Source: an optimization exercise on an open RTL-to-GDS flow (aim: a short achievable clock period and few clock cycles). Production flows keep margins and buffers that such runs may drop. The RTL was checked by simulation tests, not by an equivalence proof against the original design. The series may have gaps, and a smaller design here may also do less where the tests do not look. No activity file was given, so power comes from the tool's default toggle rates.

<file path="design/flow/run.sh">
#!/bin/bash
# synth_recipe.tcl (not shown) runs the flow's synth.tcl, then flattens the netlist and writes it again
# the make line also repeats each setting of config.mk as NAME=value (left out here)
make -C /OpenROAD-flow-scripts/flow DESIGN_CONFIG=/design/flow/config.mk WORK_HOME=/design/flow/orfs CLKGATE_MAP_FILE= SYNTH_SCRIPT=/design/flow/synth_recipe.tcl finish
</file>
<file path="design/flow/config.mk">
export PLATFORM = sky130hd
export DESIGN_NAME = nnrv_top
export DESIGN_NICKNAME = nnrv_top
export VERILOG_FILES = /design/flow/design.v
export SDC_FILE = /design/flow/constraint.sdc
export NUM_CORES = 4
export LEC_CHECK = 0
export CAP_MARGIN = 20
export CORE_MARGIN = 2
export CORE_UTILIZATION = 25
export PLACE_DENSITY = 0.5
export SLEW_MARGIN = 20
</file>
<file path="design/flow/constraint.sdc">
create_clock -name core_clock -period 10.0 [get_ports {i_clk}]
set_input_delay 2.0000 -clock core_clock [delete_from_list [all_inputs] [get_ports {i_clk}]]
set_output_delay 2.0000 -clock core_clock [all_outputs]
set_load 0.01 [all_outputs]
</file>
<file path="design/flow/design.v">
`default_nettype none
module nnrv_if
(
i_clk,
i_rst,
o_ram_rd_addr,
o_ram_rd_en,
o_ram_rd_mask,
i_ram_rd_data,
o_id_instr,
o_id_cur_pc,
i_id_jmp_stall,
i_id_jmp_pc,
i_id_hazard_stall
);
parameter INSTR_WIDTH = 32;
parameter ADDR_WIDTH = 8;
parameter XLEN = 32;
input wire i_clk;
input wire i_rst;
output wire [XLEN-1:0] o_ram_rd_addr;
output wire o_ram_rd_en;
output wire [3:0] o_ram_rd_mask;
input wire [INSTR_WIDTH-1:0] i_ram_rd_data;
output wire [INSTR_WIDTH-1:0] o_id_instr;
output wire [XLEN-1:0] o_id_cur_pc;
input wire i_id_jmp_stall;
input wire [XLEN-1:0] i_id_jmp_pc;
input wire i_id_hazard_stall;
reg [XLEN-1:0] pc;
reg [INSTR_WIDTH-1:0] instr;
reg [XLEN-1:0] cur_pc;
assign o_ram_rd_addr = (i_id_jmp_stall) ? i_id_jmp_pc : (i_id_hazard_stall) ? cur_pc : pc;
assign o_id_instr = instr;
assign o_id_cur_pc = cur_pc;
assign o_ram_rd_en = 1'b1;
assign o_ram_rd_mask = 4'b1111;
always @ (posedge i_clk or posedge i_rst) begin
    if (i_rst) begin
        pc <= {XLEN{1'b0}};
    end else if (i_id_jmp_stall) begin
        pc <= i_id_jmp_pc + 4;
    end else if (i_id_hazard_stall) begin
        pc <= pc;
    end else begin
        pc <= pc + 4;
    end
end
always @ (posedge i_clk or posedge i_rst) begin
    if (i_rst) begin
        instr <= {XLEN{1'b0}};
        cur_pc <= {XLEN{1'b0}};
    end else if (i_id_jmp_stall) begin
        instr <= i_ram_rd_data;
        cur_pc <= i_id_jmp_pc;
    end else if (i_id_hazard_stall) begin
        instr <= i_ram_rd_data;
        cur_pc <= cur_pc;
    end else begin
        instr <= i_ram_rd_data;
        cur_pc <= pc;
    end
end
endmodule
`default_nettype none
module nnrv_reg
(
i_clk,
i_rst,
i_r1_en,
i_r1,
i_r2_en,
i_r2,
i_w_en,
i_w,
i_w_reg,
o_r1_reg,
o_r2_reg
);
parameter XLEN = 32;
parameter REG_NUM = 32;
input wire i_clk;
input wire i_rst;
input wire i_r1_en;
input wire [4:0] i_r1;
input wire i_r2_en;
input wire [4:0] i_r2;
input wire i_w_en;
input wire [4:0] i_w;
input wire [XLEN-1:0] i_w_reg;
output wire [XLEN-1:0] o_r1_reg;
output wire [XLEN-1:0] o_r2_reg;
reg [XLEN-1:0] regs [0:REG_NUM-1];
assign o_r1_reg = (i_r1_en) ? regs[i_r1] : {XLEN{1'b0}};
assign o_r2_reg = (i_r2_en) ? regs[i_r2] : {XLEN{1'b0}};
integer i;
always @ (posedge i_clk or posedge i_rst) begin
    if (i_rst) begin
        for (i = 0; i < REG_NUM; i = i + 1) begin
            regs[i] <= {XLEN{1'b0}};
        end
    end else if (i_w_en && i_w) begin
            regs[i_w] <= i_w_reg;
    end
end
endmodule
`default_nettype none
module nnrv_id
(
i_clk,
i_rst,
i_if_instr,
i_if_pc,
o_if_jmp_stall,
o_if_jmp_pc,
o_if_hazard_stall,
o_exec_pc,
o_exec_op1,
o_exec_op2,
o_exec_type,
o_exec_rd_en,
o_exec_rd,
o_exec_ram_mask,
o_exec_sign,
o_reg_r1_en,
o_reg_r1,
i_reg_r1_reg,
o_reg_r2_en,
o_reg_r2,
i_reg_r2_reg,
i_exec_rd_en,
i_exec_rd_ready,
i_exec_rd,
i_exec_rd_reg,
i_mem_rd_en,
i_mem_rd_ready,
i_mem_rd,
i_mem_rd_reg
);
parameter INSTR_WIDTH = 32;
parameter XLEN = 32;
input wire i_clk;
input wire i_rst;
input wire [INSTR_WIDTH-1:0] i_if_instr;
input wire [XLEN-1:0] i_if_pc;
output wire o_if_jmp_stall;
output wire [XLEN-1:0] o_if_jmp_pc;
output wire o_if_hazard_stall;
output wire [XLEN-1:0] o_exec_pc;
output wire [XLEN-1:0] o_exec_op1;
output wire [XLEN-1:0] o_exec_op2;
output wire [3:0] o_exec_type;
output wire o_exec_rd_en;
output wire [4:0] o_exec_rd;
output wire [3:0] o_exec_ram_mask;
output wire o_exec_sign;
output wire o_reg_r1_en;
output wire [4:0] o_reg_r1;
input wire [XLEN-1:0] i_reg_r1_reg;
output wire o_reg_r2_en;
output wire [4:0] o_reg_r2;
input wire [XLEN-1:0] i_reg_r2_reg;
input wire i_exec_rd_en;
input wire i_exec_rd_ready;
input wire [4:0] i_exec_rd;
input wire [XLEN-1:0]i_exec_rd_reg;
input wire i_mem_rd_en;
input wire i_mem_rd_ready;
input wire [4:0] i_mem_rd;
input wire [XLEN-1:0]i_mem_rd_reg;
wire [6:0] opcode;
wire [4:0] rd_idx;
wire [4:0] rs1_idx;
wire [4:0] rs2_idx;
wire [2:0] funct3;
wire [6:0] funct7;
wire [5:0] imm_30_25;
wire [3:0] imm_24_21;
wire [3:0] imm_11_8;
wire [7:0] imm_19_12;
wire [10:0] imm_30_20;
wire imm_30;
wire imm_20;
wire imm_7;
wire imm_sign;
wire [4:0] shamt_5;
wire [XLEN-1:0] i_imm;
wire [XLEN-1:0] s_imm;
wire [XLEN-1:0] b_imm;
wire [XLEN-1:0] u_imm;
wire [XLEN-1:0] j_imm;
wire [INSTR_WIDTH-1:0] id_instr;
wire rs1_valid;
wire rs2_valid;
wire id_hazard_stall;
wire exec_hazard_stall;
wire exec_rd_rs1_ready;
wire exec_rd_rs2_ready;
wire mem_hazard_stall;
wire mem_rd_rs1_ready;
wire mem_rd_rs2_ready;
wire hazard_stall;
reg [XLEN-1:0] exec_op1;
reg [XLEN-1:0] exec_op2;
reg [3:0] exec_type;
reg exec_rd_en;
reg [4:0] exec_rd;
reg [XLEN-1:0] exec_pc;
reg [3:0] exec_ram_mask;
reg exec_sign;
wire reg_r1_en = 1'b1;
wire reg_r2_en = 1'b1;
reg jmp_stall;
reg [XLEN-1:0] jmp_pc;
wire [XLEN-1:0] r1_reg;
wire [XLEN-1:0] r2_reg;
assign id_instr = (jmp_stall) ? 32'h00000013 : i_if_instr;
assign opcode = id_instr[6:0];
assign rd_idx = id_instr[11:7];
assign rs1_idx = id_instr[19:15];
assign rs2_idx = id_instr[24:20];
assign funct3 = id_instr[14:12];
assign funct7 = id_instr[31:25];
assign imm_30_25 = id_instr[30:25];
assign imm_24_21 = id_instr[24:21];
assign imm_11_8 = id_instr[11:8];
assign imm_19_12 = id_instr[19:12];
assign imm_30_20 = id_instr[30:20];
assign imm_sign = id_instr[31];
assign imm_7 = id_instr[7];
assign imm_20 = id_instr[20];
assign imm_30 = id_instr[30];
assign i_imm =  {{21{imm_sign}}, imm_30_25, imm_24_21, imm_20};
assign s_imm = {{21{imm_sign}}, imm_30_25, imm_11_8, imm_7};
assign b_imm = {{20{imm_sign}}, imm_7, imm_30_25, imm_11_8, 1'b0};
assign u_imm = {imm_sign, imm_30_20, imm_19_12, 12'b0};
assign j_imm = {{12{imm_sign}}, imm_19_12, imm_20, imm_30_25, imm_24_21, 1'b0};
assign shamt_5 = id_instr[24:20];
assign rs1_valid = (opcode == 7'b1100111) || (opcode == 7'b1100011) || (opcode == 7'b0000011)
                        || (opcode == 7'b0100011) || (opcode == 7'b0110011) || (opcode == 7'b0010011);
assign rs2_valid = (opcode == 7'b1100011) || (opcode == 7'b0100011) || (opcode == 7'b0110011);
assign o_if_jmp_stall = jmp_stall;
assign o_if_jmp_pc = jmp_pc;
assign o_reg_r1_en = reg_r1_en;
assign o_reg_r2_en = reg_r2_en;
assign o_reg_r1 = rs1_idx;
assign o_reg_r2 = rs2_idx;
assign o_exec_op1 = exec_op1;
assign o_exec_op2 = exec_op2;
assign o_exec_type = exec_type;
assign o_exec_rd_en = exec_rd_en;
assign o_exec_rd = exec_rd;
assign o_exec_pc = exec_pc;
assign o_exec_ram_mask = exec_ram_mask;
assign o_exec_sign = exec_sign;
assign id_hazard_stall = (exec_rd_en) && (exec_rd != 0) &&
                (((rs1_valid) && (exec_rd == rs1_idx)) || ((rs2_valid) && (exec_rd == rs2_idx)));
assign exec_hazard_stall = (i_exec_rd_en) && (!i_exec_rd_ready) && (i_exec_rd != 0) &&
                (((rs1_valid) && (i_exec_rd == rs1_idx)) || ((rs2_valid) && (i_exec_rd == rs2_idx)));
assign exec_rd_rs1_ready = (i_exec_rd_en) && (i_exec_rd_ready) && (i_exec_rd != 0) && (rs1_valid) && (i_exec_rd == rs1_idx);
assign exec_rd_rs2_ready = (i_exec_rd_en) && (i_exec_rd_ready) && (i_exec_rd != 0) && (rs2_valid) && (i_exec_rd == rs2_idx);
assign mem_hazard_stall = (i_mem_rd_en) && (!i_mem_rd_ready) && (i_mem_rd != 0) &&
                (((rs1_valid) && (i_mem_rd == rs1_idx)) || ((rs2_valid) && (i_mem_rd == rs2_idx)));
assign mem_rd_rs1_ready = (i_mem_rd_en) && (i_mem_rd_ready) && (i_mem_rd != 0) && (rs1_valid) && (i_mem_rd == rs1_idx);
assign mem_rd_rs2_ready = (i_mem_rd_en) && (i_mem_rd_ready) && (i_mem_rd != 0) && (rs2_valid) && (i_mem_rd == rs2_idx);
assign hazard_stall = id_hazard_stall || exec_hazard_stall || mem_hazard_stall;
assign o_if_hazard_stall = hazard_stall;
assign r1_reg = (exec_rd_rs1_ready) ? i_exec_rd_reg : (mem_rd_rs1_ready) ? i_mem_rd_reg : i_reg_r1_reg;
assign r2_reg = (exec_rd_rs2_ready) ? i_exec_rd_reg : (mem_rd_rs2_ready) ? i_mem_rd_reg : i_reg_r2_reg;
always @ (posedge i_clk or posedge i_rst) begin
    if (i_rst) begin
        exec_rd <= 5'b0;
        exec_op1 <= {XLEN{1'b0}};
        exec_op2 <= {XLEN{1'b0}};
        exec_type <= 4'b0000;
        jmp_stall <= 1'b0;
        exec_rd_en <= 1'b0;
        exec_pc <= 0;
        jmp_pc <= 0;
        exec_ram_mask <= 0;
        exec_sign <= 0;
    end else if (hazard_stall) begin
        exec_rd <= 5'b0;
        exec_op1 <= {XLEN{1'b0}};
        exec_op2 <= {XLEN{1'b0}};
        exec_type <= 4'b0000;
        jmp_stall <= 1'b0;
        exec_rd_en <= 1'b0;
        exec_pc <= 0;
        jmp_pc <= 0;
        exec_ram_mask <= 0;
        exec_sign <= 0;
    end else begin
        exec_rd <= rd_idx;
        exec_pc <= i_if_pc;
        case(opcode)
        7'b0010011 :   begin
                    jmp_stall <= 1'b0;
                    exec_op1 <= r1_reg;
                    exec_rd_en <= 1'b1;
                    case(funct3)
                    3'b000: begin
                                exec_type <= 4'b0001;
                                exec_op2 <= i_imm;
                                end
                    3'b010:     begin
                                exec_type <= 4'b0011;
                                exec_op2 <= i_imm;
                                end
                    3'b011:    begin
                                exec_type <= 4'b0100;
                                exec_op2 <= i_imm;
                                end
                    3'b100:     begin
                                exec_type <= 4'b0101;
                                exec_op2 <= i_imm;
                                end
                    3'b110:      begin
                                exec_type <= 4'b0110;
                                exec_op2 <= i_imm;
                                end
                    3'b111:     begin
                                exec_type <= 4'b0111;
                                exec_op2 <= i_imm;
                                end
                    3'b001:     begin
                                exec_type <= 4'b1000;
                                exec_op2 <= shamt_5;
                                end
                    3'b101: begin
                                case(imm_30)
                                1'b0:    begin
                                        exec_type <= 4'b1001;
                                        end
                                1'b1:    begin
                                        exec_type <= 4'b1010;
                                        end
                                endcase
                                exec_op2 <= shamt_5;
                                end
                    endcase
                    end
        7'b0110111      : begin
                    jmp_stall <= 1'b0;
                    exec_op1 <= {XLEN{1'b0}};
                    exec_op2 <= u_imm;
                    exec_type <= 4'b0001;
                    exec_rd_en <= 1'b1;
                    end
        7'b0010111    : begin
                    jmp_stall <= 1'b0;
                    exec_op1 <= i_if_pc;
                    exec_op2 <= u_imm;
                    exec_type <= 4'b0001;
                    exec_rd_en <= 1'b1;
                    end
        7'b0110011       : begin
                    jmp_stall <= 1'b0;
                    exec_op1 <= r1_reg;
                    exec_op2 <= r2_reg;
                    exec_rd_en <= 1'b1;
                    case(funct3)
                    3'b000: begin
                                case(imm_30)
                                1'b0:    begin
                                        exec_type <= 4'b0001;
                                        end
                                1'b1:    begin
                                        exec_type <= 4'b0010;
                                        end
                                endcase
                                end
                    3'b010:     begin
                                exec_type <= 4'b0011;
                                end
                    3'b011:    begin
                                exec_type <= 4'b0100;
                                end
                    3'b100:     begin
                                exec_type <= 4'b0101;
                                end
                    3'b110:      begin
                                exec_type <= 4'b0110;
                                end
                    3'b111:     begin
                                exec_type <= 4'b0111;
                                end
                    3'b001:     begin
                                exec_type <= 4'b1000;
                                exec_op2 <= {{(XLEN-5){1'b0}}, r2_reg[4:0]};
                                end
                    3'b101: begin
                                case(imm_30)
                                1'b0:    begin
                                        exec_type <= 4'b1001;
                                        end
                                1'b1:    begin
                                        exec_type <= 4'b1010;
                                        end
                                endcase
                                exec_op2 <= {{(XLEN-5){1'b0}}, r2_reg[4:0]};
                                end
                    endcase
                    end
        7'b1101111      : begin
                    jmp_stall <= 1'b1;
                    jmp_pc <= j_imm + i_if_pc;
                    exec_type <= 4'b1011;
                    exec_rd_en <= 1'b1;
                    end
        7'b1100111     : begin
                    jmp_stall <= 1'b1;
                    jmp_pc <= (i_imm + r1_reg) & ~{{(XLEN-1){1'b0}}, 1'b1};
                    exec_type <= 4'b1011;
                    exec_rd_en <= 1'b1;
                    end
        7'b1100011   : begin
                    exec_type <= 4'b0000;
                    exec_rd_en <= 1'b0;
                    case(funct3)
                    3'b000:    begin
                                jmp_stall <= (r1_reg == r2_reg);
                                jmp_pc <= i_if_pc + b_imm;
                                end
                    3'b001:    begin
                                jmp_stall <= (r1_reg != r2_reg);
                                jmp_pc <= i_if_pc + b_imm;
                                end
                    3'b100:    begin
                                jmp_stall <= ($signed(r1_reg) < $signed(r2_reg));
                                jmp_pc <= i_if_pc + b_imm;
                                end
                    3'b101:    begin
                                jmp_stall <= ($signed(r1_reg) >= $signed(r2_reg));
                                jmp_pc <= i_if_pc + b_imm;
                                end
                    3'b110:   begin
                                jmp_stall <= (r1_reg < r2_reg);
                                jmp_pc <= i_if_pc + b_imm;
                                end
                    3'b111:   begin
                                jmp_stall <= (r1_reg >= r2_reg);
                                jmp_pc <= i_if_pc + b_imm;
                                end
                    default:    begin
                                jmp_stall <= 1'b0;
                                jmp_pc <= 0;
                                end
                    endcase
                    end
        7'b0000011     : begin
                    jmp_stall <= 1'b0;
                    exec_type <= 4'b1100;
                    exec_rd <= rd_idx;
                    exec_rd_en <= 1'b1;
                    exec_op2 <= r1_reg + i_imm;
                    case(funct3)
                    3'b000:     begin
                                exec_ram_mask <= 4'b0001;
                                exec_sign <= 1'b1;
                                end
                    3'b001:     begin
                                exec_ram_mask <= 4'b0011;
                                exec_sign <= 1'b1;
                                end
                    3'b010:     begin
                                exec_ram_mask <= 4'b1111;
                                exec_sign <= 1'b0;
                                end
                    3'b100:    begin
                                exec_ram_mask <= 4'b0001;
                                exec_sign <= 1'b0;
                                end
                    3'b101:    begin
                                exec_ram_mask <= 4'b0011;
                                exec_sign <= 1'b0;
                                end
                    default:    begin
                                exec_ram_mask <= 4'b1111;
                                exec_sign <= 1'b0;
                                end
                    endcase
                    end
        7'b0100011    : begin
                    jmp_stall <= 1'b0;
                    exec_type <= 4'b1101;
                    exec_rd_en <= 1'b0;
                    exec_op1 <= r2_reg;
                    exec_op2 <= r1_reg + s_imm;
                    exec_sign <= 1'b0;
                    case(funct3)
                    3'b000:     begin
                                exec_ram_mask <= 4'b0001;
                                end
                    3'b001:     begin
                                exec_ram_mask <= 4'b0011;
                                end
                    3'b010:     begin
                                exec_ram_mask <= 4'b1111;
                                end
                    default:    begin
                                exec_ram_mask <= 4'b1111;
                                end
                    endcase
                    end
        default  :  begin
                    jmp_stall <= 1'b0;
                    exec_type <= 4'b0000;
                    exec_rd_en <= 1'b0;
                    end
        endcase
    end
end
endmodule
`default_nettype none
module nnrv_exec
(
i_clk,
i_rst,
i_id_op1,
i_id_op2,
i_id_exec_type,
i_id_ram_mask,
i_id_sign,
i_id_rd,
i_id_rd_en,
i_id_pc,
o_id_rd_en,
o_id_rd_ready,
o_id_rd,
o_id_rd_reg,
o_mem_rd_en,
o_mem_rd,
o_mem_rd_reg,
o_mem_ram_wr_en,
o_mem_ram_rd_en,
o_mem_ram_addr,
o_mem_ram_data,
o_mem_ram_mask,
o_mem_sign
);
parameter XLEN = 32;
parameter ADDR_WIDTH = 8;
input wire i_clk;
input wire i_rst;
input wire [XLEN-1:0] i_id_op1;
input wire [XLEN-1:0] i_id_op2;
input wire [3:0] i_id_exec_type;
input wire [3:0] i_id_ram_mask;
input wire i_id_sign;
input wire [4:0] i_id_rd;
input wire i_id_rd_en;
input wire [XLEN-1:0] i_id_pc;
output wire o_id_rd_en;
output wire o_id_rd_ready;
output wire [4:0] o_id_rd;
output wire [XLEN-1:0] o_id_rd_reg;
output wire o_mem_rd_en;
output wire [4:0] o_mem_rd;
output wire [XLEN-1:0] o_mem_rd_reg;
output wire o_mem_ram_wr_en;
output wire o_mem_ram_rd_en;
output wire [XLEN-1:0] o_mem_ram_addr;
output wire [XLEN-1:0] o_mem_ram_data;
output wire [3:0] o_mem_ram_mask;
output wire o_mem_sign;
reg rd_en;
reg [4:0] rd;
reg [XLEN-1:0] rd_reg;
wire [XLEN-1:0] ram_full_mask;
wire [1:0] op2_shift;
wire [4:0] op2_full_shift;
reg mem_ram_wr_en;
reg mem_ram_rd_en;
reg [XLEN-1:0] mem_ram_addr;
reg [XLEN-1:0] mem_ram_data;
reg [3:0] mem_ram_mask;
reg mem_sign;
reg rd_ready;
assign o_mem_rd_en = rd_en;
assign o_mem_rd = rd;
assign o_mem_rd_reg = rd_reg;
assign ram_full_mask = {{8{i_id_ram_mask[3]}}, {8{i_id_ram_mask[2]}}, {8{i_id_ram_mask[1]}}, {8{i_id_ram_mask[0]}}};
assign op2_shift = i_id_op2[1:0];
assign op2_full_shift = {3'b000, op2_shift} << 3;
assign o_mem_ram_wr_en = mem_ram_wr_en;
assign o_mem_ram_rd_en = mem_ram_rd_en;
assign o_mem_ram_addr = mem_ram_addr;
assign o_mem_ram_data = mem_ram_data;
assign o_mem_ram_mask = mem_ram_mask;
assign o_mem_sign = mem_sign;
assign o_id_rd_en = rd_en;
assign o_id_rd_ready = rd_ready;
assign o_id_rd = rd;
assign o_id_rd_reg = rd_reg;
always @ (posedge i_clk or posedge i_rst) begin
    if (i_rst) begin
        rd_reg <= {XLEN{1'b0}};
        rd_en <= 1'b0;
        rd <= 5'b0;
        rd_ready <= 1'b0;
        mem_ram_rd_en <= 1'b0;
        mem_ram_wr_en <= 1'b0;
        mem_ram_addr <= 0;
        mem_ram_mask <= 0;
        mem_sign <= 0;
        mem_ram_data <= 0;
    end else begin
        rd <= i_id_rd;
        rd_en <= i_id_rd_en;
        case(i_id_exec_type)
        4'b0010  : begin
                   rd_reg <= i_id_op1 - i_id_op2;
                   mem_ram_rd_en <= 1'b0;
                   mem_ram_wr_en <= 1'b0;
                   rd_ready <= 1'b1;
                   end
        4'b0001  : begin
                   rd_reg <= (i_id_op1 + i_id_op2);
                   mem_ram_rd_en <= 1'b0;
                   mem_ram_wr_en <= 1'b0;
                   rd_ready <= 1'b1;
                   end
        4'b0011  : begin
                   rd_reg <= ($signed(i_id_op1) < $signed(i_id_op2));
                   mem_ram_rd_en <= 1'b0;
                   mem_ram_wr_en <= 1'b0;
                   rd_ready <= 1'b1;
                   end
        4'b0100 : begin
                   rd_reg <= (i_id_op1 < i_id_op2);
                   mem_ram_rd_en <= 1'b0;
                   mem_ram_wr_en <= 1'b0;
                   rd_ready <= 1'b1;
                   end
        4'b0101  : begin
                   rd_reg <= i_id_op1 ^ i_id_op2;
                   mem_ram_rd_en <= 1'b0;
                   mem_ram_wr_en <= 1'b0;
                   rd_ready <= 1'b1;
                   end
        4'b0110   : begin
                   rd_reg <= i_id_op1 | i_id_op2;
                   mem_ram_rd_en <= 1'b0;
                   mem_ram_wr_en <= 1'b0;
                   rd_ready <= 1'b1;
                   end
        4'b0111  : begin
                   rd_reg <= i_id_op1 & i_id_op2;
                   mem_ram_rd_en <= 1'b0;
                   mem_ram_wr_en <= 1'b0;
                   rd_ready <= 1'b1;
                   end
        4'b1000  : begin
                   rd_reg <= i_id_op1 << i_id_op2;
                   mem_ram_rd_en <= 1'b0;
                   mem_ram_wr_en <= 1'b0;
                   rd_ready <= 1'b1;
                   end
        4'b1001  : begin
                   rd_reg <= i_id_op1 >> i_id_op2;
                   mem_ram_rd_en <= 1'b0;
                   mem_ram_wr_en <= 1'b0;
                   rd_ready <= 1'b1;
                   end
        4'b1010  : begin
                   rd_reg <= $signed(i_id_op1) >>> i_id_op2;
                   mem_ram_rd_en <= 1'b0;
                   mem_ram_wr_en <= 1'b0;
                   rd_ready <= 1'b1;
                   end
        4'b1011  : begin
                   rd_reg <= i_id_pc + 4;
                   mem_ram_rd_en <= 1'b0;
                   mem_ram_wr_en <= 1'b0;
                   rd_ready <= 1'b1;
                   end
        4'b1100 : begin
                   mem_ram_rd_en <= 1'b1;
                   mem_ram_wr_en <= 1'b0;
                   mem_ram_addr <= i_id_op2;
                   mem_ram_mask <= i_id_ram_mask << op2_shift;
                   mem_sign <= i_id_sign;
                   rd_ready <= 1'b0;
                   end
        4'b1101: begin
                   mem_ram_rd_en <= 1'b0;
                   mem_ram_wr_en <= 1'b1;
                   mem_ram_addr <= i_id_op2;
                   mem_ram_data <= (i_id_op1 & ram_full_mask) << op2_full_shift;
                   mem_ram_mask <= i_id_ram_mask << op2_shift;
                   mem_sign <= i_id_sign;
                   rd_ready <= 1'b0;
                   end
        default  : begin
                   rd_reg <= {XLEN{1'b0}};
                   mem_ram_rd_en <= 1'b0;
                   mem_ram_wr_en <= 1'b0;
                   rd_ready <= 1'b0;
                   end
        endcase
    end
end
endmodule
`default_nettype none
module nnrv_mem
(
i_clk,
i_rst,
o_id_rd_en,
o_id_rd_ready,
o_id_rd,
o_id_rd_reg,
i_exec_rd_en,
i_exec_rd,
i_exec_rd_reg,
i_exec_ram_wr_en,
i_exec_ram_rd_en,
i_exec_ram_addr,
i_exec_ram_data,
i_exec_ram_mask,
i_exec_sign,
o_ram_rd_addr,
o_ram_rd_en,
o_ram_rd_mask,
i_ram_rd_data,
o_ram_wr_addr,
o_ram_wr_en,
o_ram_wr_mask,
o_ram_wr_data,
o_wb_rd_en,
o_wb_rd,
o_wb_rd_reg
);
parameter XLEN = 32;
input wire i_clk;
input wire i_rst;
output wire o_id_rd_en;
output wire o_id_rd_ready;
output wire [4:0] o_id_rd;
output wire [XLEN-1:0] o_id_rd_reg;
input wire i_exec_rd_en;
input wire [4:0] i_exec_rd;
input wire [XLEN-1:0] i_exec_rd_reg;
input wire i_exec_ram_wr_en;
input wire i_exec_ram_rd_en;
input wire [XLEN-1:0] i_exec_ram_addr;
input wire [XLEN-1:0] i_exec_ram_data;
input wire [3:0] i_exec_ram_mask;
input wire i_exec_sign;
output wire [XLEN-1:0] o_ram_rd_addr;
output wire o_ram_rd_en;
output wire [3:0] o_ram_rd_mask;
input wire [XLEN-1:0] i_ram_rd_data;
output wire [XLEN-1:0] o_ram_wr_addr;
output wire o_ram_wr_en;
output wire [3:0] o_ram_wr_mask;
output wire [XLEN-1:0] o_ram_wr_data;
output wire o_wb_rd_en;
output wire [4:0] o_wb_rd;
output wire [XLEN-1:0] o_wb_rd_reg;
reg rd_en;
reg [4:0] rd;
reg [XLEN-1:0] rd_reg;
reg [XLEN-1:0] rd_reg_exec;
reg [XLEN-1:0] rd_reg_nosign;
reg [4:0] mask_bits;
reg [4:0] right_shift;
reg rd_ready;
reg ram_rd_en;
reg sign;
assign o_wb_rd_en = rd_en;
assign o_wb_rd = rd;
assign o_wb_rd_reg = rd_reg;
assign o_ram_rd_en = i_exec_ram_rd_en;
assign o_ram_rd_addr = i_exec_ram_addr;
assign o_ram_rd_mask = i_exec_ram_mask;
assign o_ram_wr_en = i_exec_ram_wr_en;
assign o_ram_wr_addr = i_exec_ram_addr;
assign o_ram_wr_mask = i_exec_ram_mask;
assign o_ram_wr_data = i_exec_ram_data;
assign o_id_rd_en = rd_en;
assign o_id_rd_ready = rd_ready;
assign o_id_rd = rd;
assign o_id_rd_reg = rd_reg;
always @ * begin
    if (o_ram_rd_mask[0] == 1'b1) begin
        right_shift = 0;
    end else if (o_ram_rd_mask[1:0] == 2'b10) begin
        right_shift = 8;
    end else if (o_ram_rd_mask[2:0] == 3'b100) begin
        right_shift = 16;
    end else if (o_ram_rd_mask[3:0] == 4'b1000) begin
        right_shift = 24;
    end else begin
        right_shift = 0;
    end
end
always @ * begin
    rd_reg = {XLEN{1'b0}};
    if (ram_rd_en) begin
        if (sign) begin
            case (mask_bits)
                8:  rd_reg = {{24{rd_reg_nosign[7]}}, rd_reg_nosign[7:0]};
                16: rd_reg = {{16{rd_reg_nosign[15]}}, rd_reg_nosign[15:0]};
                default: rd_reg = rd_reg_nosign;
            endcase
        end else begin
            rd_reg = rd_reg_nosign;
        end
    end else begin
        rd_reg = rd_reg_exec;
    end
end
always @ (posedge i_clk or posedge i_rst) begin
    if (i_rst) begin
        rd_en <= 1'b0;
        rd <= 5'b0;
        rd_reg_exec <= {XLEN{1'b0}};
        rd_ready <= 1'b0;
        ram_rd_en <= 1'b0;
        sign <= 1'b0;
        mask_bits <= 0;
        rd_reg_nosign <= 0;
    end else begin
        rd_en <= i_exec_rd_en;
        rd <= i_exec_rd;
        ram_rd_en <= i_exec_ram_rd_en;
        sign <= i_exec_sign;
        if (i_exec_ram_rd_en) begin
            case(i_exec_ram_mask)
                4'b0001, 4'b0010, 4'b0100, 4'b1000 : mask_bits <= 8;
                4'b0011, 4'b0110, 4'b1100          : mask_bits <= 16;
                default : mask_bits <= 32;
            endcase
            rd_reg_nosign <= (i_ram_rd_data >> right_shift);
            rd_ready <= 1'b1;
        end else begin
            rd_reg_exec <= i_exec_rd_reg;
            rd_ready <= 1'b1;
            mask_bits <= 0;
            rd_reg_nosign <= 0;
        end
    end
end
endmodule
`default_nettype none
module nnrv_wb
(
i_clk,
i_rst,
i_mem_rd_en,
i_mem_rd,
i_mem_rd_reg,
o_reg_w_en,
o_reg_w,
o_reg_w_reg
);
parameter XLEN = 32;
input wire i_clk;
input wire i_rst;
input wire i_mem_rd_en;
input wire [4:0] i_mem_rd;
input wire [XLEN-1:0] i_mem_rd_reg;
output wire o_reg_w_en;
output wire [4:0] o_reg_w;
output wire [XLEN-1:0] o_reg_w_reg;
assign o_reg_w_en = i_mem_rd_en;
assign o_reg_w = i_mem_rd;
assign o_reg_w_reg = i_mem_rd_reg;
endmodule
`default_nettype none
module nnrv_top
(
i_clk,
i_rst,
o_imem_addr,
i_imem_data,
o_dmem_addr,
o_dmem_rd_en,
o_dmem_wr_en,
o_dmem_mask,
o_dmem_wdata,
i_dmem_rdata
);
parameter INSTR_WIDTH = 32;
parameter ADDR_WIDTH = 8;
parameter XLEN = 32;
input wire i_clk;
input wire i_rst;
output wire [XLEN-1:0] o_imem_addr;
input wire [INSTR_WIDTH-1:0] i_imem_data;
output wire [XLEN-1:0] o_dmem_addr;
output wire o_dmem_rd_en;
output wire o_dmem_wr_en;
output wire [3:0] o_dmem_mask;
output wire [XLEN-1:0] o_dmem_wdata;
input wire [XLEN-1:0] i_dmem_rdata;
wire [XLEN-1:0] ram_rd1_addr;
wire ram_rd1_en;
wire [3:0] ram_rd1_mask;
wire [INSTR_WIDTH-1:0] ram_rd1_data;
wire [XLEN-1:0] ram_rd2_addr;
wire ram_rd2_en;
wire [3:0] ram_rd2_mask;
wire [INSTR_WIDTH-1:0] ram_rd2_data;
wire [XLEN-1:0] ram_wr_addr;
wire ram_wr_en;
wire [3:0] ram_wr_mask;
wire [INSTR_WIDTH-1:0] ram_wr_data;
wire [INSTR_WIDTH-1:0] if_instr;
wire [XLEN-1:0] if_cur_pc;
wire id_reg_r1_en;
wire id_reg_r2_en;
wire [4:0] id_reg_r1;
wire [XLEN-1:0] id_reg_r1_reg;
wire [4:0] id_reg_r2;
wire [XLEN-1:0] id_reg_r2_reg;
wire id_jmp_stall;
wire [XLEN-1:0] id_jmp_pc;
wire [XLEN-1:0] id_exec_op1;
wire [XLEN-1:0] id_exec_op2;
wire [3:0] id_exec_type;
wire [4:0] id_exec_rd;
wire id_exec_rd_en;
wire [3:0] id_exec_ram_mask;
wire id_exec_sign;
wire [XLEN-1:0] i_id_pc;
wire exec_mem_rd_en;
wire [4:0] exec_mem_rd;
wire [XLEN-1:0] exec_mem_rd_reg;
wire exec_mem_ram_wr_en;
wire exec_mem_ram_rd_en;
wire [XLEN-1:0] exec_mem_ram_addr;
wire [XLEN-1:0] exec_mem_ram_data;
wire [3:0] exec_mem_ram_mask;
wire exec_mem_sign;
wire exec_id_hazard_stall;
wire exec_id_rd_en;
wire exec_id_rd_ready;
wire [4:0] exec_id_rd;
wire [XLEN-1:0] exec_id_rd_reg;
wire mem_wb_rd_en;
wire [4:0] mem_wb_rd;
wire [XLEN-1:0] mem_wb_rd_reg;
wire mem_id_rd_en;
wire mem_id_rd_ready;
wire [4:0] mem_id_rd;
wire [XLEN-1:0] mem_id_rd_reg;
wire wb_reg_rd_en;
wire [4:0] wb_reg_rd;
wire [XLEN-1:0] wb_reg_rd_reg;
wire [XLEN-1:0] ram_rd2_full_mask;
assign o_imem_addr = ram_rd1_addr;
assign ram_rd1_data = i_imem_data;
assign ram_rd2_full_mask = {{8{ram_rd2_mask[3]}}, {8{ram_rd2_mask[2]}}, {8{ram_rd2_mask[1]}}, {8{ram_rd2_mask[0]}}};
assign ram_rd2_data = (ram_rd2_en) ? (i_dmem_rdata & ram_rd2_full_mask) : {XLEN{1'b0}};
assign o_dmem_addr = ram_wr_addr;
assign o_dmem_rd_en = ram_rd2_en;
assign o_dmem_wr_en = ram_wr_en;
assign o_dmem_mask = ram_wr_mask;
assign o_dmem_wdata = ram_wr_data;
nnrv_if nnrv_if (
    .i_clk(i_clk),
    .i_rst(i_rst),
    .o_ram_rd_addr(ram_rd1_addr),
    .o_ram_rd_en(ram_rd1_en),
    .o_ram_rd_mask(ram_rd1_mask),
    .i_ram_rd_data(ram_rd1_data),
    .o_id_instr(if_instr),
    .o_id_cur_pc(if_cur_pc),
    .i_id_jmp_stall(id_jmp_stall),
    .i_id_jmp_pc(id_jmp_pc),
    .i_id_hazard_stall(exec_id_hazard_stall)
);
nnrv_reg nnrv_reg (
    .i_clk(i_clk),
    .i_rst(i_rst),
    .i_r1_en(id_reg_r1_en),
    .i_r1(id_reg_r1),
    .i_r2_en(id_reg_r2_en),
    .i_r2(id_reg_r2),
    .i_w_en(wb_reg_rd_en),
    .i_w(wb_reg_rd),
    .i_w_reg(wb_reg_rd_reg),
    .o_r1_reg(id_reg_r1_reg),
    .o_r2_reg(id_reg_r2_reg)
);
nnrv_id nnrv_id (
    .i_clk(i_clk),
    .i_rst(i_rst),
    .i_if_instr(if_instr),
    .i_if_pc(if_cur_pc),
    .o_if_jmp_stall(id_jmp_stall),
    .o_if_jmp_pc(id_jmp_pc),
    .o_if_hazard_stall(exec_id_hazard_stall),
    .o_exec_pc(i_id_pc),
    .o_exec_op1(id_exec_op1),
    .o_exec_op2(id_exec_op2),
    .o_exec_type(id_exec_type),
    .o_exec_rd_en(id_exec_rd_en),
    .o_exec_rd(id_exec_rd),
    .o_exec_ram_mask(id_exec_ram_mask),
    .o_exec_sign(id_exec_sign),
    .o_reg_r1_en(id_reg_r1_en),
    .o_reg_r1(id_reg_r1),
    .i_reg_r1_reg(id_reg_r1_reg),
    .o_reg_r2_en(id_reg_r2_en),
    .o_reg_r2(id_reg_r2),
    .i_reg_r2_reg(id_reg_r2_reg),
    .i_exec_rd_en(exec_id_rd_en),
    .i_exec_rd_ready(exec_id_rd_ready),
    .i_exec_rd(exec_id_rd),
    .i_exec_rd_reg(exec_id_rd_reg),
    .i_mem_rd_en(mem_id_rd_en),
    .i_mem_rd_ready(mem_id_rd_ready),
    .i_mem_rd(mem_id_rd),
    .i_mem_rd_reg(mem_id_rd_reg)
);
nnrv_exec nnrv_exec (
    .i_clk(i_clk),
    .i_rst(i_rst),
    .i_id_op1(id_exec_op1),
    .i_id_op2(id_exec_op2),
    .i_id_exec_type(id_exec_type),
    .i_id_ram_mask(id_exec_ram_mask),
    .i_id_sign(id_exec_sign),
    .i_id_rd(id_exec_rd),
    .i_id_rd_en(id_exec_rd_en),
    .i_id_pc(i_id_pc),
    .o_id_rd_en(exec_id_rd_en),
    .o_id_rd_ready(exec_id_rd_ready),
    .o_id_rd(exec_id_rd),
    .o_id_rd_reg(exec_id_rd_reg),
    .o_mem_rd_en(exec_mem_rd_en),
    .o_mem_rd(exec_mem_rd),
    .o_mem_rd_reg(exec_mem_rd_reg),
    .o_mem_ram_wr_en(exec_mem_ram_wr_en),
    .o_mem_ram_rd_en(exec_mem_ram_rd_en),
    .o_mem_ram_addr(exec_mem_ram_addr),
    .o_mem_ram_data(exec_mem_ram_data),
    .o_mem_ram_mask(exec_mem_ram_mask),
    .o_mem_sign(exec_mem_sign)
);
nnrv_mem nnrv_mem (
    .i_clk(i_clk),
    .i_rst(i_rst),
    .o_id_rd_en(mem_id_rd_en),
    .o_id_rd_ready(mem_id_rd_ready),
    .o_id_rd(mem_id_rd),
    .o_id_rd_reg(mem_id_rd_reg),
    .i_exec_rd_en(exec_mem_rd_en),
    .i_exec_rd(exec_mem_rd),
    .i_exec_rd_reg(exec_mem_rd_reg),
    .i_exec_ram_wr_en(exec_mem_ram_wr_en),
    .i_exec_ram_rd_en(exec_mem_ram_rd_en),
    .i_exec_ram_addr(exec_mem_ram_addr),
    .i_exec_ram_data(exec_mem_ram_data),
    .i_exec_ram_mask(exec_mem_ram_mask),
    .i_exec_sign(exec_mem_sign),
    .o_ram_rd_addr(ram_rd2_addr),
    .o_ram_rd_en(ram_rd2_en),
    .o_ram_rd_mask(ram_rd2_mask),
    .i_ram_rd_data(ram_rd2_data),
    .o_ram_wr_addr(ram_wr_addr),
    .o_ram_wr_en(ram_wr_en),
    .o_ram_wr_mask(ram_wr_mask),
    .o_ram_wr_data(ram_wr_data),
    .o_wb_rd_en(mem_wb_rd_en),
    .o_wb_rd(mem_wb_rd),
    .o_wb_rd_reg(mem_wb_rd_reg)
);
nnrv_wb nnrv_wb (
    .i_clk(i_clk),
    .i_rst(i_rst),
    .i_mem_rd_en(mem_wb_rd_en),
    .i_mem_rd(mem_wb_rd),
    .i_mem_rd_reg(mem_wb_rd_reg),
    .o_reg_w_en(wb_reg_rd_en),
    .o_reg_w(wb_reg_rd),
    .o_reg_w_reg(wb_reg_rd_reg)
);
endmodule
</file>
Figure 1. Clock network drawn from the DEF (run 1).
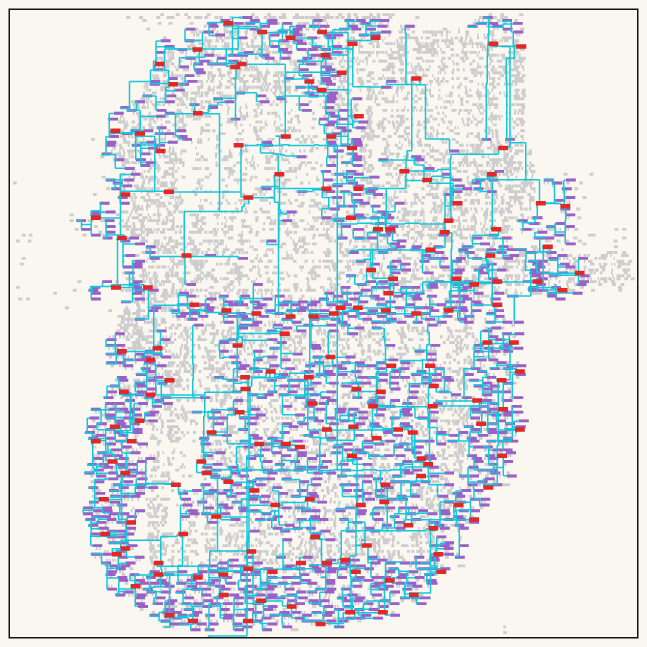
[flip-flops] purple | count: 1,448
[clock wires] cyan | length: 23.2 mm
[clock-net drivers] red | count: 174
routed clock nets	175

Figure 2. Clock tree branches (run 1).
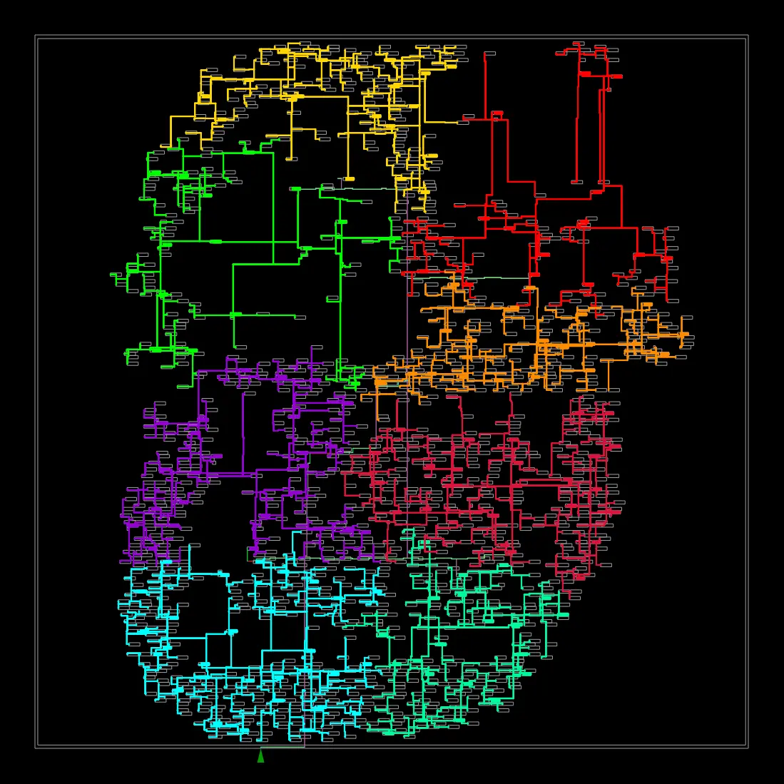
H-tree levels: 4
TritonCTS Buffers: 174
cell chosen for the clock root: clkbuf_16
FFs & Latches: 1,448
clk sink count: 1,448

Figure 3. Metal layers overlaid (run 1).
Scale bar: 200 um.
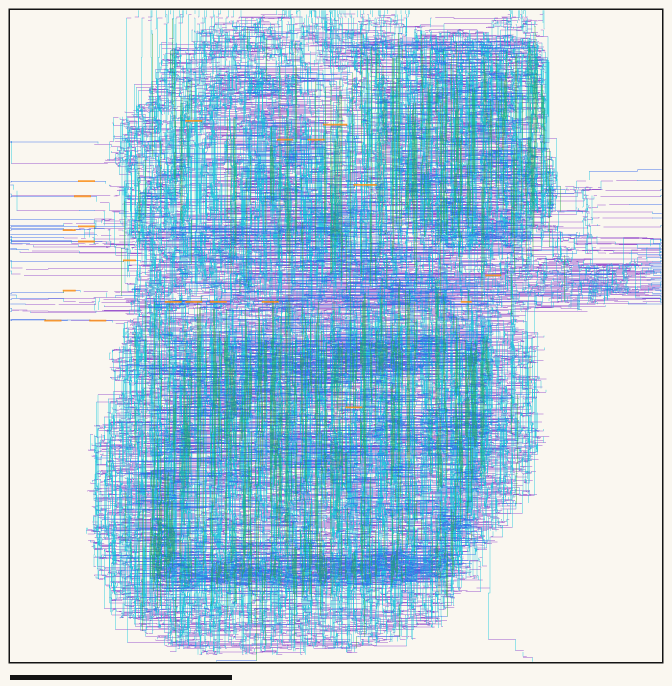
layer	color	wire length
M1	purple	207 mm
M5	orange	283 um
M2	cyan	203 mm
M4	green	35.4 mm
M3	blue	60.1 mm

==> impl_metrics.tcl, run 1 <==
set metrics [dict create \
    p_sw_mw 6.23 \
    synth_top_area_share_pct 42.5 \
    routed-wl-met3_um 60100 \
    ys_ff_latch 1448 \
    crit_type "reg2reg" \
    fin_hold_ws_ps 390 \
    crit_slowest_cell "o311ai_0" \
    path_depth 21 \
    die_h_um 588 \
    use_met3_pct 8.72 \
    routed_wl_um 506000 \
    clock_area_share_pct 5.79 \
    status "timing/DRC/antenna clean" \
    syn2layout_area_growth_pct 15.0 \
    largest_reg_flops 1024 \
    signal_buffers 475 \
    fin_area_um2 98000 \
    antennaDiodeCount 30 \
    r2r-end "nnrv_id.jmp_stall$_DFF_PP0_" \
    multi_input_area_share_pct 46.3 \
    reg2reg_slack_ps 1820 \
    synth_mux_area_share_pct 2.47 \
    grt_pass1_wl_um 691000 \
    grt.busiest_layer "met2" \
    maxSlewViolCount 0 \
    skew_ps 97.0 \
    multi_input_comb_cells 7480 \
    cp_cell_sequence "buf_4 -> nand2b_1 -> inv_1 -> and3_2 -> buf_4 -> a22oi_1 -> nand2_1 -> a2111oi_0 -> nand3_1 -> o21ai_0 -> o21ai_1 -> inv_1 -> ha_1 -> and4_1 -> nand3_1 -> or3_1 -> o311ai_0 -> nand3_1 -> a31oi_1 -> o21ai_0 -> a21oi_1" \
    leakage_nw 39.9 \
    synthAdderAreaFrac_pct 3.17 \
]
Testbench counts for the RTL of run 1, summed over its fixed seeds: cycles 56,984.
Figure 4. A small window of the routed layout (run 1).
Scale bar: 5 um. Region (284, 284) to (304, 304) um. Cells in gray, sequential cells in the stronger gray; small squares are vias.
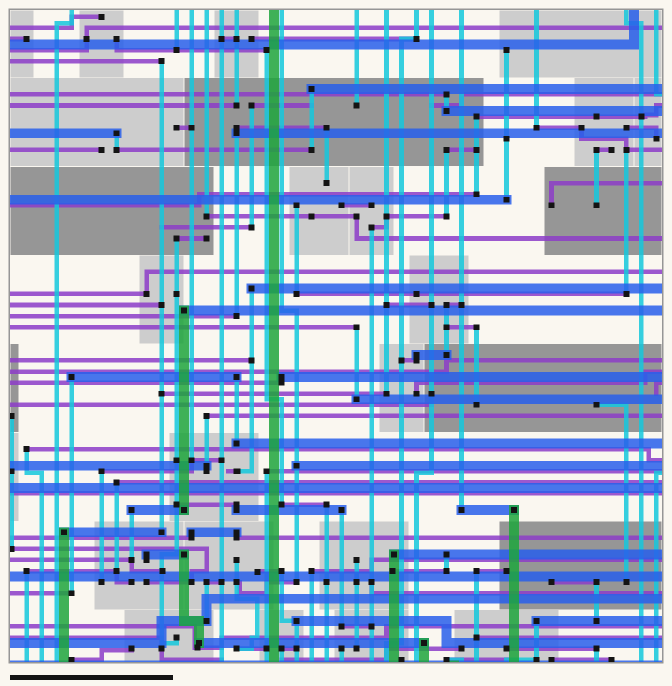

--- run 2 (changed files replaced; the others as in run 1) ---
==> design/flow/design.v <==
`default_nettype none
module nnrv_reg
(
input wire i_clk,
input wire i_rst,
input wire [4:0] i_r1,
input wire [4:0] i_r2,
input wire i_w_en,
input wire [4:0] i_w,
input wire [31:0] i_w_reg,
output wire [31:0] o_r1_reg,
output wire [31:0] o_r2_reg
);
reg [31:0] regs [1:31];
assign o_r1_reg = (i_r1 == 5'd0) ? 32'd0 : regs[i_r1];
assign o_r2_reg = (i_r2 == 5'd0) ? 32'd0 : regs[i_r2];
integer i;
always @ (posedge i_clk or posedge i_rst) begin
    if (i_rst) begin
        for (i = 1; i < 32; i = i + 1) begin
            regs[i] <= 32'd0;
        end
    end else begin
        for (i = 1; i < 32; i = i + 1) begin
            if (i_w_en && (i_w == i)) begin
                regs[i] <= i_w_reg;
            end
        end
    end
end
endmodule
`default_nettype none
module nnrv_top
(
i_clk,
i_rst,
o_imem_addr,
i_imem_data,
o_dmem_addr,
o_dmem_rd_en,
o_dmem_wr_en,
o_dmem_mask,
o_dmem_wdata,
i_dmem_rdata
);
input wire i_clk;
input wire i_rst;
output wire [31:0] o_imem_addr;
input wire [31:0] i_imem_data;
output wire [31:0] o_dmem_addr;
output wire o_dmem_rd_en;
output wire o_dmem_wr_en;
output wire [3:0] o_dmem_mask;
output wire [31:0] o_dmem_wdata;
input wire [31:0] i_dmem_rdata;
localparam [6:0] OPC_OP_IMM = 7'b0010011;
localparam [6:0] OPC_LUI    = 7'b0110111;
localparam [6:0] OPC_AUIPC  = 7'b0010111;
localparam [6:0] OPC_OP     = 7'b0110011;
localparam [6:0] OPC_JAL    = 7'b1101111;
localparam [6:0] OPC_JALR   = 7'b1100111;
localparam [6:0] OPC_BRANCH = 7'b1100011;
localparam [6:0] OPC_LOAD   = 7'b0000011;
localparam [6:0] OPC_STORE  = 7'b0100011;
reg [9:1] fp;             
reg [31:0] pc_redir;      
wire stall;
wire redir;
wire [31:0] redir_tgt;
wire [31:0] fi = i_imem_data;
wire f_is_jal = (fi[6:0] == OPC_JAL);
wire f_is_bb = (fi[6:0] == OPC_BRANCH) && fi[31];
wire f_pred = f_is_jal || f_is_bb;
wire [9:1] f_imm = fi[3] ? fi[29:21] : {fi[29:25], fi[11:8]};
wire [9:1] f_next = f_pred ? (fp + f_imm) : (fp + 9'd2);
assign o_imem_addr = {22'd0, fp, 1'b0};
always @ (posedge i_clk or posedge i_rst) begin
    if (i_rst) begin
        fp <= 9'd0;
        pc_redir <= 32'd0;
    end else if (redir) begin
        fp <= redir_tgt[9:1];
        pc_redir <= redir_tgt;
    end else if (!stall) begin
        fp <= f_next;
    end
end
reg d_v;
reg [31:0] d_ins;
reg d_pred;
reg [31:0] d_pc;
wire [6:0] d_op = d_ins[6:0];
wire [4:0] d_rd = d_ins[11:7];
wire [4:0] d_rs1 = d_ins[19:15];
wire [4:0] d_rs2 = d_ins[24:20];
wire [2:0] d_f3 = d_ins[14:12];
wire d_lui = (d_op == OPC_LUI);
wire d_auipc = (d_op == OPC_AUIPC);
wire d_jal = (d_op == OPC_JAL);
wire d_jalr = (d_op == OPC_JALR);
wire d_br = (d_op == OPC_BRANCH);
wire d_ld = (d_op == OPC_LOAD);
wire d_st = (d_op == OPC_STORE);
wire d_opi = (d_op == OPC_OP_IMM);
wire d_opr = (d_op == OPC_OP);
wire [31:0] imm_i = {{21{d_ins[31]}}, d_ins[30:20]};
wire [31:0] imm_s = {{21{d_ins[31]}}, d_ins[30:25], d_ins[11:7]};
wire [31:0] imm_b = {{20{d_ins[31]}}, d_ins[7], d_ins[30:25], d_ins[11:8], 1'b0};
wire [31:0] imm_u = {d_ins[31:12], 12'd0};
wire [31:0] imm_j = {{12{d_ins[31]}}, d_ins[19:12], d_ins[20], d_ins[30:21], 1'b0};
wire d_use1 = d_jalr || d_br || d_ld || d_st || d_opi || d_opr;
wire d_use2 = d_br || d_st || d_opr;
wire d_wen = (d_lui || d_auipc || d_jal || d_jalr || d_ld || d_opi || d_opr) && (d_rd != 5'd0);
wire [31:0] d_pc4 = d_pc + 32'd4;
wire [31:0] d_tgt = d_pc + (d_jal ? imm_j : imm_b);
wire [31:0] d_succ = d_pred ? d_tgt : d_pc4;
reg e_v;
reg e_wen;
reg e_ld;
reg [4:0] e_rd;
reg m_v;
reg m_wen;
reg [4:0] m_rd;
reg w_wen;
reg [4:0] w_rd;
reg [31:0] w_val;
reg [31:0] m_res;
wire [31:0] rf_r1;
wire [31:0] rf_r2;
nnrv_reg nnrv_reg (
    .i_clk(i_clk),
    .i_rst(i_rst),
    .i_r1(d_rs1),
    .i_r2(d_rs2),
    .i_w_en(w_wen),
    .i_w(w_rd),
    .i_w_reg(w_val),
    .o_r1_reg(rf_r1),
    .o_r2_reg(rf_r2)
);
wire [31:0] d_rv1 = (w_wen && (w_rd == d_rs1)) ? w_val : rf_r1;
wire [31:0] d_rv2 = (w_wen && (w_rd == d_rs2)) ? w_val : rf_r2;
wire e_wr = e_v && e_wen;
wire m_wr = m_v && m_wen;
wire hit1_e = e_wr && (e_rd == d_rs1);
wire hit2_e = e_wr && (e_rd == d_rs2);
wire hit1_m = m_wr && (m_rd == d_rs1);
wire hit2_m = m_wr && (m_rd == d_rs2);
assign stall = d_v && e_v && e_ld && e_wen &&
               ((d_use1 && (e_rd == d_rs1)) || (d_use2 && (e_rd == d_rs2)));
wire d_b_reg = d_opr || d_br;
always @ (posedge i_clk or posedge i_rst) begin
    if (i_rst) begin
        d_v <= 1'b0;
    end else if (redir) begin
        d_v <= 1'b0;
    end else if (!stall) begin
        d_v <= 1'b1;
    end
end
always @ (posedge i_clk) begin
    if (!stall) begin
        d_ins <= fi;
        d_pred <= f_pred;
        d_pc <= d_v ? d_succ : pc_redir;
    end
end
reg [31:0] e_a;
reg [31:0] e_b;
reg [31:0] e_s;
reg e_fa_e, e_fa_m, e_fb_e, e_fb_m, e_fs_e, e_fs_m;
reg e_st;
reg e_br;
reg e_jalr;
reg e_pred;
reg [2:0] e_f3;
reg [31:0] e_alt;
reg [31:0] e_link;
reg e_add, e_sub, e_slt, e_sltu, e_xor, e_or, e_and, e_sll, e_srl, e_sra, e_lnk;
wire d_go = d_v && !stall && !redir;
always @ (posedge i_clk or posedge i_rst) begin
    if (i_rst) begin
        e_v <= 1'b0;
    end else begin
        e_v <= d_go;
    end
end
always @ (posedge i_clk) begin
    e_a <= d_lui ? 32'd0 : d_auipc ? d_pc : d_rv1;
    e_b <= d_b_reg ? d_rv2 : d_st ? imm_s : (d_lui || d_auipc) ? imm_u : imm_i;
    e_s <= d_rv2;
    e_fa_e <= d_use1 && hit1_e;
    e_fa_m <= d_use1 && !hit1_e && hit1_m;
    e_fb_e <= d_b_reg && hit2_e;
    e_fb_m <= d_b_reg && !hit2_e && hit2_m;
    e_fs_e <= hit2_e;
    e_fs_m <= !hit2_e && hit2_m;
    e_rd <= d_rd;
    e_wen <= d_wen;
    e_ld <= d_ld;
    e_st <= d_st;
    e_br <= d_br;
    e_jalr <= d_jalr;
    e_pred <= d_pred;
    e_f3 <= d_f3;
    e_alt <= d_pred ? d_pc4 : d_tgt;
    e_link <= d_pc4;
    e_add <= d_lui || d_auipc || d_ld || d_st || ((d_opi || d_opr) && (d_f3 == 3'b000) && !(d_opr && d_ins[30]));
    e_sub <= d_opr && (d_f3 == 3'b000) && d_ins[30];
    e_slt <= (d_opi || d_opr) && (d_f3 == 3'b010);
    e_sltu <= (d_opi || d_opr) && (d_f3 == 3'b011);
    e_xor <= (d_opi || d_opr) && (d_f3 == 3'b100);
    e_or <= (d_opi || d_opr) && (d_f3 == 3'b110);
    e_and <= (d_opi || d_opr) && (d_f3 == 3'b111);
    e_sll <= (d_opi || d_opr) && (d_f3 == 3'b001);
    e_srl <= (d_opi || d_opr) && (d_f3 == 3'b101) && !d_ins[30];
    e_sra <= (d_opi || d_opr) && (d_f3 == 3'b101) && d_ins[30];
    e_lnk <= d_jal || d_jalr;
end
wire [31:0] ea = e_fa_e ? m_res : e_fa_m ? w_val : e_a;
wire [31:0] eb = e_fb_e ? m_res : e_fb_m ? w_val : e_b;
wire [31:0] es = e_fs_e ? m_res : e_fs_m ? w_val : e_s;
wire [31:0] e_sum = ea + eb;
wire [31:0] e_diff = ea - eb;
wire e_lt = $signed(ea) < $signed(eb);
wire e_ltu = ea < eb;
wire e_eq = (ea == eb);
wire [4:0] e_sh = eb[4:0];
wire [31:0] e_shl = ea << e_sh;
wire [31:0] e_shr = ea >> e_sh;
wire [31:0] e_shra = $signed(ea) >>> e_sh;
wire [31:0] e_res = ({32{e_add}} & e_sum)
                  | ({32{e_sub}} & e_diff)
                  | {31'd0, (e_slt & e_lt) | (e_sltu & e_ltu)}
                  | ({32{e_xor}} & (ea ^ eb))
                  | ({32{e_or}} & (ea | eb))
                  | ({32{e_and}} & (ea & eb))
                  | ({32{e_sll}} & e_shl)
                  | ({32{e_srl}} & e_shr)
                  | ({32{e_sra}} & e_shra)
                  | ({32{e_lnk}} & e_link);
reg e_taken;
always @ * begin
    case (e_f3)
    3'b000: e_taken = e_eq;
    3'b001: e_taken = !e_eq;
    3'b100: e_taken = e_lt;
    3'b101: e_taken = !e_lt;
    3'b110: e_taken = e_ltu;
    default: e_taken = !e_ltu;
    endcase
end
assign redir = e_v && ((e_br && (e_taken != e_pred)) || e_jalr);
assign redir_tgt = e_jalr ? {e_sum[31:1], 1'b0} : e_alt;
reg m_ld;
reg [2:0] m_f3;
reg m_rden;
reg m_wren;
reg [3:0] m_mask;
reg [31:0] m_wdata;
always @ (posedge i_clk or posedge i_rst) begin
    if (i_rst) begin
        m_v <= 1'b0;
        m_rden <= 1'b0;
        m_wren <= 1'b0;
    end else begin
        m_v <= e_v;
        m_rden <= e_v && e_ld;
        m_wren <= e_v && e_st;
    end
end
always @ (posedge i_clk) begin
    m_res <= e_res;
    m_rd <= e_rd;
    m_wen <= e_wen;
    m_ld <= e_ld;
    m_f3 <= e_f3;
    case (e_f3[1:0])
    2'b00: begin
           m_mask <= 4'b0001 << e_sum[1:0];
           m_wdata <= {4{es[7:0]}};
           end
    2'b01: begin
           m_mask <= e_sum[1] ? 4'b1100 : 4'b0011;
           m_wdata <= {2{es[15:0]}};
           end
    default: begin
           m_mask <= 4'b1111;
           m_wdata <= es;
           end
    endcase
end
assign o_dmem_addr = m_res;
assign o_dmem_rd_en = m_rden;
assign o_dmem_wr_en = m_wren;
assign o_dmem_mask = m_mask;
assign o_dmem_wdata = m_wdata;
wire [31:0] rdat = i_dmem_rdata;
wire [15:0] ld_h = m_res[1] ? rdat[31:16] : rdat[15:0];
wire [7:0] ld_b = m_res[0] ? ld_h[15:8] : ld_h[7:0];
reg [31:0] ld_val;
always @ * begin
    case (m_f3)
    3'b000: ld_val = {{24{ld_b[7]}}, ld_b};
    3'b001: ld_val = {{16{ld_h[15]}}, ld_h};
    3'b100: ld_val = {24'd0, ld_b};
    3'b101: ld_val = {16'd0, ld_h};
    default: ld_val = rdat;
    endcase
end
always @ (posedge i_clk or posedge i_rst) begin
    if (i_rst) begin
        w_wen <= 1'b0;
    end else begin
        w_wen <= m_v && m_wen;
    end
end
always @ (posedge i_clk) begin
    w_rd <= m_rd;
    w_val <= m_ld ? ld_val : m_res;
end
endmodule
Figure 5. A small window of the routed layout (run 2).
Scale bar: 5 um. Region (268, 268) to (288, 288) um. Cells in gray, sequential cells in the stronger gray; small squares are vias.
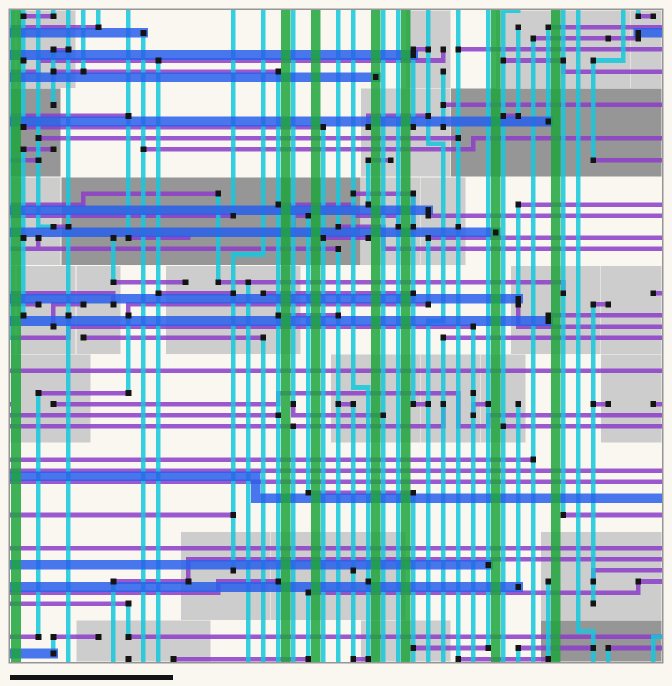
layer	color
M4	green
M2	cyan
M3	blue
M1	purple
most frequent	buf_4 (6)
sequential cells in the window	2
cells with their middle in the window	21
netlist names of flops here include	`nnrv_reg.regs` (2)

==> run 2 against run 1 <==
  * Setup slack improved by 1700 ps
  * Wire length decreased by 18%
  * Maximum frequency rose by 27%
  * Synthesized area fell by 10%
  * First-iteration DRC count down 28%
  * Sequential share of layout area grew 1.6 points
  * Utilization rose by 0.28 points
  * Register-to-register slack better by 1700 ps
  * Count of clock-buffer cells in the layout increased by 7
  * Hold slack worse by 76 ps
  * Still clean on timing, DRC and antenna
  * Non-clock buffer count fell by 72
  * Largest cell class unchanged
==> impl_metrics.tcl, run 2 <==
set metrics [dict create \
    synth_top_area_share_pct 34.1 \
    multi_input_area_share_pct 44.9 \
    cp_cell_sequence "nand2b_1 -> nor3_1 -> and2_1 -> nand2_1 -> nand2_1 -> ha_1 -> a21o_1 -> a21oi_1 -> a21boi_0 -> o311ai_0 -> a31oi_1 -> a2111oi_0 -> nor2_1 -> a211oi_1 -> mux2i_1 -> o221a_2" \
    die_h_um 557 \
    reg2reg_slack_ps 3540 \
    clock_area_share_pct 6.23 \
    routed-wl-met3_um 48600 \
    seq_cell_count 1409 \
    ys_ff_latch 1409 \
    grt.busiest_layer "met2" \
    grt_pass1_wl_um 561000 \
    numCtsBuffers 169 \
    use_met3_pct 8.38 \
    maxSlewViolCount 0 \
    multi_input_comb_cells 5104 \
    crit_type "reg2reg" \
    h-tree-depth 4 \
    routed_wl_um 414000 \
    syn2layout_area_growth_pct 15.7 \
    skew_ps 99.5 \
    largest_reg_flops 992 \
    reg2reg_from "d_ins[5]$_DFFE_PN_" \
    cts_sinks 1409 \
    status "timing/DRC/antenna clean" \
    antennaDiodeCount 20 \
    path_depth 16 \
    signal_buffers 403 \
    fin_area_um2 88300 \
    p_sw_mw 4.67 \
    cts_root_buf "clkbuf_16" \
    crit_slowest_cell "edfxtp_1" \
    r2r-end "d_pc[30]$_DFFE_PN_" \
]
Testbench counts for the RTL of run 2, summed over its fixed seeds: cycles 50,148.
Figure 6. Metal layers overlaid (run 2).
Scale bar: 200 um.
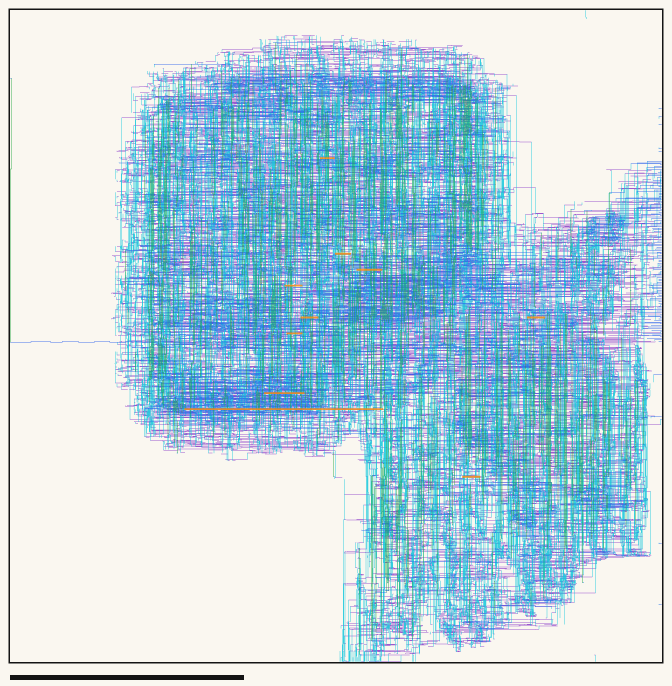
layer	color	wire length
M3	blue	48.6 mm
M5	orange	312 um
M2	cyan	174 mm
M4	green	34.6 mm
M1	purple	156 mm

Figure 7. Clock tree branches (run 2).
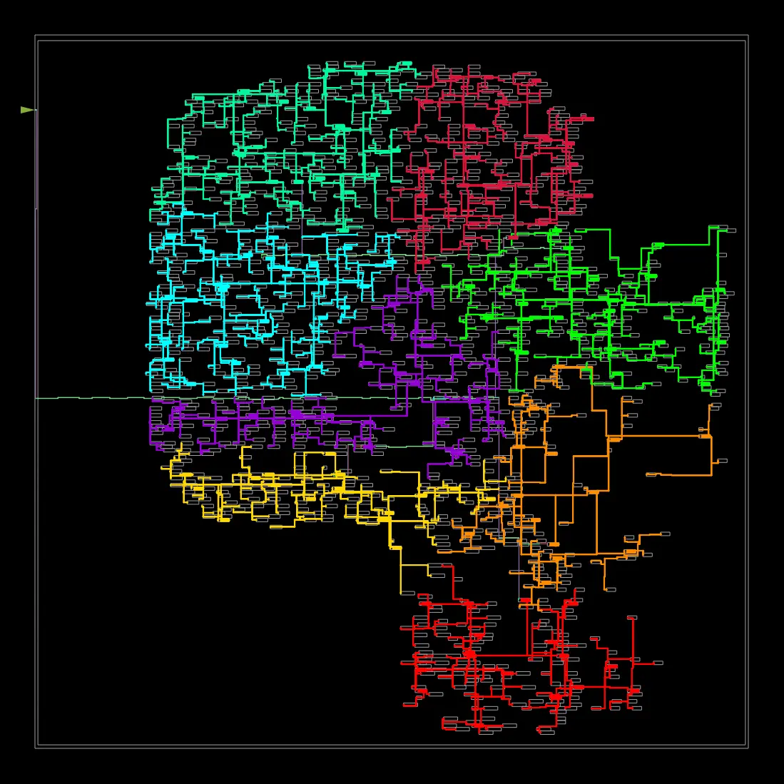

## Run 3: files that changed since run 2, shown whole
removed: design/flow/run.sh
==> design/flow/design.v <==
`default_nettype none
module nnrv_add_cs
#(
parameter W = 9,
parameter L = 4
)
(
input wire [W-1:0] i_a,
input wire [W-1:0] i_b,
output wire [W-1:0] o_s
);
wire [L:0] lo = {1'b0, i_a[L-1:0]} + {1'b0, i_b[L-1:0]};
wire [W-L-1:0] h0 = i_a[W-1:L] + i_b[W-1:L];
wire [W-L-1:0] h1 = i_a[W-1:L] + i_b[W-1:L] + 1'b1;
assign o_s = {({(W-L){lo[L]}} & h1) | ({(W-L){!lo[L]}} & h0), lo[L-1:0]};
endmodule
`default_nettype none
module nnrv_reg
(
input wire i_clk,
input wire i_rst,
input wire [4:0] i_r1,
input wire [4:0] i_r2,
input wire i_w_en,
input wire [4:0] i_w,
input wire [31:0] i_w_reg,
output wire [31:0] o_r1_reg,
output wire [31:0] o_r2_reg
);
reg [31:0] regs [1:31];
reg [31:1] written;
wire [31:0] rd_val [0:31];
genvar g;
assign rd_val[0] = 32'd0;
generate
    for (g = 1; g < 32; g = g + 1) begin : g_rd
        assign rd_val[g] = regs[g] & {32{written[g]}};
    end
endgenerate
assign o_r1_reg = rd_val[i_r1];
assign o_r2_reg = rd_val[i_r2];
integer i;
always @ (posedge i_clk or posedge i_rst) begin
    if (i_rst) begin
        written <= 31'd0;
    end else begin
        for (i = 1; i < 32; i = i + 1) begin
            if (i_w_en && (i_w == i)) begin
                written[i] <= 1'b1;
            end
        end
    end
end
always @ (posedge i_clk) begin
    for (i = 1; i < 32; i = i + 1) begin
        if (i_w_en && (i_w == i)) begin
            regs[i] <= i_w_reg;
        end
    end
end
endmodule
`default_nettype none
module nnrv_top
(
i_clk,
i_rst,
o_imem_addr,
i_imem_data,
o_dmem_addr,
o_dmem_rd_en,
o_dmem_wr_en,
o_dmem_mask,
o_dmem_wdata,
i_dmem_rdata
);
input wire i_clk;
input wire i_rst;
output wire [31:0] o_imem_addr;
input wire [31:0] i_imem_data;
output wire [31:0] o_dmem_addr;
output wire o_dmem_rd_en;
output wire o_dmem_wr_en;
output wire [3:0] o_dmem_mask;
output wire [31:0] o_dmem_wdata;
input wire [31:0] i_dmem_rdata;
localparam [6:0] OPC_OP_IMM = 7'b0010011;
localparam [6:0] OPC_LUI    = 7'b0110111;
localparam [6:0] OPC_AUIPC  = 7'b0010111;
localparam [6:0] OPC_OP     = 7'b0110011;
localparam [6:0] OPC_JAL    = 7'b1101111;
localparam [6:0] OPC_JALR   = 7'b1100111;
localparam [6:0] OPC_BRANCH = 7'b1100011;
localparam [6:0] OPC_LOAD   = 7'b0000011;
localparam [6:0] OPC_STORE  = 7'b0100011;
localparam BHT_BITS = 6;
reg d_v;
reg [31:0] d_ins;
reg d_pred;
reg [31:0] d_pc;
reg [31:0] d_rv1;           
reg [31:0] d_rv2;
reg e_v;
reg e_wen;
reg e_ld;
reg [4:0] e_rd;
reg e_cv;                   
reg [31:0] e_cval;
reg m_v;
reg m_wen;
reg m_ld;
reg [4:0] m_rd;
reg [31:0] m_res;
reg w_wen;
reg [4:0] w_rd;
reg [31:0] w_val;
wire stall;
wire redir_e;
reg x_v;                    
wire redir_d;
reg x_j;                    
reg [31:0] m_addr;          
wire [31:0] tgt_d;
reg [9:1] fp;               
reg y_v;                    
reg [31:0] pc_rd;
wire [9:1] fa = y_v ? pc_rd[9:1] : fp;
reg [31:0] pc_re;           
reg pc_sel_e;
wire [31:0] fi = i_imem_data;
wire f_is_jal = fi[3];
wire f_is_br = fi[6] && !fi[2];
wire f_is_bb = f_is_br && fi[31];
wire f_is_fb = f_is_br && !fi[31];
reg [1:0] bht [0:(1<<BHT_BITS)-1];
wire f_bht_t = bht[fa[BHT_BITS+1:2]][1];
wire f_is_jalr = fi[6] && fi[2] && !fi[3];
wire f_jr_k;
wire [9:0] d_kval;
wire [9:0] f_tr;
nnrv_add_cs #(.W(10), .L(5)) add_tr (.i_a(d_kval), .i_b(fi[29:20]), .o_s(f_tr));
wire f_pred_jr = f_is_jalr && f_jr_k;
wire f_zk;
wire d_zres;
wire f_zbr = f_is_br && (fi[14:13] == 2'b00) && (fi[24:20] == 5'd0) && f_zk;
wire f_ztaken = fi[12] ^ d_zres;
wire f_pred = f_is_jal || f_pred_jr || (f_zbr ? f_ztaken : (f_is_bb || (f_is_fb && f_bht_t)));
wire [9:1] f_tj;
wire [9:1] f_tb;
nnrv_add_cs #(.W(9), .L(4)) add_tj (.i_a(fa), .i_b(fi[29:21]), .o_s(f_tj));
nnrv_add_cs #(.W(9), .L(4)) add_tb (.i_a(fa), .i_b({fi[29:25], fi[11:8]}), .o_s(f_tb));
wire [9:1] f_seq_p = fp + 9'd2;
wire [9:1] f_seq_r = pc_rd[9:1] + 9'd2;
wire [9:1] f_seq = ({9{y_v}} & f_seq_r) | ({9{!y_v}} & f_seq_p);
wire f_s_seq = !f_pred;
wire f_s_jr = f_pred_jr;
wire f_s_j = f_is_jal;
wire f_s_b = !f_is_jal && !f_pred_jr && f_pred;
wire [9:1] f_next = ({9{f_s_seq}} & f_seq) | ({9{f_s_jr}} & f_tr[9:1])
                  | ({9{f_s_j}} & f_tj) | ({9{f_s_b}} & f_tb);
wire [9:1] fp_nxt = x_v ? (x_j ? m_addr[9:1] : pc_re[9:1]) : stall ? fa : f_next;
reg [9:2] fpo;
assign o_imem_addr = {22'd0, fpo, 2'b00};
always @ (posedge i_clk or posedge i_rst) begin
    if (i_rst) begin
        fp <= 9'h000;
        fpo <= 8'h00;
        y_v <= 1'b0;
        pc_re <= 32'd0;
        pc_rd <= 32'd0;
        pc_sel_e <= 1'b0;
        x_v <= 1'b0;
    end else begin
        if (!x_v) begin
            pc_re <= e_alt;
        end else if (x_j) begin
            pc_re <= {m_addr[31:1], 1'b0};
        end
        pc_rd <= tgt_d;
        pc_sel_e <= x_v;
        x_v <= redir_e;
        fp <= fp_nxt;
        fpo <= (redir_d && !x_v) ? tgt_d[9:2] : fp_nxt[9:2];
        y_v <= redir_d && !x_v;
    end
end
wire [4:0] f_rs1 = fi[19:15];
wire [4:0] f_rs2 = fi[24:20];
wire [31:0] rf_r1;
wire [31:0] rf_r2;
nnrv_reg nnrv_reg (
    .i_clk(i_clk),
    .i_rst(i_rst),
    .i_r1(f_rs1),
    .i_r2(f_rs2),
    .i_w_en(w_wen),
    .i_w(w_rd),
    .i_w_reg(w_val),
    .o_r1_reg(rf_r1),
    .o_r2_reg(rf_r2)
);
wire [31:0] f_rv1 = (w_wen && (w_rd == f_rs1)) ? w_val : rf_r1;
wire [31:0] f_rv2 = (w_wen && (w_rd == f_rs2)) ? w_val : rf_r2;
wire [6:0] d_op = d_ins[6:0];
wire [4:0] d_rd = d_ins[11:7];
wire [4:0] d_rs1 = d_ins[19:15];
wire [4:0] d_rs2 = d_ins[24:20];
wire [2:0] d_f3 = d_ins[14:12];
wire d_lui = (d_op == OPC_LUI);
wire d_auipc = (d_op == OPC_AUIPC);
wire d_jal = (d_op == OPC_JAL);
wire d_jalr = (d_op == OPC_JALR);
wire d_br = (d_op == OPC_BRANCH);
wire d_ld = (d_op == OPC_LOAD);
wire d_st = (d_op == OPC_STORE);
wire d_opi = (d_op == OPC_OP_IMM);
wire d_opr = (d_op == OPC_OP);
wire d_addi = d_opi && (d_f3 == 3'b000);
wire [31:0] imm_i = {{21{d_ins[31]}}, d_ins[30:20]};
wire [31:0] imm_s = {{21{d_ins[31]}}, d_ins[30:25], d_ins[11:7]};
wire [31:0] imm_b = {{20{d_ins[31]}}, d_ins[7], d_ins[30:25], d_ins[11:8], 1'b0};
wire [31:0] imm_u = {d_ins[31:12], 12'd0};
wire [31:0] imm_j = {{12{d_ins[31]}}, d_ins[19:12], d_ins[20], d_ins[30:21], 1'b0};
wire d_kset = d_v && (d_lui || (d_addi && (d_rs1 == 5'd0))) && (d_rd != 5'd0);
assign f_jr_k = d_kset && (d_rd == f_rs1);
assign f_zk = d_v && d_addi && (d_rd != 5'd0) && (d_rd == f_rs1);
assign d_kval = d_lui ? 10'd0 : imm_i[9:0];
wire d_use1 = d_jalr || d_br || d_ld || d_st || d_opi || d_opr;
wire d_use2 = d_br || d_st || d_opr;
wire d_wen = (d_lui || d_auipc || d_jal || d_jalr || d_ld || d_opi || d_opr) && (d_rd != 5'd0);
wire [31:0] d_pc4 = d_pc + 32'd4;
wire [31:0] d_tj = d_pc + imm_j;
wire [31:0] d_tb = d_pc + imm_b;
wire [31:0] d_tgt = ({32{d_jal}} & d_tj) | ({32{!d_jal}} & d_tb);
wire [31:0] d_jt = e_cval + imm_i;
wire [31:0] d_succ = ({32{!d_pred}} & d_pc4) | ({32{d_pred && d_jalr}} & {d_jt[31:1], 1'b0})
                   | ({32{d_pred && d_jal}} & d_tj) | ({32{d_pred && !d_jalr && !d_jal}} & d_tb);
wire e_wr = e_v && e_wen;
wire m_wr = m_v && m_wen;
reg hit1_e, hit2_e, hit1_m, hit2_m, hit1_w, hit2_w;
reg s1_m, s2_m, s1_w, s2_w, s1_r, s2_r;
wire d_wr = d_v && d_wen;
wire n1_e = !stall && d_wr && (d_rd == f_rs1);
wire n2_e = !stall && d_wr && (d_rd == f_rs2);
wire n1_m = stall ? (e_wr && (e_rd == d_rs1)) : (e_wr && (e_rd == f_rs1));
wire n2_m = stall ? (e_wr && (e_rd == d_rs2)) : (e_wr && (e_rd == f_rs2));
wire n1_w = stall ? (m_wr && (m_rd == d_rs1)) : (m_wr && (m_rd == f_rs1));
wire n2_w = stall ? (m_wr && (m_rd == d_rs2)) : (m_wr && (m_rd == f_rs2));
always @ (posedge i_clk) begin
    hit1_e <= n1_e;
    hit2_e <= n2_e;
    hit1_m <= n1_m;
    hit2_m <= n2_m;
    hit1_w <= n1_w;
    hit2_w <= n2_w;
    s1_m <= !n1_e && n1_m;
    s2_m <= !n2_e && n2_m;
    s1_w <= !n1_e && !n1_m && n1_w;
    s2_w <= !n2_e && !n2_m && n2_w;
    s1_r <= !n1_e && !n1_m && !n1_w;
    s2_r <= !n2_e && !n2_m && !n2_w;
end
wire [31:0] ld_val;
wire [31:0] d_op1 = ({32{hit1_e}} & e_cval) | ({32{s1_m}} & m_res) | ({32{s1_w}} & w_val) | ({32{s1_r}} & d_rv1);
wire [31:0] d_op2 = ({32{hit2_e}} & e_cval) | ({32{s2_m}} & m_res) | ({32{s2_w}} & w_val) | ({32{s2_r}} & d_rv2);
wire [31:0] d_fv1 = (hit1_m && m_ld) ? ld_val : d_op1;
wire [31:0] d_fv2 = (hit2_m && m_ld) ? ld_val : d_op2;
assign d_zres = ((d_op1 ^ imm_i) == {d_op1[30:0] | imm_i[30:0], 1'b0});
wire ok1 = !(hit1_e && !e_cv) && !(hit1_m && m_ld);
wire ok2 = !(hit2_e && !e_cv) && !(hit2_m && m_ld);
assign stall = d_v && e_ld && ((d_use1 && hit1_e) || (d_use2 && hit2_e));
wire d_go = d_v && !stall && !x_v;
wire d_eq = (d_op1 == d_op2);
wire d_lt = $signed(d_op1) < $signed(d_op2);
wire d_ltu = d_op1 < d_op2;
reg d_cond;
always @ * begin
    case (d_f3[2:1])
    2'b00: d_cond = d_eq;
    2'b10: d_cond = d_lt;
    default: d_cond = d_ltu;
    endcase
end
wire d_br_res = d_br && ok1 && ok2;
wire d_jr_res = d_jalr && !d_pred && s1_r;
wire [31:0] d_jsum = d_rv1 + imm_i;
wire d_bad = d_pred ? !(d_jal || d_br || d_jalr) : d_jal;
assign redir_d = d_v && ((d_br_res && ((d_cond ^ d_f3[0]) != d_pred)) || d_jr_res || d_bad);
assign tgt_d = ({32{d_jalr}} & {d_jsum[31:1], 1'b0}) | ({32{!d_jalr && d_jal}} & d_tj)
             | ({32{!d_jalr && !d_jal && d_pred}} & d_pc4)
             | ({32{!d_jalr && !d_jal && !d_pred}} & d_tb);
always @ (posedge i_clk or posedge i_rst) begin
    if (i_rst) begin
        d_v <= 1'b0;
    end else if (x_v || redir_d) begin
        d_v <= 1'b0;
    end else if (!stall) begin
        d_v <= 1'b1;
    end
end
always @ (posedge i_clk) begin
    x_j <= e_jalr;
end
always @ (posedge i_clk) begin
    if (!stall) begin
        d_ins <= fi;
        d_pred <= f_pred;
        d_pc <= d_v ? d_succ : (pc_sel_e ? pc_re : pc_rd);
        d_rv1 <= f_rv1;
        d_rv2 <= f_rv2;
    end else begin
        d_rv1 <= d_fv1;
        d_rv2 <= d_fv2;
    end
end
reg [31:0] e_a;
reg [31:0] e_b;
reg [31:0] e_s;
reg e_fa_e, e_fa_r, e_fb_e, e_fb_r, e_fs_e, e_fs_r;
reg e_c_rr, e_c_mr, e_c_rm, e_c_mm;
reg e_st;
reg e_jalr;
reg [2:0] e_f3;
reg [31:0] e_alt;
reg [31:0] e_link;
reg e_add, e_sub, e_slt, e_sltu, e_xor, e_or, e_and, e_sll, e_srl, e_sra, e_lnk;
reg e_bc_eq_t, e_bc_eq_f, e_bc_lt_t, e_bc_lt_f, e_bc_ltu_t, e_bc_ltu_f;
reg e_jv;
reg e_fbv;
reg [BHT_BITS-1:0] e_bidx;
wire d_b_reg = d_opr || d_br;
wire d_late = d_v && !stall && d_br && !d_br_res;
wire d_c_eq = d_late && (d_f3[2:1] == 2'b00);
wire d_c_lt = d_late && (d_f3[2:1] == 2'b10);
wire d_c_ltu = d_late && (d_f3[2:1] == 2'b11);
wire d_c_neg = d_f3[0] ^ d_pred;
always @ (posedge i_clk or posedge i_rst) begin
    if (i_rst) begin
        e_v <= 1'b0;
        e_bc_eq_t <= 1'b0; e_bc_eq_f <= 1'b0;
        e_bc_lt_t <= 1'b0; e_bc_lt_f <= 1'b0;
        e_bc_ltu_t <= 1'b0; e_bc_ltu_f <= 1'b0;
        e_jv <= 1'b0;
        e_fbv <= 1'b0;
    end else begin
        e_v <= d_go;
        e_bc_eq_t <= d_c_eq && !d_c_neg;
        e_bc_eq_f <= d_c_eq && d_c_neg;
        e_bc_lt_t <= d_c_lt && !d_c_neg;
        e_bc_lt_f <= d_c_lt && d_c_neg;
        e_bc_ltu_t <= d_c_ltu && !d_c_neg;
        e_bc_ltu_f <= d_c_ltu && d_c_neg;
        e_jv <= d_v && !stall && d_jalr && !d_pred && !d_jr_res;
        e_fbv <= d_v && !stall && d_br && !d_ins[31];
    end
end
always @ (posedge i_clk) begin
    e_a <= d_lui ? 32'd0 : d_auipc ? d_pc : d_fv1;
    e_b <= d_b_reg ? d_fv2 : d_st ? imm_s : (d_lui || d_auipc) ? imm_u : imm_i;
    e_s <= d_fv2;
    e_fa_e <= d_use1 && hit1_e;
    e_fa_r <= !(d_use1 && hit1_e);
    e_fb_e <= d_b_reg && hit2_e;
    e_fb_r <= !(d_b_reg && hit2_e);
    e_fs_e <= hit2_e;
    e_fs_r <= !hit2_e;
    e_c_rr <= !(d_use1 && hit1_e) && !(d_b_reg && hit2_e);
    e_c_mr <= (d_use1 && hit1_e) && !(d_b_reg && hit2_e);
    e_c_rm <= !(d_use1 && hit1_e) && (d_b_reg && hit2_e);
    e_c_mm <= (d_use1 && hit1_e) && (d_b_reg && hit2_e);
    e_rd <= d_rd;
    e_wen <= d_wen;
    e_ld <= d_ld;
    e_st <= d_st;
    e_jalr <= d_jalr;
    e_f3 <= d_f3;
    e_alt <= ({32{d_pred}} & d_pc4) | ({32{!d_pred}} & d_tb);
    e_link <= d_pc4;
    e_cv <= d_lui || (d_addi && s1_r);
    e_cval <= d_lui ? imm_u : (d_rv1 + imm_i);
    e_bidx <= d_pc[BHT_BITS+1:2];
    e_add <= d_lui || d_auipc || d_ld || d_st || ((d_opi || d_opr) && (d_f3 == 3'b000) && !(d_opr && d_ins[30]));
    e_sub <= d_opr && (d_f3 == 3'b000) && d_ins[30];
    e_slt <= (d_opi || d_opr) && (d_f3 == 3'b010);
    e_sltu <= (d_opi || d_opr) && (d_f3 == 3'b011);
    e_xor <= (d_opi || d_opr) && (d_f3 == 3'b100);
    e_or <= (d_opi || d_opr) && (d_f3 == 3'b110);
    e_and <= (d_opi || d_opr) && (d_f3 == 3'b111);
    e_sll <= (d_opi || d_opr) && (d_f3 == 3'b001);
    e_srl <= (d_opi || d_opr) && (d_f3 == 3'b101) && !d_ins[30];
    e_sra <= (d_opi || d_opr) && (d_f3 == 3'b101) && d_ins[30];
    e_lnk <= d_jal || d_jalr;
end
wire [31:0] ea = ({32{e_fa_e}} & m_res) | ({32{e_fa_r}} & e_a);
wire [31:0] eb = ({32{e_fb_e}} & m_res) | ({32{e_fb_r}} & e_b);
wire [31:0] es = ({32{e_fs_e}} & m_res) | ({32{e_fs_r}} & e_s);
wire [31:0] e_sum = ({32{e_c_rr}} & (e_a + e_b)) | ({32{e_c_mr}} & (m_res + e_b))
                  | ({32{e_c_rm}} & (e_a + m_res)) | ({32{e_c_mm}} & {m_res[30:0], 1'b0});
wire [31:0] e_diff = ({32{e_c_rr}} & (e_a - e_b)) | ({32{e_c_mr}} & (m_res - e_b))
                   | ({32{e_c_rm}} & (e_a - m_res));
wire [4:0] e_sh = eb[4:0];
wire [31:0] e_shl = ea << e_sh;
wire [31:0] e_shr = ea >> e_sh;
wire [31:0] e_shra = $signed(ea) >>> e_sh;
wire b_eq = (e_c_rr & (e_a == e_b)) | (e_c_mr & (m_res == e_b)) | (e_c_rm & (e_a == m_res)) | e_c_mm;
wire b_lt = (e_c_rr & ($signed(e_a) < $signed(e_b))) | (e_c_mr & ($signed(m_res) < $signed(e_b)))
          | (e_c_rm & ($signed(e_a) < $signed(m_res)));
wire b_ltu = (e_c_rr & (e_a < e_b)) | (e_c_mr & (m_res < e_b)) | (e_c_rm & (e_a < m_res));
wire [31:0] e_res = ({32{e_add}} & e_sum)
                  | ({32{e_sub}} & e_diff)
                  | {31'd0, (e_slt & b_lt) | (e_sltu & b_ltu)}
                  | ({32{e_xor}} & (ea ^ eb))
                  | ({32{e_or}} & (ea | eb))
                  | ({32{e_and}} & (ea & eb))
                  | ({32{e_sll}} & e_shl)
                  | ({32{e_srl}} & e_shr)
                  | ({32{e_sra}} & e_shra)
                  | ({32{e_lnk}} & e_link);
assign redir_e = e_v & !x_v & ((e_bc_eq_t & b_eq) | (e_bc_eq_f & !b_eq)
               | (e_bc_lt_t & b_lt) | (e_bc_lt_f & !b_lt)
               | (e_bc_ltu_t & b_ltu) | (e_bc_ltu_f & !b_ltu)
               | e_jv);
reg u_v;
reg u_eq, u_lt, u_ltu;
reg [2:0] u_f3;
reg [BHT_BITS-1:0] u_idx;
reg u_taken;
always @ * begin
    case (u_f3)
    3'b000: u_taken = u_eq;
    3'b001: u_taken = !u_eq;
    3'b100: u_taken = u_lt;
    3'b101: u_taken = !u_lt;
    3'b110: u_taken = u_ltu;
    default: u_taken = !u_ltu;
    endcase
end
always @ (posedge i_clk or posedge i_rst) begin
    if (i_rst) begin
        u_v <= 1'b0;
    end else begin
        u_v <= e_v && !x_v && e_fbv;
    end
end
always @ (posedge i_clk) begin
    u_eq <= b_eq;
    u_lt <= b_lt;
    u_ltu <= b_ltu;
    u_f3 <= e_f3;
    u_idx <= e_bidx;
end
integer bi;
always @ (posedge i_clk or posedge i_rst) begin
    if (i_rst) begin
        for (bi = 0; bi < (1<<BHT_BITS); bi = bi + 1) begin
            bht[bi] <= 2'b01;
        end
    end else begin
        for (bi = 0; bi < (1<<BHT_BITS); bi = bi + 1) begin
            if (u_v && (u_idx == bi)) begin
                if (u_taken && (bht[bi] != 2'b11)) begin
                    bht[bi] <= bht[bi] + 2'b01;
                end else if (!u_taken && (bht[bi] != 2'b00)) begin
                    bht[bi] <= bht[bi] - 2'b01;
                end
            end
        end
    end
end
reg [2:0] m_f3;
reg m_rden;
reg m_wren;
reg [3:0] m_mask;
reg [31:0] m_wdata;
always @ (posedge i_clk or posedge i_rst) begin
    if (i_rst) begin
        m_v <= 1'b0;
        m_rden <= 1'b0;
        m_wren <= 1'b0;
    end else begin
        m_v <= e_v && !x_v;
        m_rden <= e_v && !x_v && e_ld;
        m_wren <= e_v && !x_v && e_st;
    end
end
always @ (posedge i_clk) begin
    m_res <= e_res;
    m_addr <= e_sum;
    m_rd <= e_rd;
    m_wen <= e_wen;
    m_ld <= e_ld;
    m_f3 <= e_f3;
    case (e_f3[1:0])
    2'b00: begin
           m_mask <= 4'b0001 << e_sum[1:0];
           m_wdata <= {4{es[7:0]}};
           end
    2'b01: begin
           m_mask <= e_sum[1] ? 4'b1100 : 4'b0011;
           m_wdata <= {2{es[15:0]}};
           end
    default: begin
           m_mask <= 4'b1111;
           m_wdata <= es;
           end
    endcase
end
assign o_dmem_addr = m_addr;
assign o_dmem_rd_en = m_rden;
assign o_dmem_wr_en = m_wren;
assign o_dmem_mask = m_mask;
assign o_dmem_wdata = m_wdata;
wire [31:0] rdat = i_dmem_rdata;
wire [15:0] ld_h = m_res[1] ? rdat[31:16] : rdat[15:0];
wire [7:0] ld_b = m_res[0] ? ld_h[15:8] : ld_h[7:0];
reg [31:0] ld_v;
always @ * begin
    case (m_f3)
    3'b000: ld_v = {{24{ld_b[7]}}, ld_b};
    3'b001: ld_v = {{16{ld_h[15]}}, ld_h};
    3'b100: ld_v = {24'd0, ld_b};
    3'b101: ld_v = {16'd0, ld_h};
    default: ld_v = rdat;
    endcase
end
assign ld_val = ld_v;
always @ (posedge i_clk or posedge i_rst) begin
    if (i_rst) begin
        w_wen <= 1'b0;
    end else begin
        w_wen <= m_v && m_wen;
    end
end
always @ (posedge i_clk) begin
    w_rd <= m_rd;
    w_val <= m_ld ? ld_val : m_res;
end
endmodule
==> design/flow/flow/run.sh <==
#!/bin/bash
set -euo pipefail
MARGIN=${MARGIN:-6.5}
bash standard.sh SETUP_SLACK_MARGIN=$MARGIN ADDER_MAP_FILE= finish > standard.log 2>&1
==> design/flow/standard.sh <==
#!/bin/bash
# synth_recipe.tcl (not shown) runs the flow's synth.tcl, then flattens the netlist and writes it again
# the make line also repeats each setting of config.mk as NAME=value (left out here)
make -C /OpenROAD-flow-scripts/flow DESIGN_CONFIG=/design/flow/config.mk WORK_HOME=/design/flow/orfs CLKGATE_MAP_FILE= SYNTH_SCRIPT=/design/flow/synth_recipe.tcl "${@:-finish}"
==> design/flow/config.mk <==
export PLATFORM = sky130hd
export DESIGN_NAME = nnrv_top
export DESIGN_NICKNAME = nnrv_top
export VERILOG_FILES = /design/flow/design.v
export SDC_FILE = /design/flow/constraint.sdc
export NUM_CORES = 4
export LEC_CHECK = 0
export ABC_CLOCK_PERIOD_IN_PS = 2500
export CAP_MARGIN = 20
export CORE_MARGIN = 2
export CORE_UTILIZATION = 30
export PLACE_DENSITY = 0.5
export SLEW_MARGIN = 20
Figure 8. Clock tree branches (run 3).
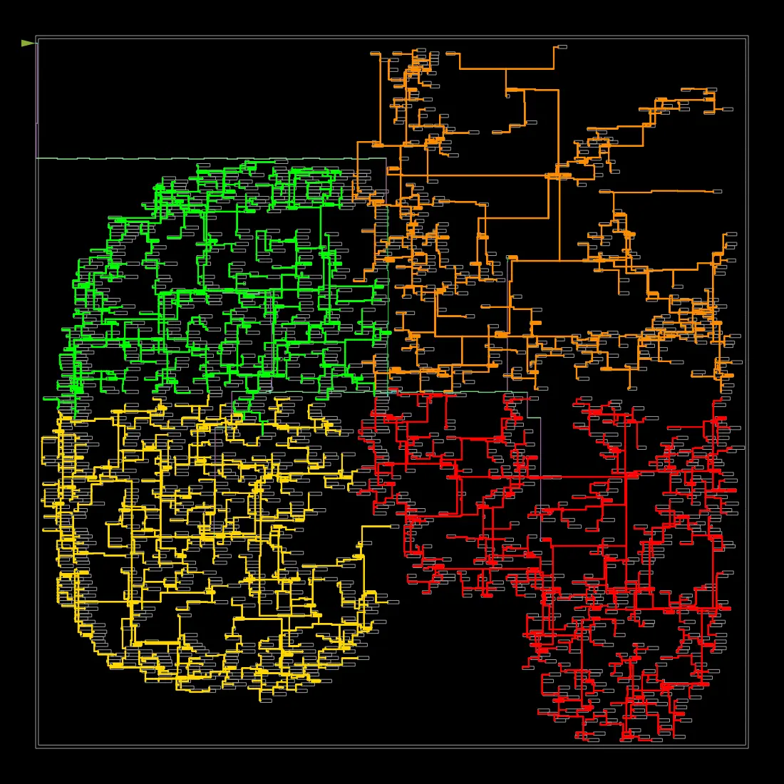
TritonCTS Buffers: 209
clk sink count: 1,778
FFs & Latches: 1,778

==> run 3 against run 2 <==
  * Still clean
  * Count of clock-buffer cells in the layout up 23
  * Wire length up 61%
  * Clock power up 27%
  * Sequential share of layout area down 2.6 points
  * First-iteration DRC count up 84%
  * Largest cell class unchanged
==> impl_metrics.tcl, run 3 <==
set metrics [dict create \
    reg2reg_slack_ps 6080 \
    synth_top_area_share_pct 30.8 \
    power_leader "registers" \
    dr.max_layer_used "met5" \
    hold_viol_final 0 \
    grtUsageTotal_pct 36.1 \
    maxCapViolations 0 \
    status "timing/DRC/antenna clean" \
    die_h_um 590 \
    multi_input_comb_cells 8637 \
    stdcell_count 16800 \
    antennaDiodeCount 20 \
    clock_area_share_pct 5.21 \
    drc 0 \
    avgSynthCellArea_um2 8.87 \
    place_congestion 1.02 \
    use_met3_pct 15.1 \
    cts_root_buf "clkbuf_16" \
    syn2layout_area_growth_pct 29.7 \
    synthAdderAreaFrac_pct 1.87 \
    crit_slowest_cell "or4_4" \
    final_nets 12100 \
    yosys-top-cells-area "edfxtp_1, nand3_1, dfxtp_1" \
    largestRegisters "nnrv_reg.regs: 992 flops, bht: 128 flops" \
    grt_pass1_wl_um 877000 \
    cp_cell_sequence "buf_12 -> a22oi_2 -> nand2_2 -> or4_4 -> or3_1 -> o31a_1 -> nor4_4 -> buf_4 -> a41oi_4 -> a211oi_4 -> buf_12 -> mux2i_1 -> a221oi_2 -> nor2_1 -> mux2_4" \
    cts_setup_buffers 431 \
    synth_mux_area_share_pct 1.97 \
    synth-simple-area-share_pct 24.7 \
    routed-wl-met3_um 102000 \
    fin_hold_ws_ps 300 \
    leakage_nw 46.3 \
    skew_ps 93.0 \
    grt.busiest_layer "met2" \
    synth_edf_count 1057 \
    taps 4557 \
    p_sw_mw 8.40 \
    signal_buffers 1293 \
    r2r-end "fpo[8]$_DFF_PP0_" \
    largest_reg_flops 992 \
    synth_top_family_by_area "simple AND/OR/NAND/NOR gates" \
    h-tree-depth 4 \
    path_depth 15 \
    clock_buffers 263 \
    crit_type "reg2reg" \
    final.min_clock_period_ps 3920 \
    maxSlewViolCount 0 \
    ys_ff_latch 1778 \
]
Testbench counts for the RTL of run 3, summed over its fixed seeds: cycles 43,534.
Figure 9. A small window of the routed layout (run 3).
Scale bar: 5 um. Region (285, 285) to (305, 305) um. Cells in gray, sequential cells in the stronger gray; small squares are vias.
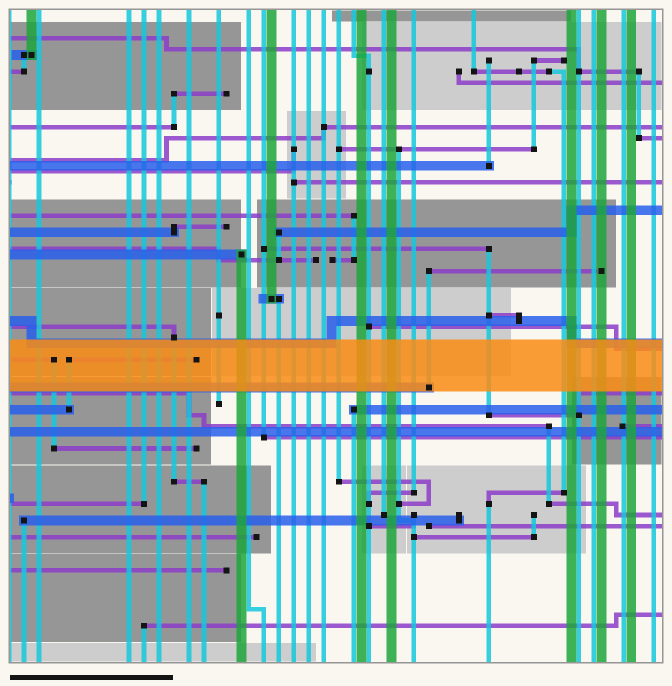
layer	color
M2	cyan
M1	purple
M4	green
M3	blue
M5	orange
netlist names of flops here include	`nnrv_reg.regs` (7)
sequential cells in the window	7
most frequent	edfxtp_1 (7)
cells with their middle in the window	12

Figure 10. Clock network drawn from the DEF (run 3).
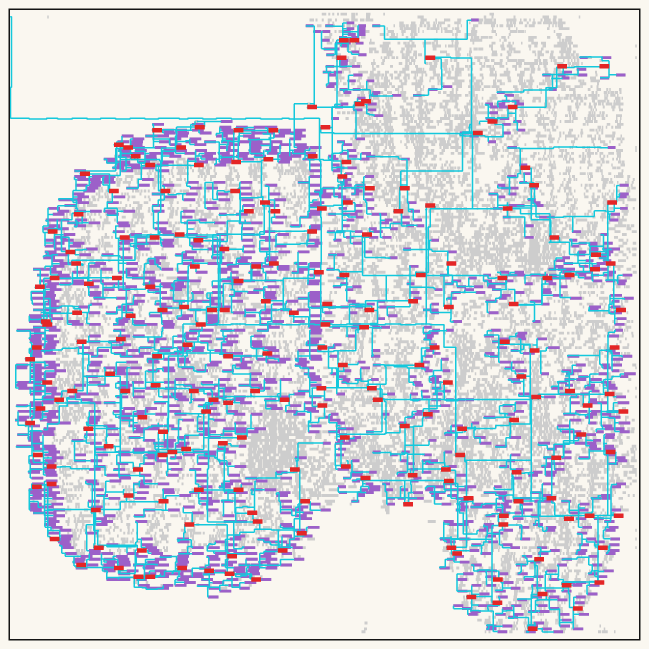

--- run 4 (diff from run 3) ---
==> design/flow/flow/run.sh (replaced) <==
#!/bin/bash
set -euo pipefail
MARGIN=${MARGIN:-6.3}
bash standard.sh SETUP_SLACK_MARGIN=$MARGIN ADDER_MAP_FILE= finish > standard.log 2>&1
Figure 11. Clock network drawn from the DEF (run 4).
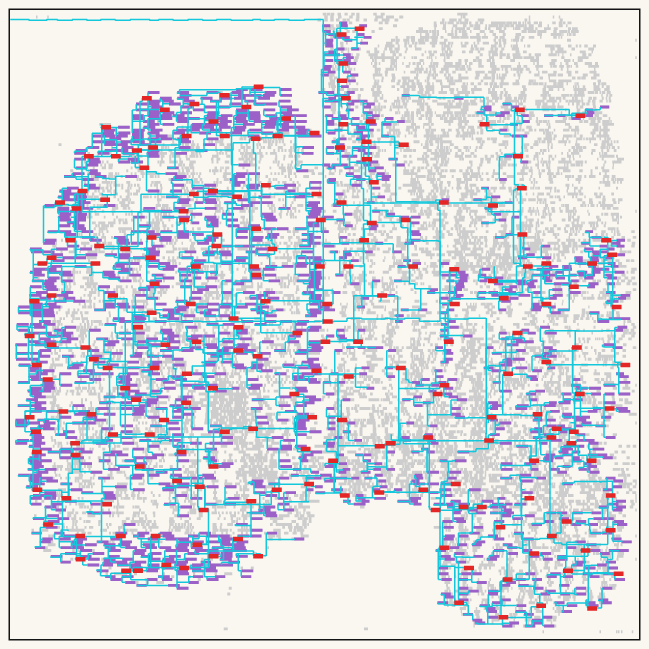
clock network fraction of total power: 34.6%
worst skew pair latency: 1020 ps
Clock Skew: 132 ps
Clock Power: 8.05 mW

Figure 12. Clock tree branches (run 4).
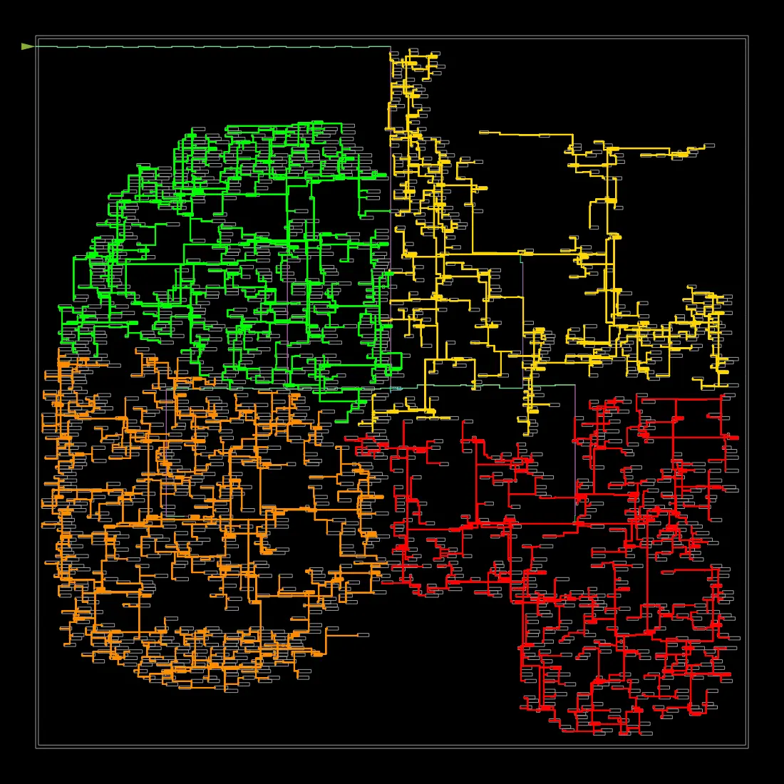

==> run 4 against run 3 <==
  * Power fell by 1.6%
  * Clock power barely moved
  * Utilization fell by 1.3 points
  * Setup slack got worse by 95 ps
  * Sequential power barely moved
  * Combinational power fell by 5.6%
  * Cell count fell by 1.0%
  * Non-clock buffer count fell by 182
  * Critical path depth rose by 1
==> impl_metrics.tcl, run 4 <==
set metrics [dict create \
    cp_cell_sequence "buf_12 -> buf_16 -> a22oi_2 -> nand2_2 -> or4_4 -> or3_1 -> o31a_1 -> nor4_4 -> buf_4 -> a41oi_4 -> a211oi_4 -> buf_12 -> mux2i_1 -> a221oi_1 -> nor2_1 -> mux2_4" \
    status "timing/DRC/antenna clean" \
    maxSlewViolCount 0 \
    grt_pass1_wl_um 885000 \
    multi_input_comb_cells 8637 \
    taps 4557 \
    leakage_nw 44.6 \
    clock_area_share_pct 5.39 \
    synth_mux_area_share_pct 1.97 \
    synthAdderAreaFrac_pct 1.87 \
    power_leader "registers" \
    drc 0 \
    antennaDiodeCount 32 \
    use_met3_pct 14.6 \
    ys_ff_latch 1778 \
    final_nets 12000 \
    routed_wl_um 676000 \
    fin_area_um2 129000 \
    largestRegisters "nnrv_reg.regs: 992 flops, bht: 128 flops" \
    cts_sinks 1778 \
    place_congestion 1.04 \
    reg2reg_slack_ps 5980 \
    h-tree-depth 4 \
    synth-simple-area-share_pct 24.7 \
    clock_buffers 267 \
    synth_edf_count 1057 \
]
Figure 13. A small window of the routed layout (run 4).
Scale bar: 5 um. Region (285, 285) to (305, 305) um. Cells in gray, sequential cells in the stronger gray; small squares are vias.
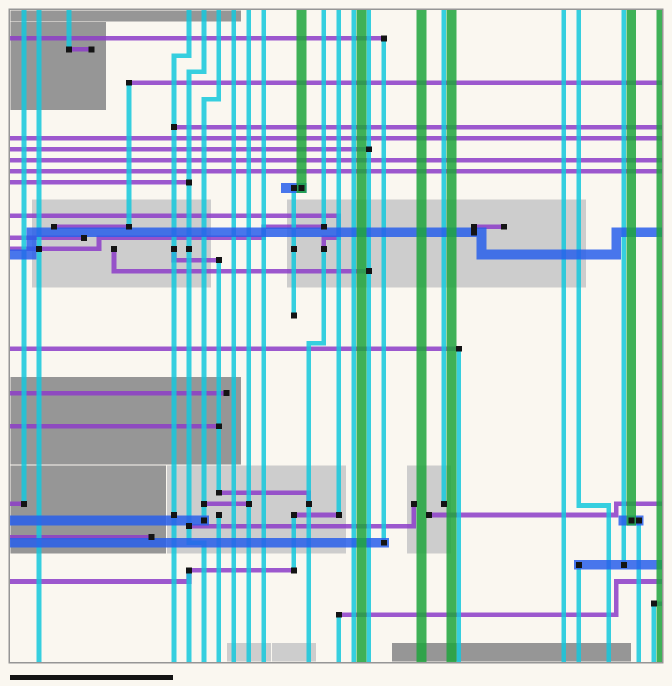

--- run 5 (diff from run 4) ---
--- a/design/flow/design.v
+++ b/design/flow/design.v
@@ -224,3 +224,3 @@
 assign f_jr_k = d_kset && (d_rd == f_rs1);
-assign f_zk = d_v && d_addi && (d_rd != 5'd0) && (d_rd == f_rs1);
+assign f_zk = d_v && d_addi && s1_r && (d_rd != 5'd0) && (d_rd == f_rs1);
 assign d_kval = d_lui ? 10'd0 : imm_i[9:0];
@@ -266,6 +266,14 @@
 wire [31:0] d_fv2 = (hit2_m && m_ld) ? ld_val : d_op2;
-assign d_zres = ((d_op1 ^ imm_i) == {d_op1[30:0] | imm_i[30:0], 1'b0});
+assign d_zres = ((d_rv1 ^ imm_i) == {d_rv1[30:0] | imm_i[30:0], 1'b0});
 wire ok1 = !(hit1_e && !e_cv) && !(hit1_m && m_ld);
 wire ok2 = !(hit2_e && !e_cv) && !(hit2_m && m_ld);
-assign stall = d_v && e_ld && ((d_use1 && hit1_e) || (d_use2 && hit2_e));
+wire f_use1 = (fi[6:0] == OPC_JALR) || (fi[6:0] == OPC_BRANCH) || (fi[6:0] == OPC_LOAD)
+           || (fi[6:0] == OPC_STORE) || (fi[6:0] == OPC_OP_IMM) || (fi[6:0] == OPC_OP);
+wire f_use2 = (fi[6:0] == OPC_BRANCH) || (fi[6:0] == OPC_STORE) || (fi[6:0] == OPC_OP);
+reg pre_stall;
+always @ (posedge i_clk) begin
+    pre_stall <= !stall && d_wr && d_ld
+                 && ((f_use1 && (d_rd == f_rs1)) || (f_use2 && (d_rd == f_rs2)));
+end
+assign stall = d_v && pre_stall;
 wire d_go = d_v && !stall && !x_v;
==> design/flow/flow/run.sh (replaced) <==
#!/bin/bash
set -euo pipefail
MARGIN=${MARGIN:-6.5}
bash standard.sh SETUP_SLACK_MARGIN=$MARGIN ADDER_MAP_FILE= finish > standard.log 2>&1
Figure 14. A small window of the routed layout (run 5).
Scale bar: 5 um. Region (287, 287) to (307, 307) um. Cells in gray, sequential cells in the stronger gray; small squares are vias.
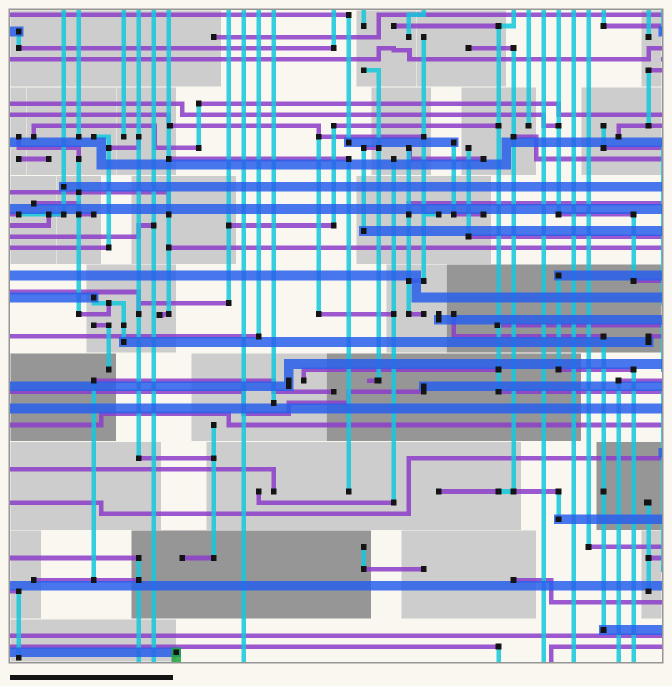
layer	color
M4	green
M3	blue
M1	purple
M2	cyan
netlist names of flops here include	`w_val` (2), `d_rv2` (1)
sequential cells in the window	3
cells with their middle in the window	21
most frequent	nand3_1 (2), a21oi_1 (2), dfxtp_1 (2)

==> run 5 against run 4 <==
  * Cell count up 1.7%
  * Synthesized area up 1.3%
  * Clock power up 3.0%
  * Power up 1.7%
  * Critical path depth down 3
  * Utilization up 1.1 points
  * Wire length down 1.4%
  * Die area up 1.3%
  * Count of clock-buffer cells in the layout down 3
  * First-iteration DRC count up 9.0%
  * Register-to-register slack better by 110 ps
  * Critical path type unchanged
  * Highest routed layer unchanged
==> impl_metrics.tcl, run 5 <==
set metrics [dict create \
    hold_viol_final 0 \
    reg2reg_from "s1_w$_DFF_P_" \
    final.min_clock_period_ps 3910 \
    ys_ff_latch 1779 \
    taps 4578 \
    synth_mux_area_share_pct 2.65 \
    maxCapViolations 0 \
    grtUsageTotal_pct 35.0 \
    fin_hold_ws_ps 322 \
    stdcell_count 17000 \
    synthAdderAreaFrac_pct 1.71 \
    leakage_nw 47.2 \
    cts_setup_buffers 374 \
    power_leader "registers" \
    die_h_um 594 \
    reg2reg_slack_ps 6090 \
    dr.max_layer_used "met5" \
    synth_top_family_by_area "simple AND/OR/NAND/NOR gates" \
    status "timing/DRC/antenna clean" \
    signal_buffers 1202 \
    syn2layout_area_growth_pct 28.8 \
    cts_root_buf "clkbuf_16" \
    maxSlewViolCount 0 \
    cts_sinks 1779 \
    cp_cell_sequence "buf_12 -> buf_6 -> a22oi_2 -> nand2_2 -> a31o_4 -> a311oi_4 -> o22ai_4 -> a311oi_4 -> nor2_2 -> a211oi_4 -> xnor2_4 -> o22a_4 -> mux2_4" \
    multi_input_area_share_pct 44.0 \
    place_congestion 1.00 \
    synth_edf_count 1057 \
    skew_ps 177 \
    numCtsBuffers 206 \
    yosys-top-cells-area "edfxtp_1, nand3_1, dfxtp_1" \
    crit_slowest_cell "a311oi_4" \
    clock_buffers 264 \
    routed-wl-met3_um 113000 \
    drc 0 \
    seq_cell_count 1779 \
    path_depth 13 \
]
Testbench counts for the RTL of run 5, summed over its fixed seeds: cycles 43,654.
Figure 15. Clock network drawn from the DEF (run 5).
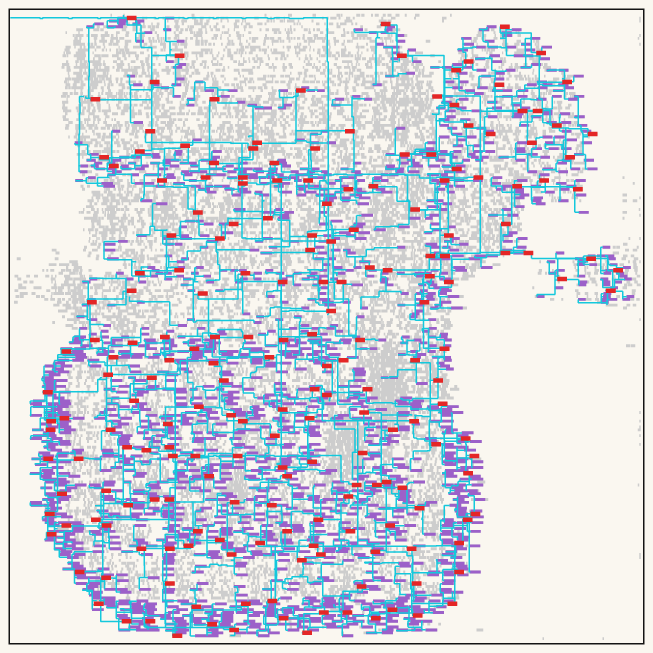
[clock-net drivers] red | count: 206
[clock wires] cyan | length: 27.2 mm
[flip-flops] purple | count: 1,779
routed clock nets	207

[separate check: timing with driven ports]
How much do the figures lean on ideal ports? The routed layouts below were timed once more, with nothing changed but the port constraints.
Step 1 (the two cells are an assumption about what drives the block):
set clk [get_ports {i_clk}]
set_driving_cell -lib_cell sky130_fd_sc_hd__clkbuf_16 $clk
set_driving_cell -lib_cell sky130_fd_sc_hd__buf_2 [delete_from_list [all_inputs] $clk]
Step 2 times the ports against the registers' clock, not the clock port: input delays grow and output delays shrink by t, the midpoint of the rising clock arrivals with the driver on.
Slacks: no drivers / after step 1 / after step 2; pairs: no drivers / after step 1.
| run | shift t [ns] | setup slack, ns | worst hold slack (ns) | latest minus earliest clock arrival (ns) |
|---|---|---|---|---|
| run 1 | 0.952 | 1.816 / 1.816 / 1.816 | 0.390 / 0.390 / 0.390 | 0.099 / 0.098 |
| run 2 | 0.953 | 3.544 / 3.544 / 3.544 | 0.314 / 0.314 / 0.314 | 0.104 / 0.104 |
| run 3 | 1.059 | 6.077 / 6.045 / 4.986 | 0.300 / 0.300 / 0.300 | 0.102 / 0.102 |
| run 4 | 1.059 | 5.982 / 5.979 / 4.920 | 0.326 / 0.326 / 0.326 | 0.136 / 0.137 |
| run 5 | 1.056 | 6.094 / 6.071 / 5.014 | 0.322 / 0.322 / 0.322 | 0.178 / 0.179 |
After both steps every run listed still meets setup and hold. For run 3, which loses most, drivers alone change the setup slack by -0.032 ns; drivers and shift together by -1.091 ns.
